This design comes from an exercise in tuning for a short achievable clock period and few clock cycles per item on the open sky130 flow, not from production work.
At most, simulation tests tie the RTL to the original design; equivalence was not proved.
The series may have gaps, and a smaller design here may also do less where the tests do not look.
Only the layout flow was run in run 2; the RTL was not checked for function there.
No activity file was given, so power comes from the tool's default toggle rates.

==> flow/design.v <==
module alu(op1,op2,alu_op,zero,result);
    parameter [3:0]ALUOP_AND        = 4'b0000,  
                   ALUOP_OR         = 4'b0001,  
                   ALUOP_ADD        = 4'b0010,  
                   ALUOP_SUB        = 4'b0110,  
                   ALUOP_LESS       = 4'b0100,  
                   ALUOP_SHIFTR     = 4'b1000,  
                   ALUOP_SHIFTL     = 4'b1001,  
                   ALUOP_AR_SHIFTR  = 4'b1010,  
                   ALUOP_XOR        = 4'b0101;  
    output zero;
    output reg[31:0]result;
    input [31:0] op1,op2;
    input [3:0]alu_op;
    always @(*) begin
        case (alu_op)
            ALUOP_AND:      result = op1 & op2;
            ALUOP_OR:       result = op1 | op2;
            ALUOP_ADD:      result = op1 + op2;
            ALUOP_SUB:      result = op1 - op2;
            ALUOP_LESS:     result = ($signed(op1) < $signed(op2)) ? 32'b1 : 32'b0;
            ALUOP_SHIFTR:   result = op1 >> op2[4:0];
            ALUOP_SHIFTL:   result = op1 << op2[4:0];
            ALUOP_AR_SHIFTR: result = $signed(op1) >>> op2[4:0];
            ALUOP_XOR:      result = op1 ^ op2;
            default:        result = 32'b0;
        endcase
    end    
    assign zero = (result == 0) ? 1'b1 : 1'b0;
endmodule
module regfile (clk,readReg1,readReg2,writeReg,writeData,write,readData1,readData2);
    parameter DATAWIDTH = 32;
    input clk,write;
    input[4:0] readReg1,readReg2,writeReg;
    input[DATAWIDTH-1:0] writeData;
    output reg[DATAWIDTH-1:0] readData1,readData2;
    reg[DATAWIDTH-1:0] registers [31:0]; 
    always @(posedge clk)
        begin
            if(write && readReg1 == writeReg)begin
                registers[writeReg] <= writeData;
                readData1 <= writeData;
                readData2 <= registers[readReg2];
            end
            else if(write && readReg2 == writeReg)begin
                registers[writeReg] <= writeData;
                readData1 <= registers[readReg1];
                readData2 <= writeData;
            end
            else if(write)begin
                registers[writeReg] <= writeData;
                readData1 <= registers[readReg1];
                readData2 <= registers[readReg2];
            end
            else begin
                readData1 <= registers[readReg1];
                readData2 <= registers[readReg2];
            end
        end
endmodule
module datapath (clk,rst,instr,PCSrc,ALUSrc,RegWrite,MemToReg,ALUCtrl,
                loadPC,PC,Zero,dAddress,dWriteData,dReadData,WriteBackData);
    parameter INITIAL_PC = 32'h00400000;
    parameter instr_Rtype = 7'b0110011,
              instr_Itype = 7'b0010011,
              instr_Stype = 7'b0100011,
              instr_Btype = 7'b1100011;
    input clk,rst,PCSrc,ALUSrc,RegWrite,MemToReg,loadPC;
    input[31:0] instr,dReadData;
    input[3:0] ALUCtrl;
    output Zero;
    output[31:0] dAddress,dWriteData,WriteBackData;
    output reg[31:0] PC;
    wire[4:0] rs1,rs2,rd;
    wire[6:0] opcode;
    wire[31:0] read_data1,read_data2,ext_imm,alu_result,op2_alu;
    wire[11:0] imm;
    wire[31:0] branch_offset;
    always@(posedge clk)begin
        if(rst)
            PC <= INITIAL_PC; 
        else if(loadPC && PCSrc)
            PC <= PC + branch_offset  ; 
        else if(loadPC)
            PC <= PC + 4;
    end
    assign opcode = instr[6:0];
    assign rd = instr[11:7];
    assign rs1 = instr[19:15];
    assign rs2 = instr[24:20];
    assign imm = (opcode == instr_Stype) ? {instr[31:25],instr[11:7]} :
                 (opcode == instr_Itype || opcode == 7'b0000011) ? instr[31:20] :
                 (opcode == instr_Btype) ? {instr[31],instr[7],instr[30:25],instr[11:8]}:
                 12'b0;
    assign ext_imm = {{20{imm[11]}}, imm};
    assign branch_offset = ext_imm << 1;
    regfile regfile(.clk(clk),
               .readReg1(rs1),
               .readReg2(rs2),
               .writeReg(rd),
               .writeData(WriteBackData),
               .write(RegWrite),
               .readData1(read_data1),
               .readData2(read_data2));
    assign op2_alu = (ALUSrc == 0) ? read_data2 : ext_imm;
    alu alu(.op1(read_data1),
           .op2(op2_alu),
           .alu_op(ALUCtrl),
           .zero(Zero),
           .result(alu_result));
    assign dAddress = alu_result;
    assign dWriteData = read_data2;
    assign WriteBackData = (MemToReg == 0) ? alu_result : dReadData;
endmodule
module top_proc(clk,rst,instr,dReadData,PC,dAddress,dWriteData,MemRead,MemWrite,WriteBackData,RegWrite);
    parameter INITIAL_PC = 32'h00400000;
    parameter IF = 3'b000,
              ID = 3'b001,
              EX = 3'b010,
              MEM = 3'b100,
              WB = 3'b101;
    reg[2:0] current_state,next_state; 
    input clk,rst;
    input[31:0] instr,dReadData;
    output MemRead,MemWrite,RegWrite;
    output[31:0] PC,dAddress,dWriteData,WriteBackData;
    reg loadPC,RegWrite,MemToReg,MemRead,MemWrite,PCSrc;
    wire[3:0] ALUCtrl;
    wire ALUSrc;
    wire[4:0] rs1,rs2,rd;
    wire[2:0] funct3;
    wire[6:0] funct7;
    wire[6:0] opcode;
    wire zero;
    always@(posedge clk) 
        begin : STATE_MEMORY
            if(rst)
                current_state <= IF;
            else
                current_state <= next_state;
        end
    always@(*)
        begin : NEXT_STATE_LOGIC
            case (current_state)
                IF : next_state = ID;
                ID : next_state = EX;
                EX : next_state = MEM;
                MEM : next_state = WB;
                WB : next_state = IF; 
                default : next_state = IF;
            endcase
        end
    always @(*) 
        begin : OUTPUT_LOGIC
            loadPC = 0;
            RegWrite = 0;
            MemToReg = 0;
            MemRead = 0;
            MemWrite = 0;
            PCSrc = 0;
            case (current_state)
                MEM :begin
                        if(opcode == 7'b0000011)
                            MemRead = 1;
                        else if(opcode == 7'b0100011)
                            MemWrite = 1;
                        PCSrc =  (opcode == 7'b1100011 && funct3 == 3'b000 && zero == 1'b1) ? 1'b1:
                                  1'b0;
                     end 
                WB :begin 
                        loadPC = 1;
                        if(!(opcode == 7'b0100011 && funct3 == 3'b010)&&
                           !(opcode == 7'b1100011 && funct3 == 3'b000))
                                RegWrite = 1;
                        if(opcode == 7'b0000011 && funct3 == 3'b010)
                            MemToReg = 1;
                        PCSrc =  (opcode == 7'b1100011 && funct3 == 3'b000 && zero == 1'b1) ? 1'b1:
                                  1'b0;
                    end
                default : ;
            endcase
        end
    assign opcode = instr[6:0];
    assign rd = instr[11:7];
    assign funct3 = instr[14:12];
    assign rs1 = instr[19:15];
    assign rs2 = instr[24:20];
    assign funct7 = instr[31:25];
    assign ALUCtrl = (funct3 == 3'b111 && 
                     (opcode == 7'b0010011 || (opcode == 7'b0110011 && funct7 == 7'b0000000))) ? 4'b0000:  
                     (funct3 == 3'b110 &&
                     (opcode == 7'b0010011 || (opcode == 7'b0110011 && funct7 == 7'b0000000))) ? 4'b0001:  
                     (funct3 == 3'b000 &&  
                     (opcode == 7'b0010011 || (opcode == 7'b0110011 && funct7 == 7'b0000000))) ? 4'b0010:  
                     (funct3 == 3'b000 &&
                     (opcode == 7'b1100011 || (opcode == 7'b0110011 && funct7 == 7'b0100000))) ? 4'b0110:  
                     (funct3 == 3'b010 &&
                     (opcode == 7'b0010011 || (opcode == 7'b0110011 && funct7 == 7'b0000000))) ? 4'b0100:  
                     (funct3 == 3'b101 && funct7 == 7'b0000000 &&
                     (opcode == 7'b0010011 || opcode == 7'b0110011)) ? 4'b1000:  
                     (funct3 == 3'b001 && funct7 == 7'b0000000 &&
                     (opcode == 7'b0010011 || opcode == 7'b0110011)) ? 4'b1001:  
                     (funct3 == 3'b101 && funct7 == 7'b0100000 &&
                     (opcode == 7'b0010011 || opcode == 7'b0110011)) ? 4'b1010:  
                     (funct3 == 3'b100  &&
                     (opcode == 7'b0010011 || (opcode == 7'b0110011 && funct7 == 7'b0000000))) ? 4'b0101:  
                     (funct3 == 3'b010 &&
                     (opcode == 7'b0000011 || opcode == 7'b0100011)) ? 4'b0010:  
                     4'b1111;
    assign ALUSrc = (opcode == 7'b0000011 ||
                     opcode == 7'b0100011 ||
                     opcode == 7'b0010011) ? 1'b1:
                    1'b0;
    datapath #(INITIAL_PC) datapath (
                .clk(clk),
                .rst(rst),
                .instr(instr),
                .PCSrc(PCSrc),
                .ALUSrc(ALUSrc),
                .RegWrite(RegWrite),
                .MemToReg(MemToReg),
                .ALUCtrl(ALUCtrl),
                .loadPC(loadPC),
                .PC(PC),
                .Zero(zero),
                .dAddress(dAddress),
                .dReadData(dReadData),
                .dWriteData(dWriteData),
                .WriteBackData(WriteBackData));
endmodule
==> flow/run.sh <==
#!/bin/bash
# synth_recipe.tcl (not shown) runs the flow's synth.tcl, then flattens the netlist and writes it again
# the make line also repeats each setting of config.mk as NAME=value (left out here)
make -C /OpenROAD-flow-scripts/flow DESIGN_CONFIG=/design/flow/config.mk WORK_HOME=/design/flow/orfs CLKGATE_MAP_FILE= SYNTH_SCRIPT=/design/flow/synth_recipe.tcl finish
==> flow/config.mk <==
export PLATFORM = sky130hd
export DESIGN_NAME = top_proc
export DESIGN_NICKNAME = top_proc
export VERILOG_FILES = /design/flow/design.v
export SDC_FILE = /design/flow/constraint.sdc
export NUM_CORES = 4
export LEC_CHECK = 0
export CAP_MARGIN = 20
export CORE_MARGIN = 2
export CORE_UTILIZATION = 40
export SLEW_MARGIN = 20
==> flow/constraint.sdc <==
create_clock -name core_clock -period 12.0 [get_ports {clk}]
set_input_delay 2.4000 -clock core_clock [delete_from_list [all_inputs] [get_ports {clk}]]
set_output_delay 2.4000 -clock core_clock [all_outputs]
set_load 0.01 [all_outputs]
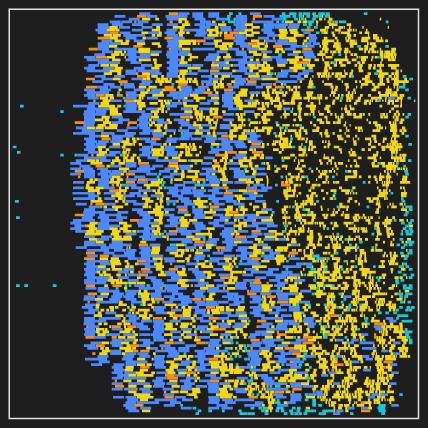
*Placement by cell class, run 1*
Drawn at 1 px/um.
Orange is clock drivers and dummy loads, cells 200. Blue is sequential cells, cells 1095. Yellow is combinational and other logic, cells 3601. Cyan is remaining buffers and delay cells, cells 425.
fin util: 0.455
Core ar.: 162000 um^2
Seq/total area: 0.436
Post-Layout Inst Area: 73800 um^2

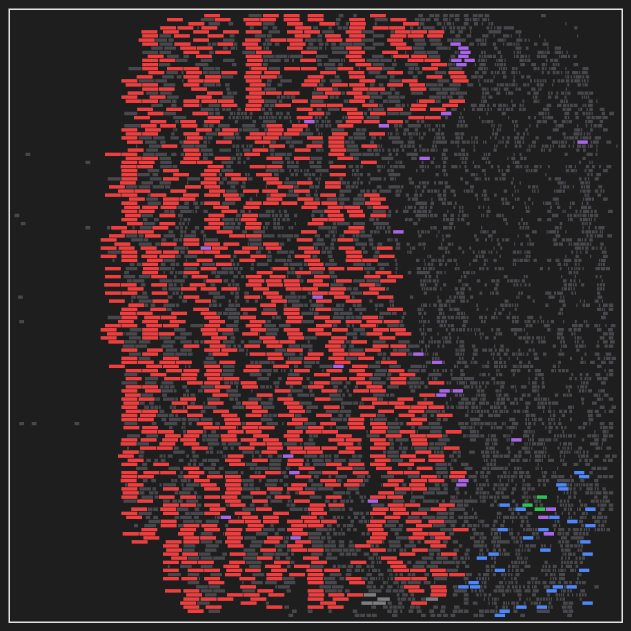
*Where the registers sit, run 1*
Drawn at 1.5 px/um.
Purple is datapath.regfile.readData2, sequential cells 32. Red is datapath.regfile.registers, sequential cells 1024. Blue is datapath.PC, sequential cells 31, where bottom right. Green is current_state, sequential cells 3.
Another 5 sequential cells are not colored.
seq pwr: 4.35 mW
Storage cell area: 32200 um^2

==> metrics.yaml, run 1 <==
netSwitchingFraction: 0.298
powerClk_mw: 3.47
worstPathMaxFanout: 19
p_sw_mw: 2.95
grt_max_degree: 83
gr-usage-all-layers: 0.327
multi_input_comb_cells: 3473
highest_layer: "met5"
status: "complete, no violations"
critPathArrivalTime_ns: 9.45
r2r_cells: 26
slowest_stage: "clkdlybuf4s50_1"
hold_path_startpoint: "current_state[2]"
cpPeakStageDelay_ns: 0.68
die_w_um: 408
regToRegSetupSlack_ns: 2.66
netlist_area_um2: 65200
antenna_left: 0
seq_cell_count: 1095
drtIter0Drc: 8411
n_all_buffers: 425
fmax_mhz: 84.4
synth-compound-area-share: 0.123
drv_cap: 0
firstDrtPassIters: 10
die_y_um: 408
wl_met3_um: 34400
timing.rr.end: "datapath.PC[24]"
yosys.area_share.simple: 0.0929
critPathCaptureType: "primary output"
required_ns: 9.60
io_pins: 197
mostFrequentLayoutCells: "edfxtp_1 (1024), mux4_2 (437), mux2i_1 (425)"
nNonClkInverters: 128
cts_tree: "done"
ys_types: 108
root_buffer: "clkbuf_16"
synth_mux_area_frac: 0.223
path_depth: 20
irDropWorstVdd_mv: 0.115
multiInputGateArea_um2: 31100
synthArstFlopShare: 0
path_delay_family: "simple AND/OR/NAND/NOR gates"
largest_cell_class: "flip-flops and latches"
synth_fa_ha_area_frac: 0.0254
Testbench counts for the RTL of run 1, summed over its fixed seeds: cycles 125,162, instrs 25,042.
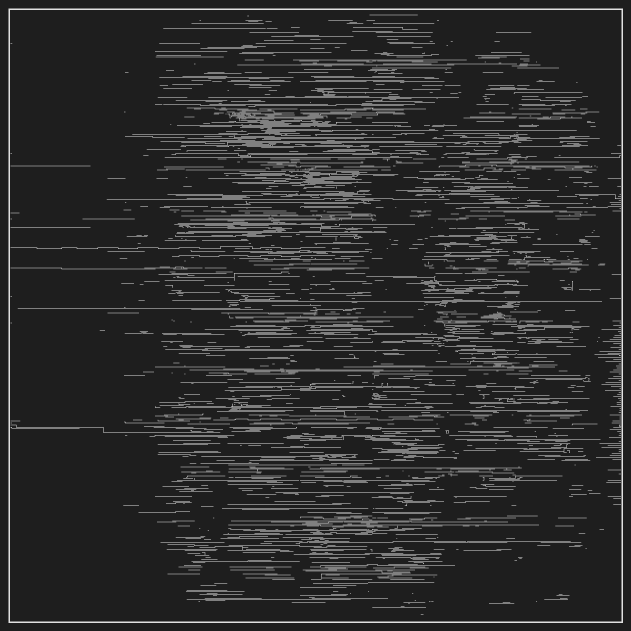
*The metal 3 layer, run 1*
Drawn at 1.5 px/um.
The longest straight run is 241 um. The layer holds 12% of the routed length. The layer carries 34.4 mm of wire. The wires run mostly horizontal.
final wirelength: 279000 um
vias post-DR: 51598
GR Layer Usage met3: 0.0876

## Run 2: files that changed since run 1, shown whole
removed: flow/run.sh
==> flow/design.v <==
module alu (op1, op2, sel_xor, sel_or, sel_and, sel_sra,
            sum, diff, shl, shr, lres, lt);
    input  [31:0] op1, op2;
    input         sel_xor, sel_or, sel_and, sel_sra;
    output [31:0] sum, diff, shl, shr, lres;
    output        lt;
    assign sum   = ks32(op1, op2, 1'b0);
    assign diff  = ks32(op1, ~op2, 1'b1);
    assign lt    = (op1[31] ^ op2[31]) ? op1[31] : diff[31];
    assign shl   = op1 << op2[4:0];
    wire [32:0] ext = {sel_sra & op1[31], op1};
    wire [32:0] sh  = $signed(ext) >>> op2[4:0];
    assign shr   = sh[31:0];
    assign lres = ({32{sel_xor}} & (op1 ^ op2))
                 | ({32{sel_or}}  & (op1 | op2))
                 | ({32{sel_and}} & (op1 & op2));
    function [31:0] ks32;
        input [31:0] a, b;
        input        cin;
        reg [31:0] g, p, gg, pp;
        integer i, d;
        begin
            g = a & b;
            p = a | b;
            g[0] = g[0] | (p[0] & cin);
            gg = g;
            pp = p;
            for (d = 1; d < 32; d = d * 2) begin
                for (i = 31; i >= d; i = i - 1) begin
                    gg[i] = gg[i] | (pp[i] & gg[i-d]);
                    pp[i] = pp[i] & pp[i-d];
                end
            end
            ks32 = (a ^ b) ^ {gg[30:0], cin};
        end
    endfunction
endmodule
module regfile (clk, raddr1, raddr2, rdata1, rdata2,
                wea, waddra, wdataa, web, waddrb, wdatab);
    input          clk;
    input  [2:0]   raddr1, raddr2;
    output [127:0] rdata1, rdata2;    
    input          wea, web;
    input  [4:0]   waddra, waddrb;
    input  [31:0]  wdataa, wdatab;
    reg [31:0] registers [0:31];
    integer i;
    always @(posedge clk) begin
        for (i = 0; i < 32; i = i + 1) begin
            if (wea && waddra == i)
                registers[i] <= wdataa;
            else if (web && waddrb == i)
                registers[i] <= wdatab;
        end
    end
    genvar g;
    generate
        for (g = 0; g < 4; g = g + 1) begin : grp
            assign rdata1[32*g +: 32] = registers[{g[1:0], raddr1}];
            assign rdata2[32*g +: 32] = registers[{g[1:0], raddr2}];
        end
    endgenerate
endmodule
module datapath (clk, rst, instr, dReadData, PC, dAddress, dWriteData,
                 MemRead, MemWrite, WriteBackData, RegWrite);
    parameter INITIAL_PC = 32'h00400000;
    input             clk, rst;
    input      [31:0] instr, dReadData;
    output reg [31:0] PC;
    output reg [31:0] dAddress, dWriteData, WriteBackData;
    output reg        MemRead, MemWrite, RegWrite;
    reg        vD;
    reg [31:0] pcD, pc4D;
    wire [4:0] rs1 = instr[19:15];
    wire [4:0] rs2 = instr[24:20];
    wire [4:0] rd  = instr[11:7];
    wire [2:0] f3  = instr[14:12];
    wire       f7b = instr[30];
    wire d_br  = instr[6];
    wire d_ld  = ~instr[6] & ~instr[5] & ~instr[4];
    wire d_st  = ~instr[6] &  instr[5] & ~instr[4];
    wire d_r   = ~instr[6] &  instr[5] &  instr[4];
    wire d_alu = ~instr[6] & instr[4];
    wire d_wr  = ~instr[6] & ~(instr[5] & ~instr[4]);
    wire use2  = d_r | d_st | d_br;
    wire [31:0] imm_i = {{20{instr[31]}}, instr[31:20]};
    wire [31:0] imm_s = {{20{instr[31]}}, instr[31:25], instr[11:7]};
    wire [12:0] imm_b = {instr[31], instr[7], instr[30:25], instr[11:8], 1'b0};
    wire         wea, web;
    wire [4:0]   waddra, waddrb;
    wire [31:0]  wdataa;
    wire [127:0] rf1, rf2;
    regfile rf (.clk(clk), .raddr1(rs1[2:0]), .raddr2(rs2[2:0]), .rdata1(rf1), .rdata2(rf2),
                .wea(wea), .waddra(waddra), .wdataa(wdataa),
                .web(web), .waddrb(waddrb), .wdatab(dReadData));
    reg        vE, ldE, wrE, stE, brE, ptE;
    reg [4:0]  rdE;
    reg        redirE;
    reg [31:0] tgtE;
    reg        vM, ldM, wrM;
    reg [4:0]  rdM;
    reg        vW, ldW, wrW;
    reg [4:0]  rdW;
    wire ldE_hit = vE & ldE & ((rdE == rs1) | (use2 & (rdE == rs2)));
    wire ldM_hit = vM & ldM & ((rdM == rs1) | (use2 & (rdM == rs2)));
    wire haz     = ldE_hit | ldM_hit;
    wire pt      = d_br & (instr[31] | (rs1 == rs2));
    wire go      = vD & ~redirE;
    localparam NB = 4;
    reg [NB-1:0] bv;
    reg [29:0]   btag [0:NB-1];
    reg [31:0]   btgt [0:NB-1];
    reg [1:0]    bptr;
    reg          bD;             
    reg          ins;
    reg [29:0]   insPC;
    reg [31:0]   insTgt;
    reg          hit;
    reg [31:0]   hit_tgt;
    integer k;
    always @(*) begin
        hit = 1'b0;
        hit_tgt = 32'd0;
        for (k = 0; k < NB; k = k + 1)
            if (bv[k] && btag[k] == PC[31:2]) begin
                hit = 1'b1;
                hit_tgt = hit_tgt | btgt[k];
            end
    end
    reg        rpE, bE;
    reg [31:0] pcE, bimmE, pc4E;
    wire [31:0] tgtB;
    wire        insE;
    always @(posedge clk) begin
        pcD   <= PC;
        pc4D  <= PC + 32'd4;
        if (rst) begin
            PC <= INITIAL_PC;
            vD <= 1'b0;
            bD <= 1'b0;
            bv <= {NB{1'b0}};
            bptr <= 2'd0;
            ins <= 1'b0;
        end else begin
            vD <= ~redirE;
            bD <= hit & ~redirE;
            if (redirE)      PC <= tgtE;
            else if (hit)    PC <= hit_tgt;
            else             PC <= PC + 32'd4;
            ins <= insE;
            if (ins) begin
                bv[bptr] <= 1'b1;
                bptr <= bptr + 2'd1;
            end
        end
        insPC  <= pcE[31:2];
        insTgt <= tgtB;
        if (ins) begin
            btag[bptr] <= insPC;
            btgt[bptr] <= insTgt;
        end
    end
    reg [127:0] G1, G2;
    reg [31:0]  IE;
    reg [11:0]  selA, selS, selB;
    reg         immB;
    reg [5:0]   tE, tM;
    reg         s_xor, s_or, s_and, s_sra;
    reg [31:0]  PA, PS, PL, PR, PX;
    reg         PT;
    reg [31:0]  RW;
    wire m1a = vE & wrE & (rdE == rs1);
    wire m2a = vM & wrM & (rdM == rs1);
    wire m3a = vW & wrW & (rdW == rs1);
    wire m1s = vE & wrE & (rdE == rs2);
    wire m2s = vM & wrM & (rdM == rs2);
    wire m3s = vW & wrW & (rdW == rs2);
    wire [3:0] g1 = 4'b0001 << rs1[4:3];
    wire [3:0] g2 = 4'b0001 << rs2[4:3];
    wire [11:0] nsA = {g1 & {4{~m1a & ~m2a & ~m3a}}, m3a & ~m1a & ~m2a, m2a & ~m1a, tE & {6{m1a}}};
    wire [11:0] nsS = {g2 & {4{~m1s & ~m2s & ~m3s}}, m3s & ~m1s & ~m2s, m2s & ~m1s, tE & {6{m1s}}};
    wire d_add = ~d_alu | (f3 == 3'b000 & ~(d_r & f7b));
    wire d_sub = d_alu & f3 == 3'b000 & d_r & f7b;
    wire d_sll = d_alu & f3 == 3'b001;
    wire d_sr  = d_alu & f3 == 3'b101;
    wire d_log = d_alu & f3[2] & (f3[1] | ~f3[0]);
    wire d_slt = d_alu & f3 == 3'b010;
    always @(posedge clk) begin
        if (rst) begin
            vE  <= 1'b0;
            rpE <= 1'b0;
        end else begin
            vE  <= go & ~haz;
            rpE <= go & haz;
        end
        bE    <= bD;
        pcE   <= pcD;
        bimmE <= {{19{instr[31]}}, instr[31], instr[7], instr[30:25], instr[11:8], 1'b0};
        ldE  <= d_ld;
        stE  <= d_st;
        brE  <= d_br;
        wrE  <= d_wr;
        ptE  <= pt;
        rdE  <= rd;
        G1   <= rf1;
        G2   <= rf2;
        IE   <= d_st ? imm_s : imm_i;
        immB <= ~d_r;
        selA <= nsA;
        selS <= nsS;
        selB <= nsS & {12{d_r}};
        pc4E  <= pc4D;
        tE    <= {d_slt, d_log, d_sr, d_sll, d_sub, d_add};
        s_xor <= f3 == 3'b100;
        s_or  <= f3 == 3'b110;
        s_and <= f3 == 3'b111;
        s_sra <= f7b;
    end
    function [31:0] pick;
        input [11:0]  sel;
        input [127:0] g;
        input [31:0]  a, s, l, r, x;
        input         t;
        input [31:0]  r2, r3;
        pick = ({32{sel[0]}} & a) | ({32{sel[1]}} & s) | ({32{sel[2]}} & l)
             | ({32{sel[3]}} & r) | ({32{sel[4]}} & x) | {31'b0, sel[5] & t}
             | ({32{sel[6]}} & r2) | ({32{sel[7]}} & r3)
             | ({32{sel[8]}} & g[31:0])  | ({32{sel[9]}}  & g[63:32])
             | ({32{sel[10]}} & g[95:64]) | ({32{sel[11]}} & g[127:96]);
    endfunction
    wire [31:0] opA = pick(selA, G1, PA, PS, PL, PR, PX, PT, RW, WriteBackData);
    wire [31:0] opS = pick(selS, G2, PA, PS, PL, PR, PX, PT, RW, WriteBackData);
    wire [31:0] opB = pick(selB, G2, PA, PS, PL, PR, PX, PT, RW, WriteBackData) | ({32{immB}} & IE);
    wire [31:0] sum, diff, shl, shr, lres;
    wire        lt;
    alu alu (.op1(opA), .op2(opB), .sel_xor(s_xor), .sel_or(s_or), .sel_and(s_and),
             .sel_sra(s_sra), .sum(sum), .diff(diff), .shl(shl), .shr(shr),
             .lres(lres), .lt(lt));
    wire eq = (opA == opS);
    assign tgtB = ks32(pcE, bimmE, 1'b0);
    assign insE = vE & brE & eq & ptE & ~bE;
    always @(*) begin
        redirE = rpE | (vE & (brE ? (eq ^ bE) : bE));
        tgtE   = rpE ? pcE : (brE & eq) ? tgtB : pc4E;
    end
    always @(posedge clk) begin
        if (rst) begin
            vM <= 1'b0;
            MemRead <= 1'b0;
            MemWrite <= 1'b0;
        end else begin
            vM <= vE;
            MemRead <= vE & ldE;
            MemWrite <= vE & stE;
        end
        ldM <= ldE;
        wrM <= wrE;
        rdM <= rdE;
        tM  <= tE;
        PA  <= sum;
        PS  <= diff;
        PL  <= shl;
        PR  <= shr;
        PX  <= lres;
        PT  <= lt;
        dAddress <= sum;
        dWriteData <= opS;
    end
    wire [31:0] RM = ({32{tM[0]}} & PA) | ({32{tM[1]}} & PS) | ({32{tM[2]}} & PL)
                   | ({32{tM[3]}} & PR) | ({32{tM[4]}} & PX) | {31'b0, tM[5] & PT};
    assign wea    = vM & wrM & ~ldM;
    assign waddra = rdM;
    assign wdataa = RM;
    always @(posedge clk) begin
        if (rst) vW <= 1'b0;
        else     vW <= vM;
        ldW <= ldM;
        wrW <= wrM;
        rdW <= rdM;
        RW  <= RM;
    end
    assign web    = vW & ldW;
    assign waddrb = rdW;
    always @(posedge clk) begin
        if (rst) RegWrite <= 1'b0;
        else     RegWrite <= vW & wrW;
        WriteBackData <= ldW ? dReadData : RW;
    end
    function [31:0] ks32;
        input [31:0] a, b;
        input        cin;
        reg [31:0] g, p, gg, pp;
        integer i, d;
        begin
            g = a & b;
            p = a | b;
            g[0] = g[0] | (p[0] & cin);
            gg = g;
            pp = p;
            for (d = 1; d < 32; d = d * 2) begin
                for (i = 31; i >= d; i = i - 1) begin
                    gg[i] = gg[i] | (pp[i] & gg[i-d]);
                    pp[i] = pp[i] & pp[i-d];
                end
            end
            ks32 = (a ^ b) ^ {gg[30:0], cin};
        end
    endfunction
endmodule
module top_proc(clk,rst,instr,dReadData,PC,dAddress,dWriteData,MemRead,MemWrite,WriteBackData,RegWrite);
    parameter INITIAL_PC = 32'h00400000;
    input clk,rst;
    input[31:0] instr,dReadData;
    output MemRead,MemWrite,RegWrite;
    output[31:0] PC,dAddress,dWriteData,WriteBackData;
    datapath #(INITIAL_PC) datapath (
                .clk(clk),
                .rst(rst),
                .instr(instr),
                .dReadData(dReadData),
                .PC(PC),
                .dAddress(dAddress),
                .dWriteData(dWriteData),
                .MemRead(MemRead),
                .MemWrite(MemWrite),
                .WriteBackData(WriteBackData),
                .RegWrite(RegWrite));
endmodule
==> flow/flow/run.sh <==
#!/bin/bash
set -euo pipefail
export SETUP_SLACK_MARGIN=${MARGIN:-8.5}
bash standard.sh > flow_make.log 2>&1
==> flow/standard.sh <==
#!/bin/bash
# synth_recipe.tcl (not shown) runs the flow's synth.tcl, then flattens the netlist and writes it again
# the make line also repeats each setting of config.mk as NAME=value (left out here)
make -C /OpenROAD-flow-scripts/flow DESIGN_CONFIG=/design/flow/config.mk WORK_HOME=/design/flow/orfs CLKGATE_MAP_FILE= SYNTH_SCRIPT=/design/flow/synth_recipe.tcl "${@:-finish}"
==> flow/config.mk <==
export PLATFORM = sky130hd
export DESIGN_NAME = top_proc
export DESIGN_NICKNAME = top_proc
export VERILOG_FILES = /design/flow/design.v
export SDC_FILE = /design/flow/constraint.sdc
export NUM_CORES = 4
export LEC_CHECK = 0
export ABC_CLOCK_PERIOD_IN_PS = 3500
export CAP_MARGIN = 20
export CORE_MARGIN = 2
export CORE_UTILIZATION = 40
export SLEW_MARGIN = 20
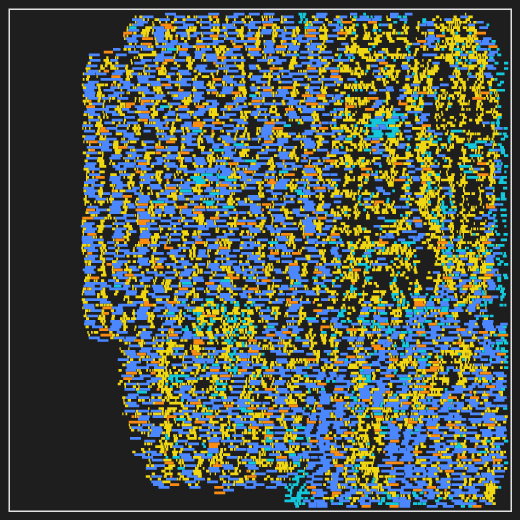
*Placement by cell class, run 2*
Drawn at 1 px/um.
Core ar.: 245000 um^2
Core Rows: 182
Seq/total area: 0.462
fin util: 0.488

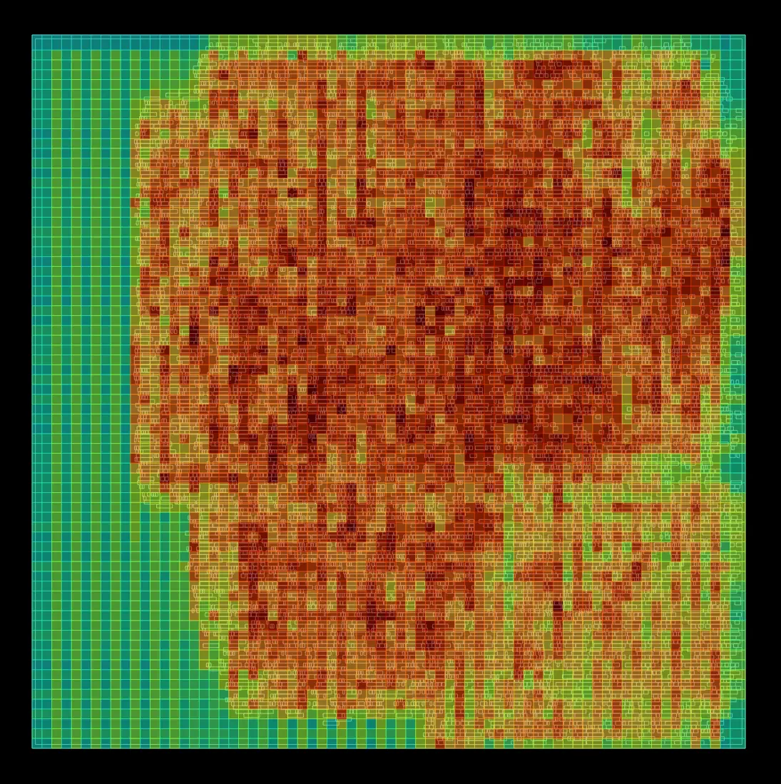
*Congestion heat map, run 2*
GRT met2 Usage: 0.522
WL/cell: 37.1 um

==> run 2 against run 1 <==
Net effect: setup slack gained 7.4 ns; largest cell class unchanged; via count grew 70%; highest routed layer unchanged; still clean; maximum frequency grew to 2.7 times the previous value; final cell count grew 76%; sequential cell count grew 1012; global-route usage grew 4.8 points; core utilization grew 3.3 points; die area grew 51%.
==> metrics.yaml, run 2 <==
synth_mux_area_frac: 0.0251
netSwitchingFraction: 0.320
mostFrequentLayoutCells: "edfxtp_1 (1272), a22oi_1 (984), nand2_1 (882)"
wl_met3_um: 78000
cts_tree: "done"
synthArstFlopShare: 0
seq_cell_count: 2107
critPathArrivalTime_ns: 5.24
path_delay_family: "compound AO/OA/AOI/OAI gates"
synth_fa_ha_area_frac: 0.0243
die_w_um: 500
highest_layer: "met5"
die_y_um: 500
gr-usage-all-layers: 0.376
powerSeq_mw: 8.89
yosys.area_share.simple: 0.111
status: "complete, no violations"
multiInputGateArea_um2: 42700
antenna_left: 0
largest_cell_class: "flip-flops and latches"
cpPeakStageDelay_ns: 0.84
grt_max_degree: 89
timing.rr.end: "datapath.PS[31]"
wl_um: 490000
fmax_mhz: 225
io_pins: 197
p_sw_mw: 6.35
hold_path_startpoint: "datapath.pc4D[20]"
multi_input_comb_cells: 6377
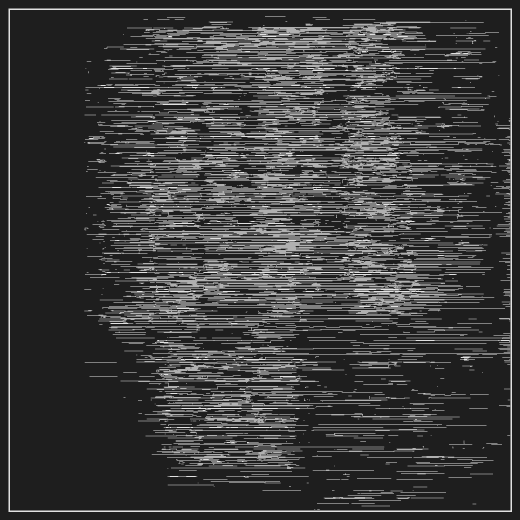
*The metal 3 layer, run 2*
Drawn at 1 px/um.
1472 nets have wire on it. The longest straight run is 241 um. The layer holds 16% of the routed length.
GR Layer Usage met3: 0.153
vias post-DR: 87900

==> run 3, diff against run 2 <==
--- a/flow/design.v
+++ b/flow/design.v
@@ -35,6 +35,14 @@
         end
     endfunction
 endmodule
+module brtarget (pc, hip1, him1, imm, tgt);
+    input  [31:0] pc;
+    input  [18:0] hip1, him1;
+    input  [12:0] imm;
+    output [31:0] tgt;
+    wire [13:0] lo = {1'b0, pc[12:0]} + {1'b0, imm};
+    assign tgt = {(lo[13] == imm[12]) ? pc[31:13] : (lo[13] ? hip1 : him1), lo[12:0]};
+endmodule
 module regfile (clk, raddr1, raddr2, rdata1, rdata2,
                 wea, waddra, wdataa, web, waddrb, wdatab);
     input          clk;
@@ -93,10 +101,10 @@
     regfile rf (.clk(clk), .raddr1(rs1[2:0]), .raddr2(rs2[2:0]), .rdata1(rf1), .rdata2(rf2),
                 .wea(wea), .waddra(waddra), .wdataa(wdataa),
                 .web(web), .waddrb(waddrb), .wdatab(dReadData));
-    reg        vE, ldE, wrE, stE, brE, ptE;
+    reg        vEr, kE, ldE, wrE, stE, brE, ptE;
+    wire       vE;
     reg [4:0]  rdE;
     reg        redirE;
-    reg [31:0] tgtE;
     reg        vM, ldM, wrM;
     reg [4:0]  rdM;
     reg        vW, ldW, wrW;
@@ -105,7 +113,10 @@
     wire ldM_hit = vM & ldM & ((rdM == rs1) | (use2 & (rdM == rs2)));
     wire haz     = ldE_hit | ldM_hit;
     wire pt      = d_br & (instr[31] | (rs1 == rs2));
-    wire go      = vD & ~redirE;
+    reg  [18:0] hiP1D, hiM1D;
+    wire [31:0] tgtD;
+    brtarget brt (.pc(pcD), .hip1(hiP1D), .him1(hiM1D),
+                  .imm({instr[31], instr[7], instr[30:25], instr[11:8], 1'b0}), .tgt(tgtD));
     localparam NB = 4;
     reg [NB-1:0] bv;
     reg [29:0]   btag [0:NB-1];
@@ -127,13 +138,20 @@
                 hit_tgt = hit_tgt | btgt[k];
             end
     end
-    reg        rpE, bE;
-    reg [31:0] pcE, bimmE, pc4E;
-    wire [31:0] tgtB;
+    reg        bE;
+    wire       eq;
+    reg [31:0] pcE, tgtTE, pc4E;
     wire        insE;
+    wire d_rp  = vD & haz;
+    wire d_tk  = vD & ~haz & pt & ~bD;
+    wire d_bad = vD & ~haz & ~pt & bD;
+    wire [31:0] seqD = d_rp ? pcD : d_bad ? pc4D : hit ? hit_tgt : PC + 32'd4;
+    wire dred = d_rp | d_tk | d_bad;
     always @(posedge clk) begin
         pcD   <= PC;
         pc4D  <= PC + 32'd4;
+        hiP1D <= PC[31:13] + 19'd1;
+        hiM1D <= PC[31:13] - 19'd1;
         if (rst) begin
             PC <= INITIAL_PC;
             vD <= 1'b0;
@@ -142,11 +160,9 @@
             bptr <= 2'd0;
             ins <= 1'b0;
         end else begin
-            vD <= ~redirE;
-            bD <= hit & ~redirE;
-            if (redirE)      PC <= tgtE;
-            else if (hit)    PC <= hit_tgt;
-            else             PC <= PC + 32'd4;
+            vD <= (eq ? ~red1 : ~red0) & ~dred;
+            bD <= hit;
+            PC <= (d_tk & ~redirE) ? tgtD : (eq ? pcn1 : pcn0);
             ins <= insE;
             if (ins) begin
                 bv[bptr] <= 1'b1;
@@ -154,7 +170,7 @@
             end
         end
         insPC  <= pcE[31:2];
-        insTgt <= tgtB;
+        insTgt <= tgtTE;
         if (ins) begin
             btag[bptr] <= insPC;
             btgt[bptr] <= insTgt;
@@ -168,7 +184,7 @@
     reg         s_xor, s_or, s_and, s_sra;
     reg [31:0]  PA, PS, PL, PR, PX;
     reg         PT;
-    reg [31:0]  RW;
+    reg [31:0]  RW, RO;
     wire m1a = vE & wrE & (rdE == rs1);
     wire m2a = vM & wrM & (rdM == rs1);
     wire m3a = vW & wrW & (rdW == rs1);
@@ -187,15 +203,15 @@
     wire d_slt = d_alu & f3 == 3'b010;
     always @(posedge clk) begin
         if (rst) begin
-            vE  <= 1'b0;
-            rpE <= 1'b0;
+            vEr  <= 1'b0;
+            kE   <= 1'b0;
         end else begin
-            vE  <= go & ~haz;
-            rpE <= go & haz;
+            vEr  <= vD & ~haz;
+            kE   <= redirE;
         end
         bE    <= bD;
         pcE   <= pcD;
-        bimmE <= {{19{instr[31]}}, instr[31], instr[7], instr[30:25], instr[11:8], 1'b0};
+        tgtTE <= tgtD;
         ldE  <= d_ld;
         stE  <= d_st;
         brE  <= d_br;
@@ -228,21 +244,24 @@
              | ({32{sel[8]}} & g[31:0])  | ({32{sel[9]}}  & g[63:32])
              | ({32{sel[10]}} & g[95:64]) | ({32{sel[11]}} & g[127:96]);
     endfunction
-    wire [31:0] opA = pick(selA, G1, PA, PS, PL, PR, PX, PT, RW, WriteBackData);
-    wire [31:0] opS = pick(selS, G2, PA, PS, PL, PR, PX, PT, RW, WriteBackData);
-    wire [31:0] opB = pick(selB, G2, PA, PS, PL, PR, PX, PT, RW, WriteBackData) | ({32{immB}} & IE);
+    wire [31:0] opA = pick(selA, G1, PA, PS, PL, PR, PX, PT, RW, RO);
+    wire [31:0] opS = pick(selS, G2, PA, PS, PL, PR, PX, PT, RW, RO);
+    wire [31:0] opB = pick(selB, G2, PA, PS, PL, PR, PX, PT, RW, RO) | ({32{immB}} & IE);
     wire [31:0] sum, diff, shl, shr, lres;
     wire        lt;
     alu alu (.op1(opA), .op2(opB), .sel_xor(s_xor), .sel_or(s_or), .sel_and(s_and),
              .sel_sra(s_sra), .sum(sum), .diff(diff), .shl(shl), .shr(shr),
              .lres(lres), .lt(lt));
-    wire eq = (opA == opS);
-    assign tgtB = ks32(pcE, bimmE, 1'b0);
+    assign vE  = vEr & ~kE;
+    assign eq  = (opA == opS);
     assign insE = vE & brE & eq & ptE & ~bE;
     always @(*) begin
-        redirE = rpE | (vE & (brE ? (eq ^ bE) : bE));
-        tgtE   = rpE ? pcE : (brE & eq) ? tgtB : pc4E;
+        redirE = vE & brE & (eq ^ ptE);
     end
+    wire        red1 = vE & brE & ~ptE;
+    wire        red0 = vE & brE & ptE;
+    wire [31:0] pcn1 = red1 ? tgtTE : seqD;
+    wire [31:0] pcn0 = red0 ? pc4E : seqD;
     always @(posedge clk) begin
         if (rst) begin
             vM <= 1'b0;
@@ -263,8 +282,8 @@
         PR  <= shr;
         PX  <= lres;
         PT  <= lt;
-        dAddress <= sum;
-        dWriteData <= opS;
+        if (ldE | stE) dAddress <= sum;
+        if (stE)       dWriteData <= opS;
     end
     wire [31:0] RM = ({32{tM[0]}} & PA) | ({32{tM[1]}} & PS) | ({32{tM[2]}} & PL)
                    | ({32{tM[3]}} & PR) | ({32{tM[4]}} & PX) | {31'b0, tM[5] & PT};
@@ -284,7 +303,8 @@
     always @(posedge clk) begin
         if (rst) RegWrite <= 1'b0;
         else     RegWrite <= vW & wrW;
-        WriteBackData <= ldW ? dReadData : RW;
+        RO <= ldW ? dReadData : RW;
+        if (wrW) WriteBackData <= ldW ? dReadData : RW;
     end
     function [31:0] ks32;
         input [31:0] a, b;
==> flow/flow/run.sh (replaced) <==
#!/bin/bash
# The standard layout with two changes to how it is made:
#  - timing repair aims at a period well below the 12 ns constraint
#    (SETUP_SLACK_MARGIN), so that the achieved period shrinks;
#  - synthesis leaves adders to ABC instead of extracting full/half-adder
#    cells first (ADDER_MAP_FILE empty), which gives faster carry logic.
# Registers are untouched: same synthesis script, names and cell types.
set -euo pipefail
export SETUP_SLACK_MARGIN=${MARGIN:-8.5}
bash standard.sh ADDER_MAP_FILE= finish > flow_make.log 2>&1
--- a/flow/config.mk
+++ b/flow/config.mk
@@ -5,8 +5,9 @@
 export SDC_FILE = /design/flow/constraint.sdc
 export NUM_CORES = 4
 export LEC_CHECK = 0
-export ABC_CLOCK_PERIOD_IN_PS = 3500
 export CAP_MARGIN = 20
 export CORE_MARGIN = 2
 export CORE_UTILIZATION = 40
 export SLEW_MARGIN = 20
+export SYNTH_HIERARCHICAL = 1
+export SYNTH_MINIMUM_KEEP_SIZE = 0
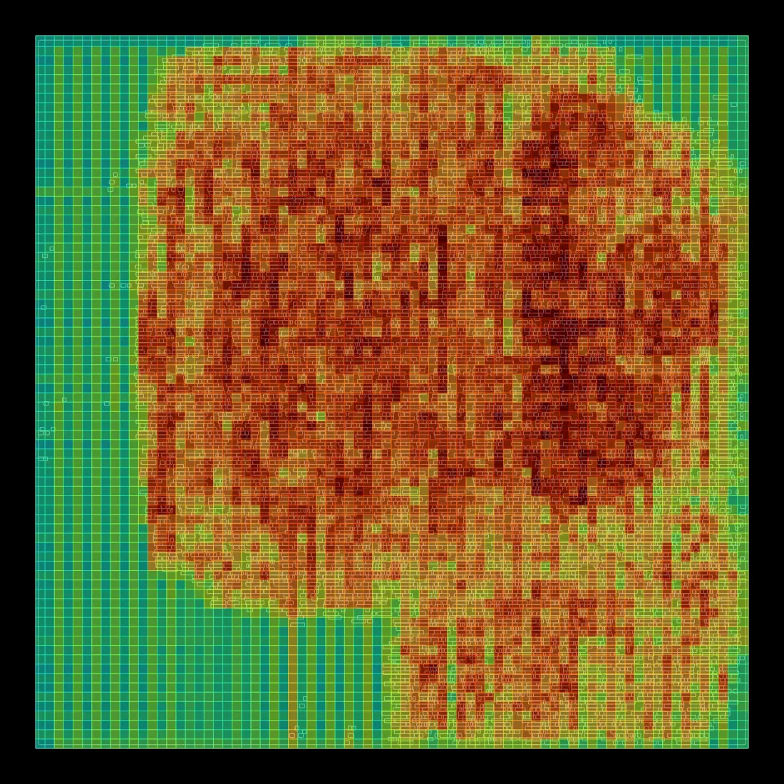
*Congestion heat map, run 3*
GR Layer Usage met3: 0.151
GRT met2 Usage: 0.493
GRT Resource Usage Total: 0.351
grt met1 use: 0.445

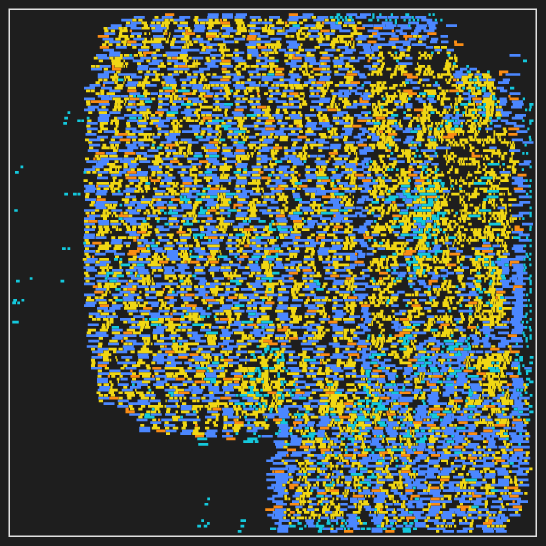
*Placement by cell class, run 3*
Drawn at 1 px/um.
Cyan is remaining buffers and delay cells, cells 946. Blue is sequential cells, cells 2241. Orange is clock drivers and dummy loads, cells 439. Yellow is combinational and other logic, cells 5550.
fin util: 0.491
Seq/total area: 0.441
Post-Layout Inst Area: 133000 um^2
Core Rows: 191

==> run 3 against run 2 <==
Net effect: via count increased by 0.97%; synthesized cell count shrank 10%; final cell count is 3.1% lower; clock power grew 5.7%; still clean; clock-buffer cell count is 15 higher; die area increased by 10%; highest routed layer unchanged; critical path depth is 4 lower; power rose by 3.7%; sequential power increased by 4.6%.
==> metrics.yaml, run 3 <==
largest_cell_class: "flip-flops and latches"
worstPathMaxFanout: 7
wl_um: 514000
wl_per_cell_um: 40.2
critPathArrivalTime_ns: 4.98
timing.rr.end: "datapath.dAddress[28]"
io_pins: 197
drtIter0Drc: 15906
multi_input_comb_cells: 5476
slowest_stage: "dfxtp_4"
hold_path_startpoint: "datapath.pcE[31]"
critPathCaptureType: "flop"
die_w_um: 526
seq_area_um2: 58700
cts_tree: "done"
firstDrtPassIters: 17
synth_mux_area_frac: 0.189
synth_fa_ha_area_frac: 0.00428
yosys.area_share.simple: 0.0648
status: "complete, no violations"
antenna_left: 0
wl_met3_um: 84000
ys_types: 111
root_buffer: "clkbuf_16"
cpPeakStageDelay_ns: 0.43
netlist_area_um2: 109000
path_depth: 16
synth-compound-area-share: 0.136
nNonClkInverters: 74
fmax_mhz: 232
regToRegSetupSlack_ns: 7.68
path_delay_family: "compound AO/OA/AOI/OAI gates"
drv_cap: 0
Testbench counts for the RTL of run 3, summed over its fixed seeds: cycles 27,480, instrs 25,042.
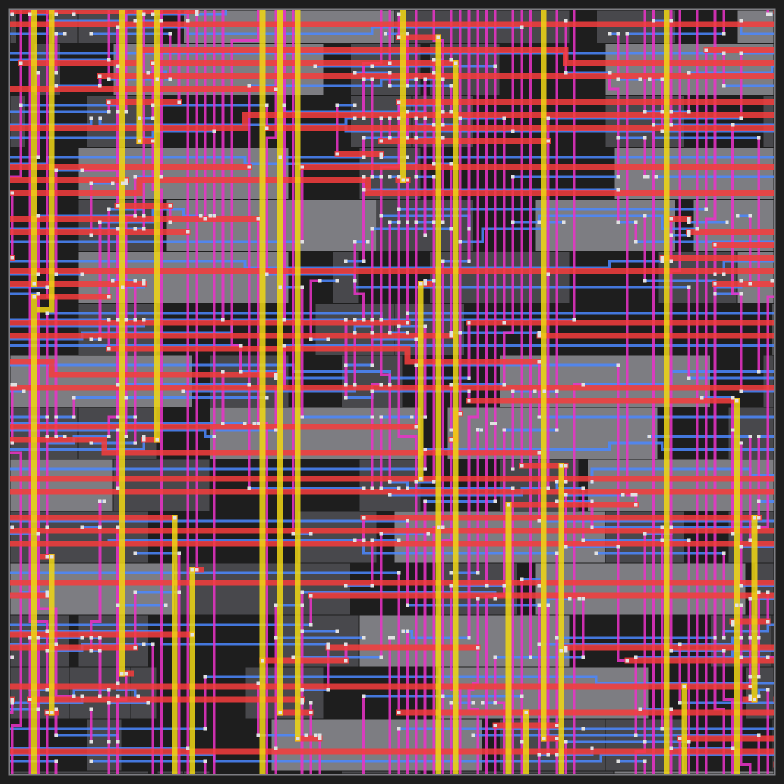
*Layout detail, run 3*
Region (243, 348) to (283, 388) um. Cells in gray, sequential cells in the stronger gray; small squares are vias.
Red is metal 3. Blue is metal 1. Yellow is metal 4. Magenta is metal 2.
Sequential cells in the window: 19. Most frequent: mux2_2 (18), edfxtp_1 (18). 66 logic cells have their middle in the window. Netlist names of flops here include datapath.rf.registers (18), datapath.G2 (1).

==> run 4, diff against run 3 <==
--- a/flow/design.v
+++ b/flow/design.v
@@ -4,8 +4,8 @@
     input         sel_xor, sel_or, sel_and, sel_sra;
     output [31:0] sum, diff, shl, shr, lres;
     output        lt;
-    assign sum   = ks32(op1, op2, 1'b0);
-    assign diff  = ks32(op1, ~op2, 1'b1);
+    adder32 add (.a(op1), .b(op2), .cin(1'b0), .s(sum));
+    adder32 sub (.a(op1), .b(~op2), .cin(1'b1), .s(diff));
     assign lt    = (op1[31] ^ op2[31]) ? op1[31] : diff[31];
     assign shl   = op1 << op2[4:0];
     wire [32:0] ext = {sel_sra & op1[31], op1};
@@ -43,6 +43,24 @@
     wire [13:0] lo = {1'b0, pc[12:0]} + {1'b0, imm};
     assign tgt = {(lo[13] == imm[12]) ? pc[31:13] : (lo[13] ? hip1 : him1), lo[12:0]};
 endmodule
+module adder32 (a, b, cin, s);
+    input  [31:0] a, b;
+    input         cin;
+    output [31:0] s;
+    reg [31:0] g, p;
+    integer i, d;
+    always @(*) begin
+        g = a & b;
+        p = a | b;
+        g[0] = g[0] | (p[0] & cin);
+        for (d = 1; d < 32; d = d * 2)
+            for (i = 31; i >= d; i = i - 1) begin
+                g[i] = g[i] | (p[i] & g[i-d]);
+                p[i] = p[i] & p[i-d];
+            end
+    end
+    assign s = (a ^ b) ^ {g[30:0], cin};
+endmodule
 module regfile (clk, raddr1, raddr2, rdata1, rdata2,
                 wea, waddra, wdataa, web, waddrb, wdatab);
     input          clk;
@@ -282,7 +300,7 @@
         PR  <= shr;
         PX  <= lres;
         PT  <= lt;
-        if (ldE | stE) dAddress <= sum;
+        dAddress <= sum;
         if (stE)       dWriteData <= opS;
     end
     wire [31:0] RM = ({32{tM[0]}} & PA) | ({32{tM[1]}} & PS) | ({32{tM[2]}} & PL)
==> flow/flow/run.sh (replaced) <==
#!/bin/bash
set -euo pipefail
export SETUP_SLACK_MARGIN=${MARGIN:-8.5}
bash standard.sh > flow_make.log 2>&1
--- a/flow/config.mk
+++ b/flow/config.mk
@@ -7,7 +7,8 @@
 export LEC_CHECK = 0
 export CAP_MARGIN = 20
 export CORE_MARGIN = 2
-export CORE_UTILIZATION = 40
+export CORE_UTILIZATION = 50
+export PLACE_DENSITY = 0.65
 export SLEW_MARGIN = 20
 export SYNTH_HIERARCHICAL = 1
 export SYNTH_MINIMUM_KEEP_SIZE = 0
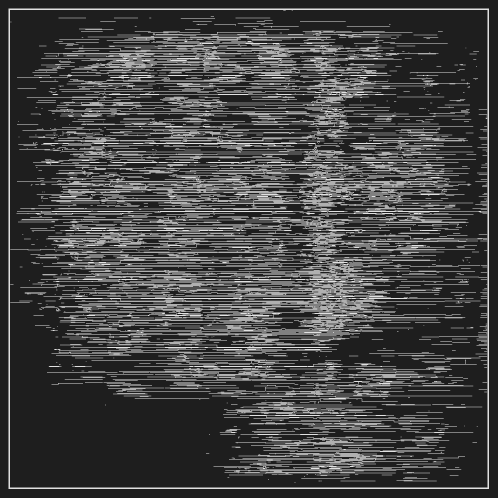
*The metal 3 layer, run 4*
Drawn at 1 px/um.
GR Layer Usage met3: 0.202
vias post-DR: 92306

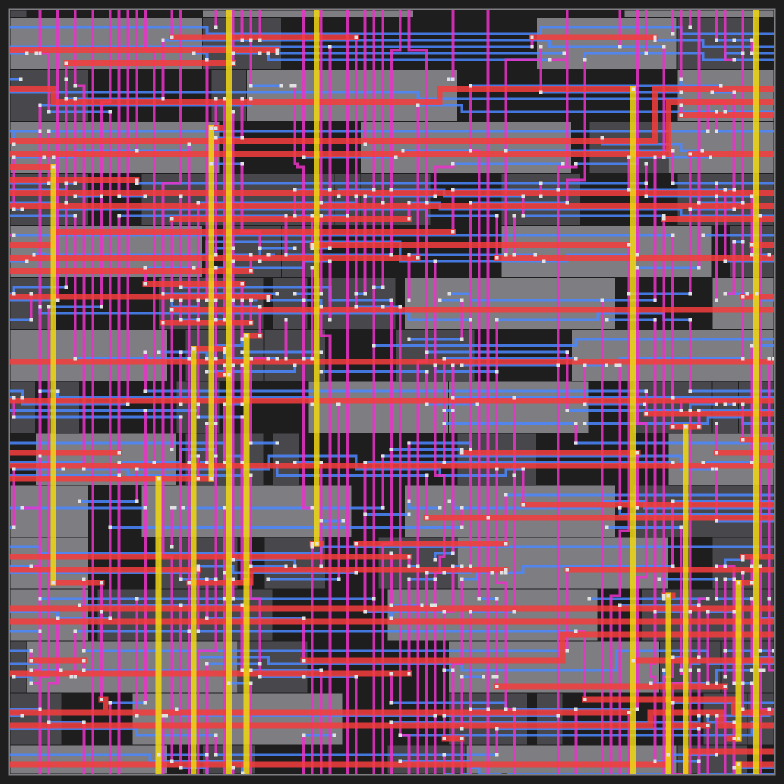
*Layout detail, run 4*
Region (219, 314) to (259, 354) um. Cells in gray, sequential cells in the stronger gray; small squares are vias.
Red is metal 3. Magenta is metal 2. Blue is metal 1. Yellow is metal 4.
74 logic cells have their middle in the window. Sequential cells in the window: 25. Netlist names of flops here include datapath.rf.registers (20), datapath.G2 (3), datapath.G1 (2). Most frequent: edfxtp_1 (20), mux2_2 (18), dfxtp_1 (5).

==> run 4 against run 3 <==
Net effect: still clean; final cell count shrank 1.3%; sequential power is essentially flat; worst hold slack gained 0.060 ns; core utilization grew 13 points; global-route usage grew 8.0 points; sequential share of layout area shrank 2.0 points; routed wire length grew 1.2%; register-to-register slack gained 0.27 ns; synthesized cell count grew 4.0%; power grew 4.4%; synthesized area grew 3.1%; critical path type unchanged; largest power group unchanged.
==> metrics.yaml, run 4 <==
status: "complete, no violations"
antenna_left: 0
mostFrequentLayoutCells: "edfxtp_1 (1336), mux2_2 (1134), dfxtp_1 (772)"
path_depth: 15
core_area_um2: 223000
firstDrtPassIters: 11
hold_path_startpoint: "datapath.pcE[8]"
multiInputGateArea_um2: 54600
required_ns: 12.83
drv_cap: 0
n_all_buffers: 1024
slowest_stage: "a222oi_1"
seq_cell_count: 2209
synth-compound-area-share: 0.143
root_buffer: "clkbuf_16"
critPathArrivalTime_ns: 4.89
yosys.area_share.simple: 0.0587
synthArstFlopShare: 0
die_y_um: 478
netSwitchingFraction: 0.322
cpPeakStageDelay_ns: 0.77
powerClk_mw: 7.62
ys_types: 102
irDropWorstVdd_mv: 0.154
cts_tree: "done"
seq_share: 0.422
path_delay_family: "compound AO/OA/AOI/OAI gates"
regToRegSetupSlack_ns: 7.95
seq_area_um2: 57900
largest_cell_class: "flip-flops and latches"
timing.rr.end: "datapath.PC[10]"
use_met1: 0.557
nNonClkInverters: 268
Testbench counts for the RTL of run 4, summed over its fixed seeds: cycles 27,480, instrs 25,042.
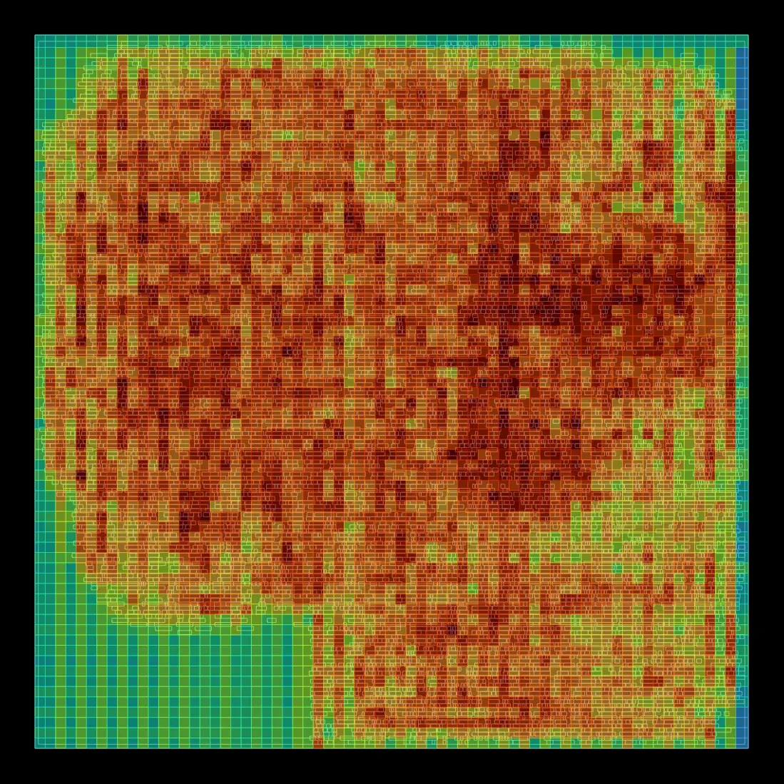
*Congestion heat map, run 4*
fin util: 0.616
GRT met2 Usage: 0.586

==> run 5, diff against run 4 <==
--- a/flow/design.v
+++ b/flow/design.v
@@ -61,6 +61,11 @@
     end
     assign s = (a ^ b) ^ {g[30:0], cin};
 endmodule
+module inc30 (a, y);
+    input  [29:0] a;
+    output [29:0] y;
+    assign y = a + 30'd1;
+endmodule
 module regfile (clk, raddr1, raddr2, rdata1, rdata2,
                 wea, waddra, wdataa, web, waddrb, wdatab);
     input          clk;
@@ -163,11 +168,14 @@
     wire d_rp  = vD & haz;
     wire d_tk  = vD & ~haz & pt & ~bD;
     wire d_bad = vD & ~haz & ~pt & bD;
-    wire [31:0] seqD = d_rp ? pcD : d_bad ? pc4D : hit ? hit_tgt : PC + 32'd4;
+    wire [31:0] pcInc;
+    inc30 pcinc (.a(PC[31:2]), .y(pcInc[31:2]));
+    assign pcInc[1:0] = PC[1:0];
+    wire [31:0] seqD = d_rp ? pcD : d_bad ? pc4D : hit ? hit_tgt : pcInc;
     wire dred = d_rp | d_tk | d_bad;
     always @(posedge clk) begin
         pcD   <= PC;
-        pc4D  <= PC + 32'd4;
+        pc4D  <= pcInc;
         hiP1D <= PC[31:13] + 19'd1;
         hiM1D <= PC[31:13] - 19'd1;
         if (rst) begin
--- a/flow/config.mk
+++ b/flow/config.mk
@@ -7,8 +7,7 @@
 export LEC_CHECK = 0
 export CAP_MARGIN = 20
 export CORE_MARGIN = 2
-export CORE_UTILIZATION = 50
-export PLACE_DENSITY = 0.65
+export CORE_UTILIZATION = 40
 export SLEW_MARGIN = 20
 export SYNTH_HIERARCHICAL = 1
 export SYNTH_MINIMUM_KEEP_SIZE = 0
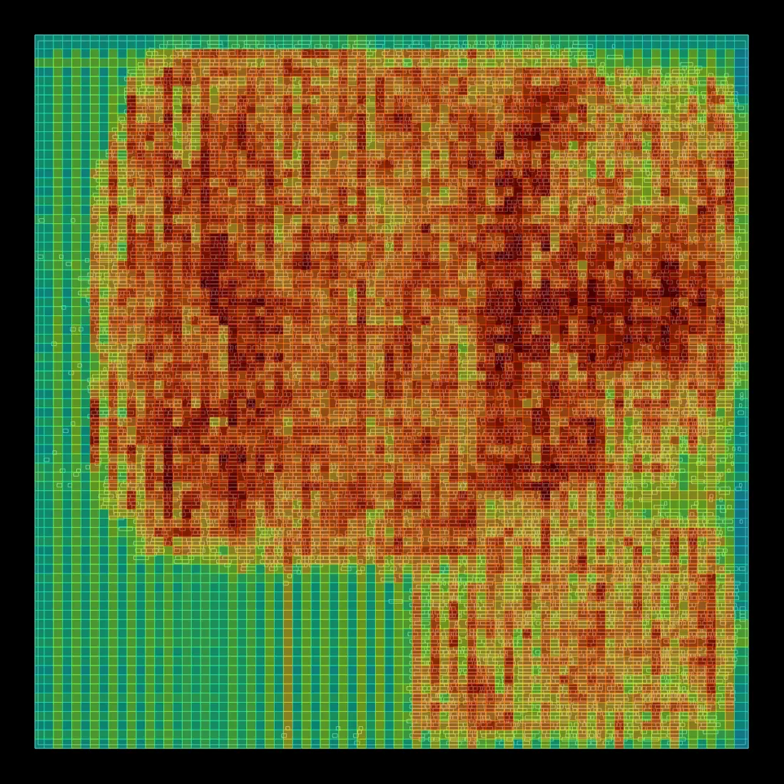
*Congestion heat map, run 5*
GRT met2 Usage: 0.499
fin util: 0.495
WL/cell: 39.4 um

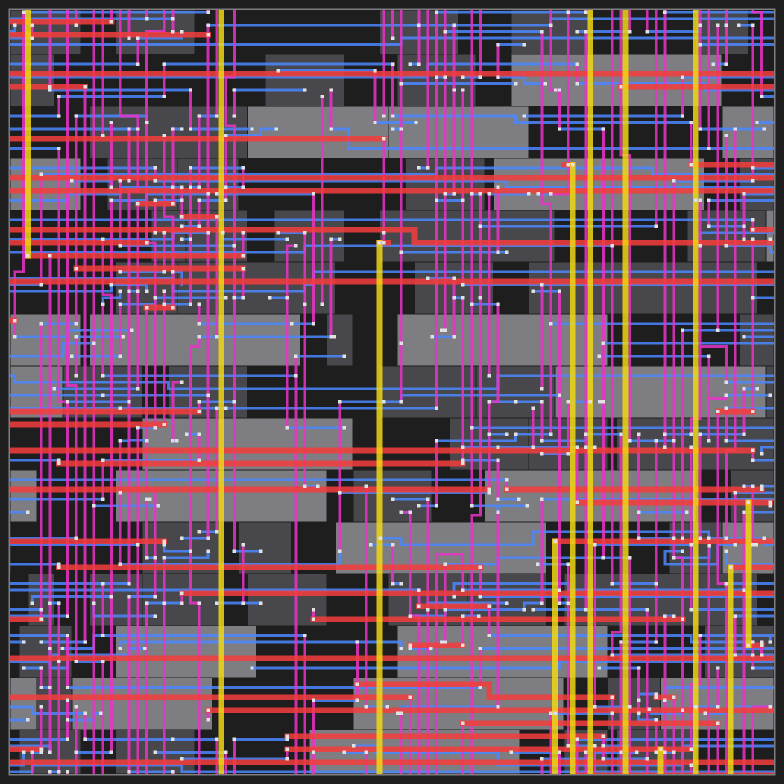
*Layout detail, run 5*
Region (247, 354) to (287, 394) um. Cells in gray, sequential cells in the stronger gray; small squares are vias.

==> run 5 against run 4 <==
Net effect: synthesized cell count rose by 0.23%; highest routed layer unchanged; via count fell by 0.82%; setup slack worse by 0.077 ns; global-route usage fell by 8.1 points; die area grew 25%; sequential share of layout area decreased by 0.41 points; non-clock buffer count increased by 6.
==> metrics.yaml, run 5 <==
io_pins: 197
wl_met3_um: 81200
status: "complete, no violations"
antenna_left: 0
fmax_mhz: 242
highest_layer: "met5"
multi_input_comb_cells: 5699
cts_tree: "done"
yosys.area_share.simple: 0.0576
synth_mux_area_frac: 0.191
mostFrequentLayoutCells: "edfxtp_1 (1336), mux2_2 (1133), dfxtp_1 (774)"
nNonClkInverters: 265
slowest_stage: "a221o_1"
p_sw_mw: 6.73
netlist_area_um2: 113000
seq_cell_count: 2209
irDropWorstVdd_mv: 0.136
firstDrtPassIters: 9
critPathCaptureType: "flop"
use_met3: 0.138
powerSeq_mw: 9.18
seq_area_um2: 57900
ys_types: 105
largest_cell_class: "flip-flops and latches"
hold_path_startpoint: "datapath.pcE[6]"
timing.rr.end: "datapath.PC[21]"
Testbench counts for the RTL of run 5, summed over its fixed seeds: cycles 27,480, instrs 25,042.
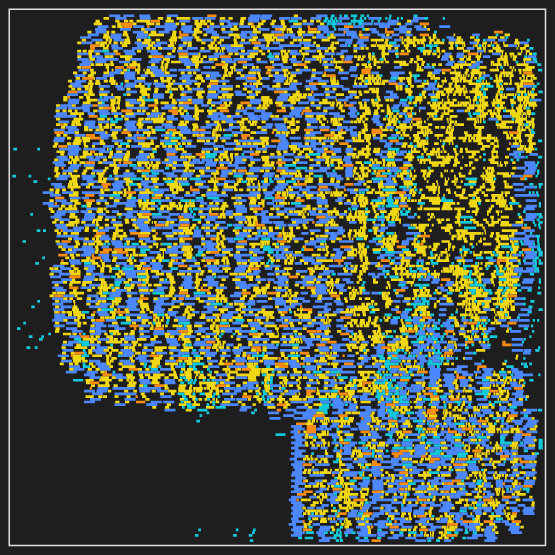
*Placement by cell class, run 5*
Drawn at 1 px/um.
Post-Layout Inst Area: 139000 um^2
Core ar.: 280000 um^2
Seq/total area: 0.418
Core Rows: 194

==> run 6, diff against run 5 <==
--- a/flow/config.mk
+++ b/flow/config.mk
@@ -7,7 +7,8 @@
 export LEC_CHECK = 0
 export CAP_MARGIN = 20
 export CORE_MARGIN = 2
-export CORE_UTILIZATION = 40
+export CORE_UTILIZATION = 50
+export PLACE_DENSITY = 0.65
 export SLEW_MARGIN = 20
 export SYNTH_HIERARCHICAL = 1
 export SYNTH_MINIMUM_KEEP_SIZE = 0
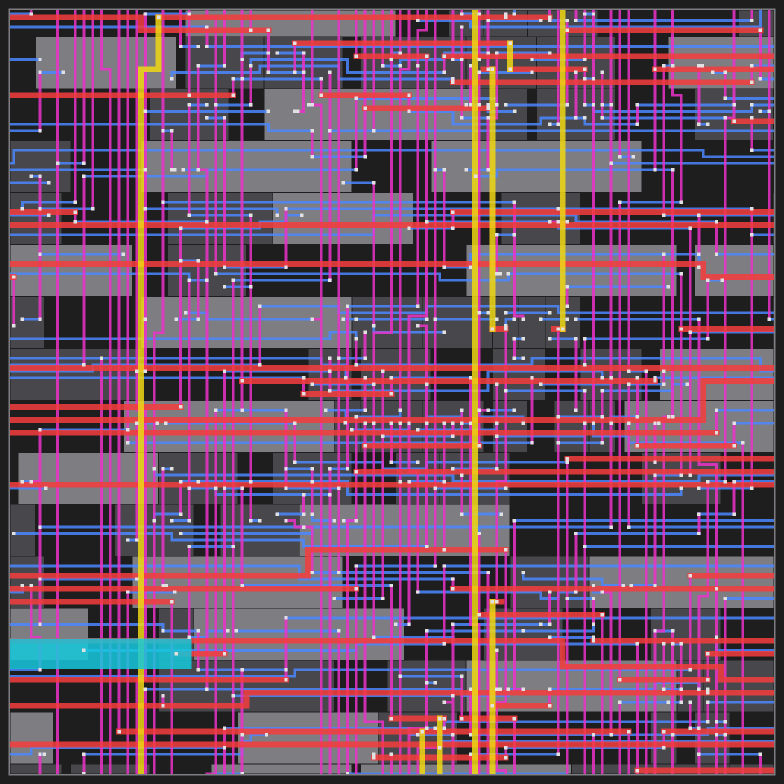
*Layout detail, run 6*
Region (219, 315) to (259, 355) um. Cells in gray, sequential cells in the stronger gray; small squares are vias.
Blue is metal 1. Cyan is metal 5. Yellow is metal 4. Magenta is metal 2. Red is metal 3.
Most frequent: mux2_2 (19), edfxtp_1 (15). Sequential cells in the window: 22. Netlist names of flops here include datapath.rf.registers (15), datapath.G1 (4), datapath.G2 (3). 72 logic cells have their middle in the window.

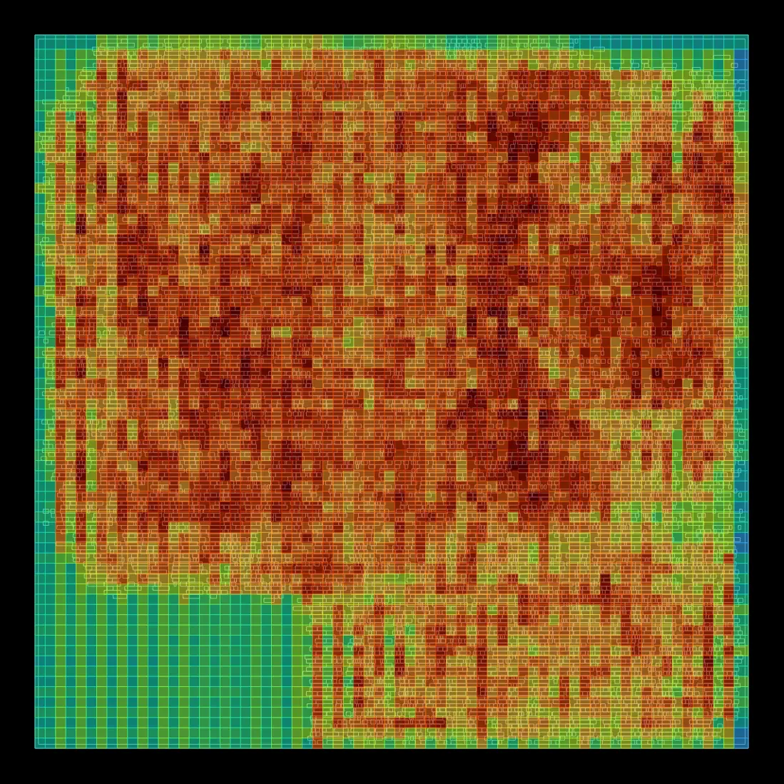
*Congestion heat map, run 6*
WL/cell: 40.5 um
fin util: 0.607
grt met1 use: 0.527
busiest grt layer: met2
GR Layer Usage met3: 0.207

==> run 6 against run 5 <==
Net effect: worst hold slack improved by 0.0084 ns; combinational power shrank 4%; die area is 20% lower; still clean on timing, DRC and antenna; clock-buffer cell count fell by 12; register-to-register slack worse by 0.04 ns.
==> metrics.yaml, run 6 <==
status: "complete, no violations"
powerClk_mw: 7.52
gr-usage-all-layers: 0.423
ys_types: 105
seq_cell_count: 2209
critPathArrivalTime_ns: 1.67
core_area_um2: 224000
regToRegSetupSlack_ns: 7.99
powerSeq_mw: 9.21
multi_input_comb_cells: 5699
mostFrequentLayoutCells: "edfxtp_1 (1336), mux2_2 (1134), dfxtp_1 (783)"
p_sw_mw: 6.71
yosys.area_share.simple: 0.0576
synth-compound-area-share: 0.147
r2r_cells: 16
cts_tree: "done"
netSwitchingFraction: 0.319
irDropWorstVdd_mv: 0.149
hold_path_startpoint: "datapath.pcE[7]"
antenna_left: 0
synthArstFlopShare: 0
fmax_mhz: 246
root_buffer: "clkbuf_16"
grt_max_degree: 79
nNonClkInverters: 264
cpPeakStageDelay_ns: 0.55
required_ns: 9.60
seq_area_um2: 57800
io_pins: 197
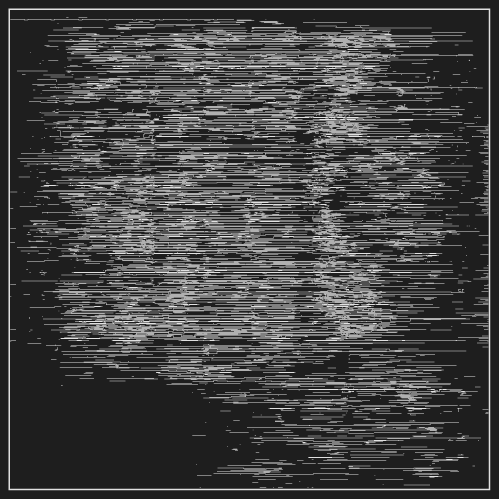
*The metal 3 layer, run 6*
Drawn at 1 px/um.
The longest straight run is 278 um. The wires run mostly horizontal. 1617 nets have wire on it. The layer holds 17% of the routed length. The layer carries 88.1 mm of wire.
final wirelength: 510000 um
vias post-DR: 91521

==> run 7, diff against run 6 <==
--- a/flow/design.v
+++ b/flow/design.v
@@ -166,12 +166,12 @@
     reg [31:0] pcE, tgtTE, pc4E;
     wire        insE;
     wire d_rp  = vD & haz;
-    wire d_tk  = vD & ~haz & pt & ~bD;
-    wire d_bad = vD & ~haz & ~pt & bD;
+    wire d_tk  = vD & pt & ~bD;      
+    wire d_bad = vD & ~pt & bD;
     wire [31:0] pcInc;
     inc30 pcinc (.a(PC[31:2]), .y(pcInc[31:2]));
     assign pcInc[1:0] = PC[1:0];
-    wire [31:0] seqD = d_rp ? pcD : d_bad ? pc4D : hit ? hit_tgt : pcInc;
+    wire [31:0] seqD = d_bad ? pc4D : hit ? hit_tgt : pcInc;
     wire dred = d_rp | d_tk | d_bad;
     always @(posedge clk) begin
         pcD   <= PC;
@@ -188,7 +188,8 @@
         end else begin
             vD <= (eq ? ~red1 : ~red0) & ~dred;
             bD <= hit;
-            PC <= (d_tk & ~redirE) ? tgtD : (eq ? pcn1 : pcn0);
+            PC <= (d_rp & ~redirE) ? pcD :
+                  (d_tk & ~redirE) ? tgtD : (eq ? pcn1 : pcn0);
             ins <= insE;
             if (ins) begin
                 bv[bptr] <= 1'b1;
--- a/flow/config.mk
+++ b/flow/config.mk
@@ -7,8 +7,7 @@
 export LEC_CHECK = 0
 export CAP_MARGIN = 20
 export CORE_MARGIN = 2
-export CORE_UTILIZATION = 50
-export PLACE_DENSITY = 0.65
+export CORE_UTILIZATION = 40
 export SLEW_MARGIN = 20
 export SYNTH_HIERARCHICAL = 1
 export SYNTH_MINIMUM_KEEP_SIZE = 0
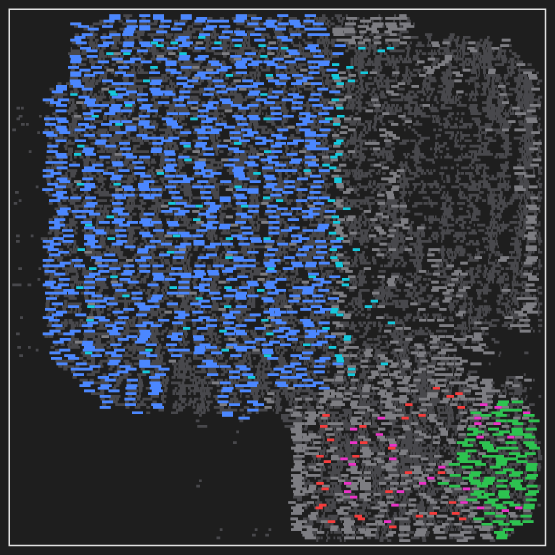
*Where the registers sit, run 7*
Drawn at 1 px/um.
Magenta is datapath.pcE, sequential cells 30, where bottom right. Red is datapath.tgtTE, sequential cells 32. Blue is datapath.rf.registers, sequential cells 1024. Green is datapath.btag, sequential cells 120, where bottom right. Cyan is datapath.G1, sequential cells 128.
Another 875 sequential cells are not colored.
fin util: 0.492
Storage cell area: 57800 um^2

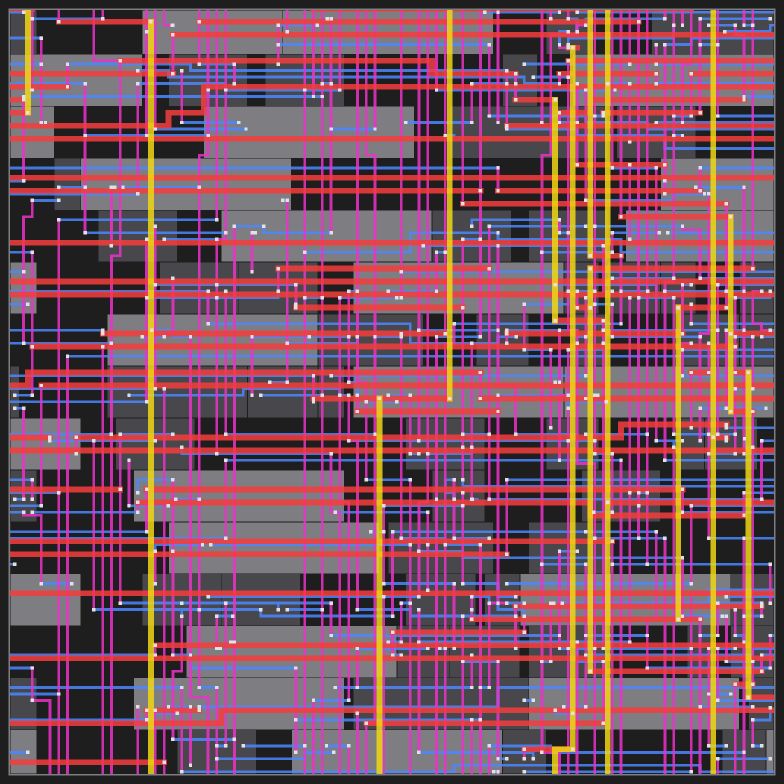
*Layout detail, run 7*
Region (247, 354) to (287, 394) um. Cells in gray, sequential cells in the stronger gray; small squares are vias.
Magenta is metal 2. Blue is metal 1. Red is metal 3. Yellow is metal 4.
Sequential cells in the window: 21. Most frequent: edfxtp_1 (18), mux2_2 (17), a22oi_1 (5). 70 logic cells have their middle in the window. Netlist names of flops here include datapath.rf.registers (18), datapath.G1 (2).

==> run 7 against run 6 <==
Net effect: via count down 0.41%; synthesized cell count grew 0.59%; largest cell class unchanged; routed wire length rose by 2.9%; maximum frequency down 2.7%; still clean; critical path type is now reg -> reg; combinational power increased by 4.8%; setup slack worse by 0.11 ns; final area up 0.80%; worst hold slack better by 0.040 ns; sequential power grew 0.4%.
==> metrics.yaml, run 7 <==
status: "complete, no violations"
critPathArrivalTime_ns: 4.98
seq_cell_count: 2209
cpPeakStageDelay_ns: 0.55
synth-compound-area-share: 0.142
io_pins: 197
netSwitchingFraction: 0.316
irDropWorstVdd_mv: 0.147
path_delay_family: "compound AO/OA/AOI/OAI gates"
worstPathMaxFanout: 25
rows: 194
synthFlopType: "edfxtp_1"
ys_types: 106
die_w_um: 535
antenna_left: 0
hold_path_startpoint: "datapath.PC[6]"
timing.rr.end: "datapath.PT"
synth_fa_ha_area_frac: 0.0242
wl_per_cell_um: 39.2
vias: 91150
multi_input_comb_cells: 5762
synth_mux_area_frac: 0.194
drtIter0Drc: 15833
drv_cap: 0
use_met1: 0.452
powerClk_mw: 7.74
multiInputGateArea_um2: 55000
powerSeq_mw: 9.25
gr-usage-all-layers: 0.350
firstDrtPassIters: 17
fmax_mhz: 239
grt_util_met2: 0.499
nNonClkInverters: 269
netlist_area_um2: 113000
root_buffer: "clkbuf_16"
regToRegSetupSlack_ns: 7.82
use_met3: 0.139
yosys.area_share.simple: 0.0606
synthArstFlopShare: 0
required_ns: 12.80
n_all_buffers: 951
wl_um: 525000
largest_cell_class: "flip-flops and latches"
p_sw_mw: 6.82
Testbench counts for the RTL of run 7, summed over its fixed seeds: cycles 27,480, instrs 25,042.
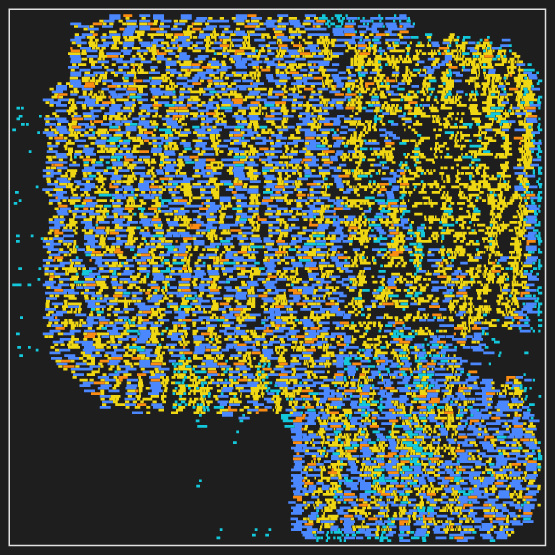
*Placement by cell class, run 7*
Drawn at 1 px/um.
Yellow is combinational and other logic, cells 6031. Blue is sequential cells, cells 2209. Orange is clock drivers and dummy loads, cells 443. Cyan is remaining buffers and delay cells, cells 951.
Core ar.: 280000 um^2
Post-Layout Inst Area: 137000 um^2
Seq/total area: 0.421

==> run 8, diff against run 7 <==
--- a/flow/config.mk
+++ b/flow/config.mk
@@ -7,7 +7,8 @@
 export LEC_CHECK = 0
 export CAP_MARGIN = 20
 export CORE_MARGIN = 2
-export CORE_UTILIZATION = 40
+export CORE_UTILIZATION = 50
+export PLACE_DENSITY = 0.65
 export SLEW_MARGIN = 20
 export SYNTH_HIERARCHICAL = 1
 export SYNTH_MINIMUM_KEEP_SIZE = 0
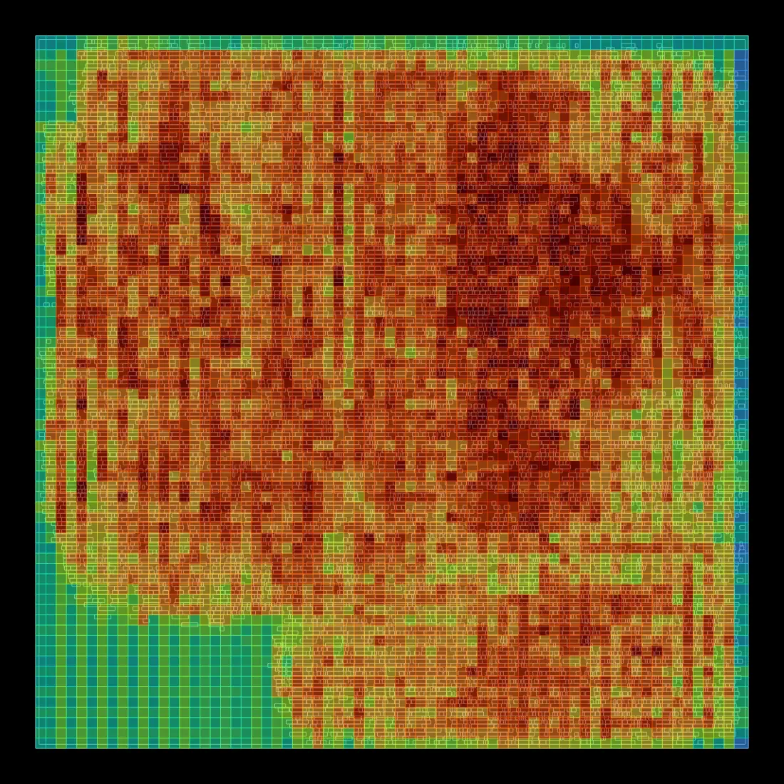
*Congestion heat map, run 8*
WL/cell: 41.3 um
GRT Resource Usage Total: 0.437

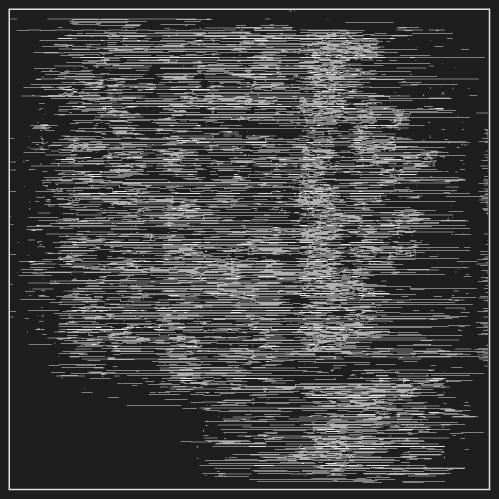
*The metal 3 layer, run 8*
Drawn at 1 px/um.
1700 nets have wire on it. The longest straight run is 278 um.
GR Layer Usage met3: 0.217
vias post-DR: 92461
final wirelength: 524000 um

==> run 8 against run 7 <==
Net effect: final area is 0.54% lower; critical endpoint is now datapath.PC[23]; global-route usage is 8.6 points higher; largest cell class unchanged; setup slack improved by 0.050 ns; clock power down 3.6%.
==> metrics.yaml, run 8 <==
status: "complete, no violations"
cts_tree: "done"
regToRegSetupSlack_ns: 7.87
firstDrtPassIters: 13
synth-compound-area-share: 0.142
netlist_area_um2: 113000
multi_input_comb_cells: 5762
ys_types: 106
root_buffer: "clkbuf_16"
synth_fa_ha_area_frac: 0.0242
cpPeakStageDelay_ns: 0.95
grt_util_met2: 0.605
wl_met3_um: 93000
mostFrequentLayoutCells: "edfxtp_1 (1336), mux2_2 (1130), dfxtp_1 (781)"
nNonClkInverters: 270
slowest_stage: "xor2_1"
worstPathMaxFanout: 32
seq_cell_count: 2209
synthArstFlopShare: 0
synthFlopType: "edfxtp_1"
drtIter0Drc: 15827
synth_mux_area_frac: 0.194
powerClk_mw: 7.46
p_sw_mw: 6.90
yosys.area_share.simple: 0.0606
n_all_buffers: 1003
critPathArrivalTime_ns: 4.97
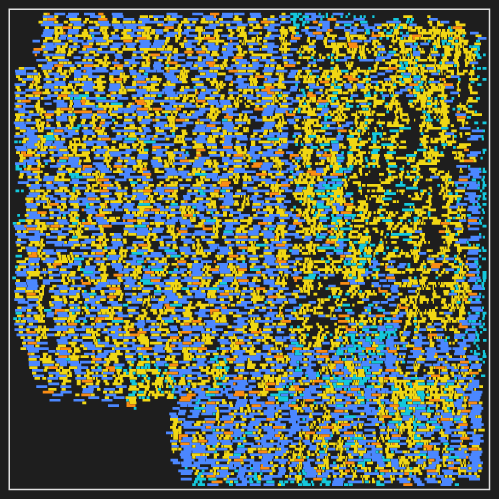
*Placement by cell class, run 8*
Drawn at 1 px/um.
Blue is sequential cells, cells 2209. Yellow is combinational and other logic, cells 6032. Orange is clock drivers and dummy loads, cells 437. Cyan is remaining buffers and delay cells, cells 1003.
fin util: 0.609
Seq/total area: 0.423
Core Rows: 174
Post-Layout Inst Area: 137000 um^2


==> screenshots <==
Where the registers sit.
Drawn at 1 px/um.
panel A
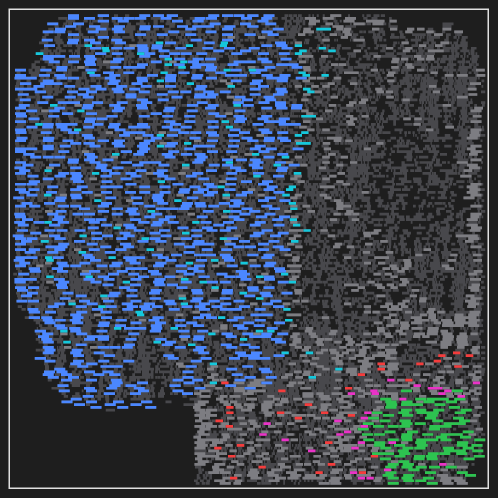
panel B
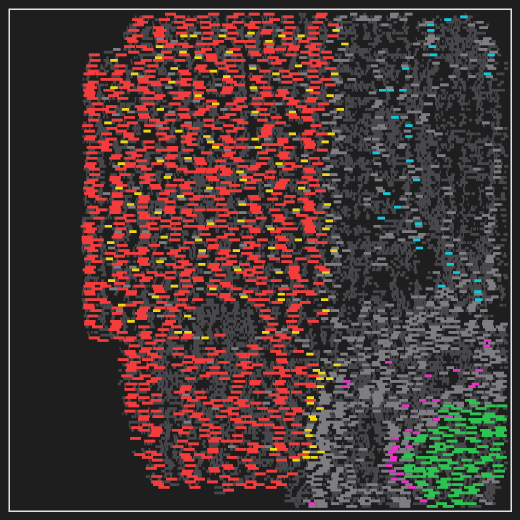
panel C
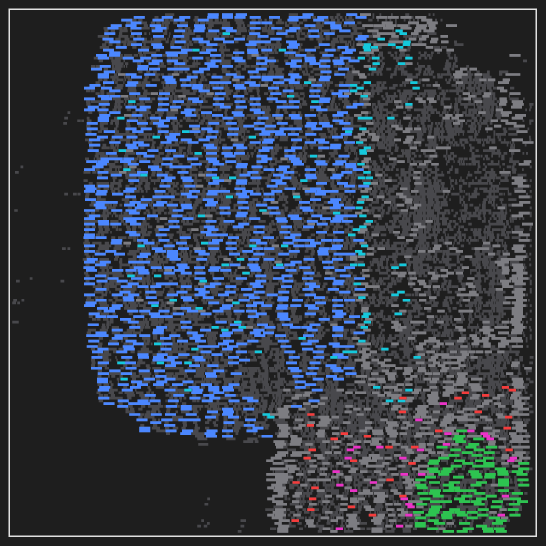
| picture | from |
|---|---|
| panel A | run 4 |
| panel B | run 2 |
| panel C | run 3 |


==> screenshots <==
Where the registers sit.
Drawn at 1 px/um.
picture 1
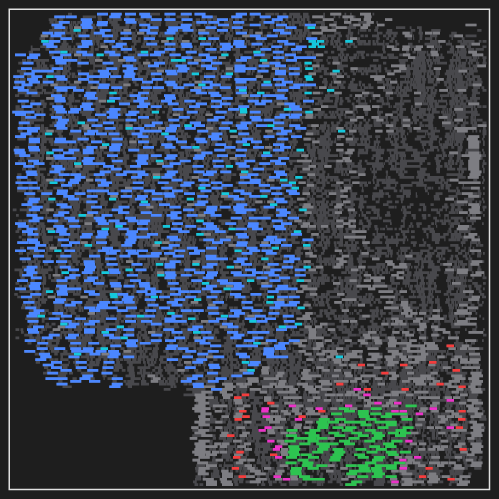
picture 2
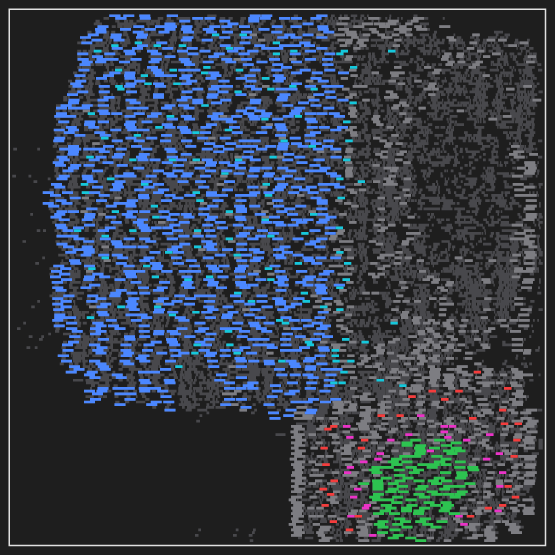
For run 5, see picture 2.
For run 6, see picture 1.

[static timing again, ports no longer ideal]
No port has a modelled driver above. Below, the same layouts with a new extraction and two added sets of constraints.
Step 1 assumes that a clkbuf_16 drives the clock port and a buf_2 every other input.
Step 2 moves the port delays by t, midway between the first and last clock arrival at a register: inputs arrive t later, outputs are due t later. That takes back most of the time a late clock gives input paths.
Three values: ideal ports, drivers, drivers and shift; two values: the first two.
run | t (ns) | slack for setup (ns) | worst data-port slew with drivers (ns) | pins driven straight from the clock port
run 1 | 0.824 | 0.146 / 0.125 / 0.125 | 0.16 | 1
run 2 | 0.995 | 7.556 / 7.556 / 7.378 | 0.23 | 1
run 3 | 0.994 | 7.683 / 7.683 / 6.779 | 0.42 | 1
run 4 | 0.990 | 7.949 / 7.831 / 6.840 | 0.38 | 1
run 5 | 0.983 | 7.871 / 7.650 / 6.667 | 0.61 | 1
run 6 | 0.998 | 7.933 / 7.730 / 6.732 | 0.43 | 1
run 7 | 1.004 | 7.821 / 7.794 / 6.958 | 0.36 | 1
run 8 | 1.010 | 7.871 / 7.871 / 6.929 | 0.40 | 1
After both steps every run listed still meets setup and hold. The setup slack of run 5, which loses most, moves by -0.221 ns with the drivers and by -1.204 ns with both steps.
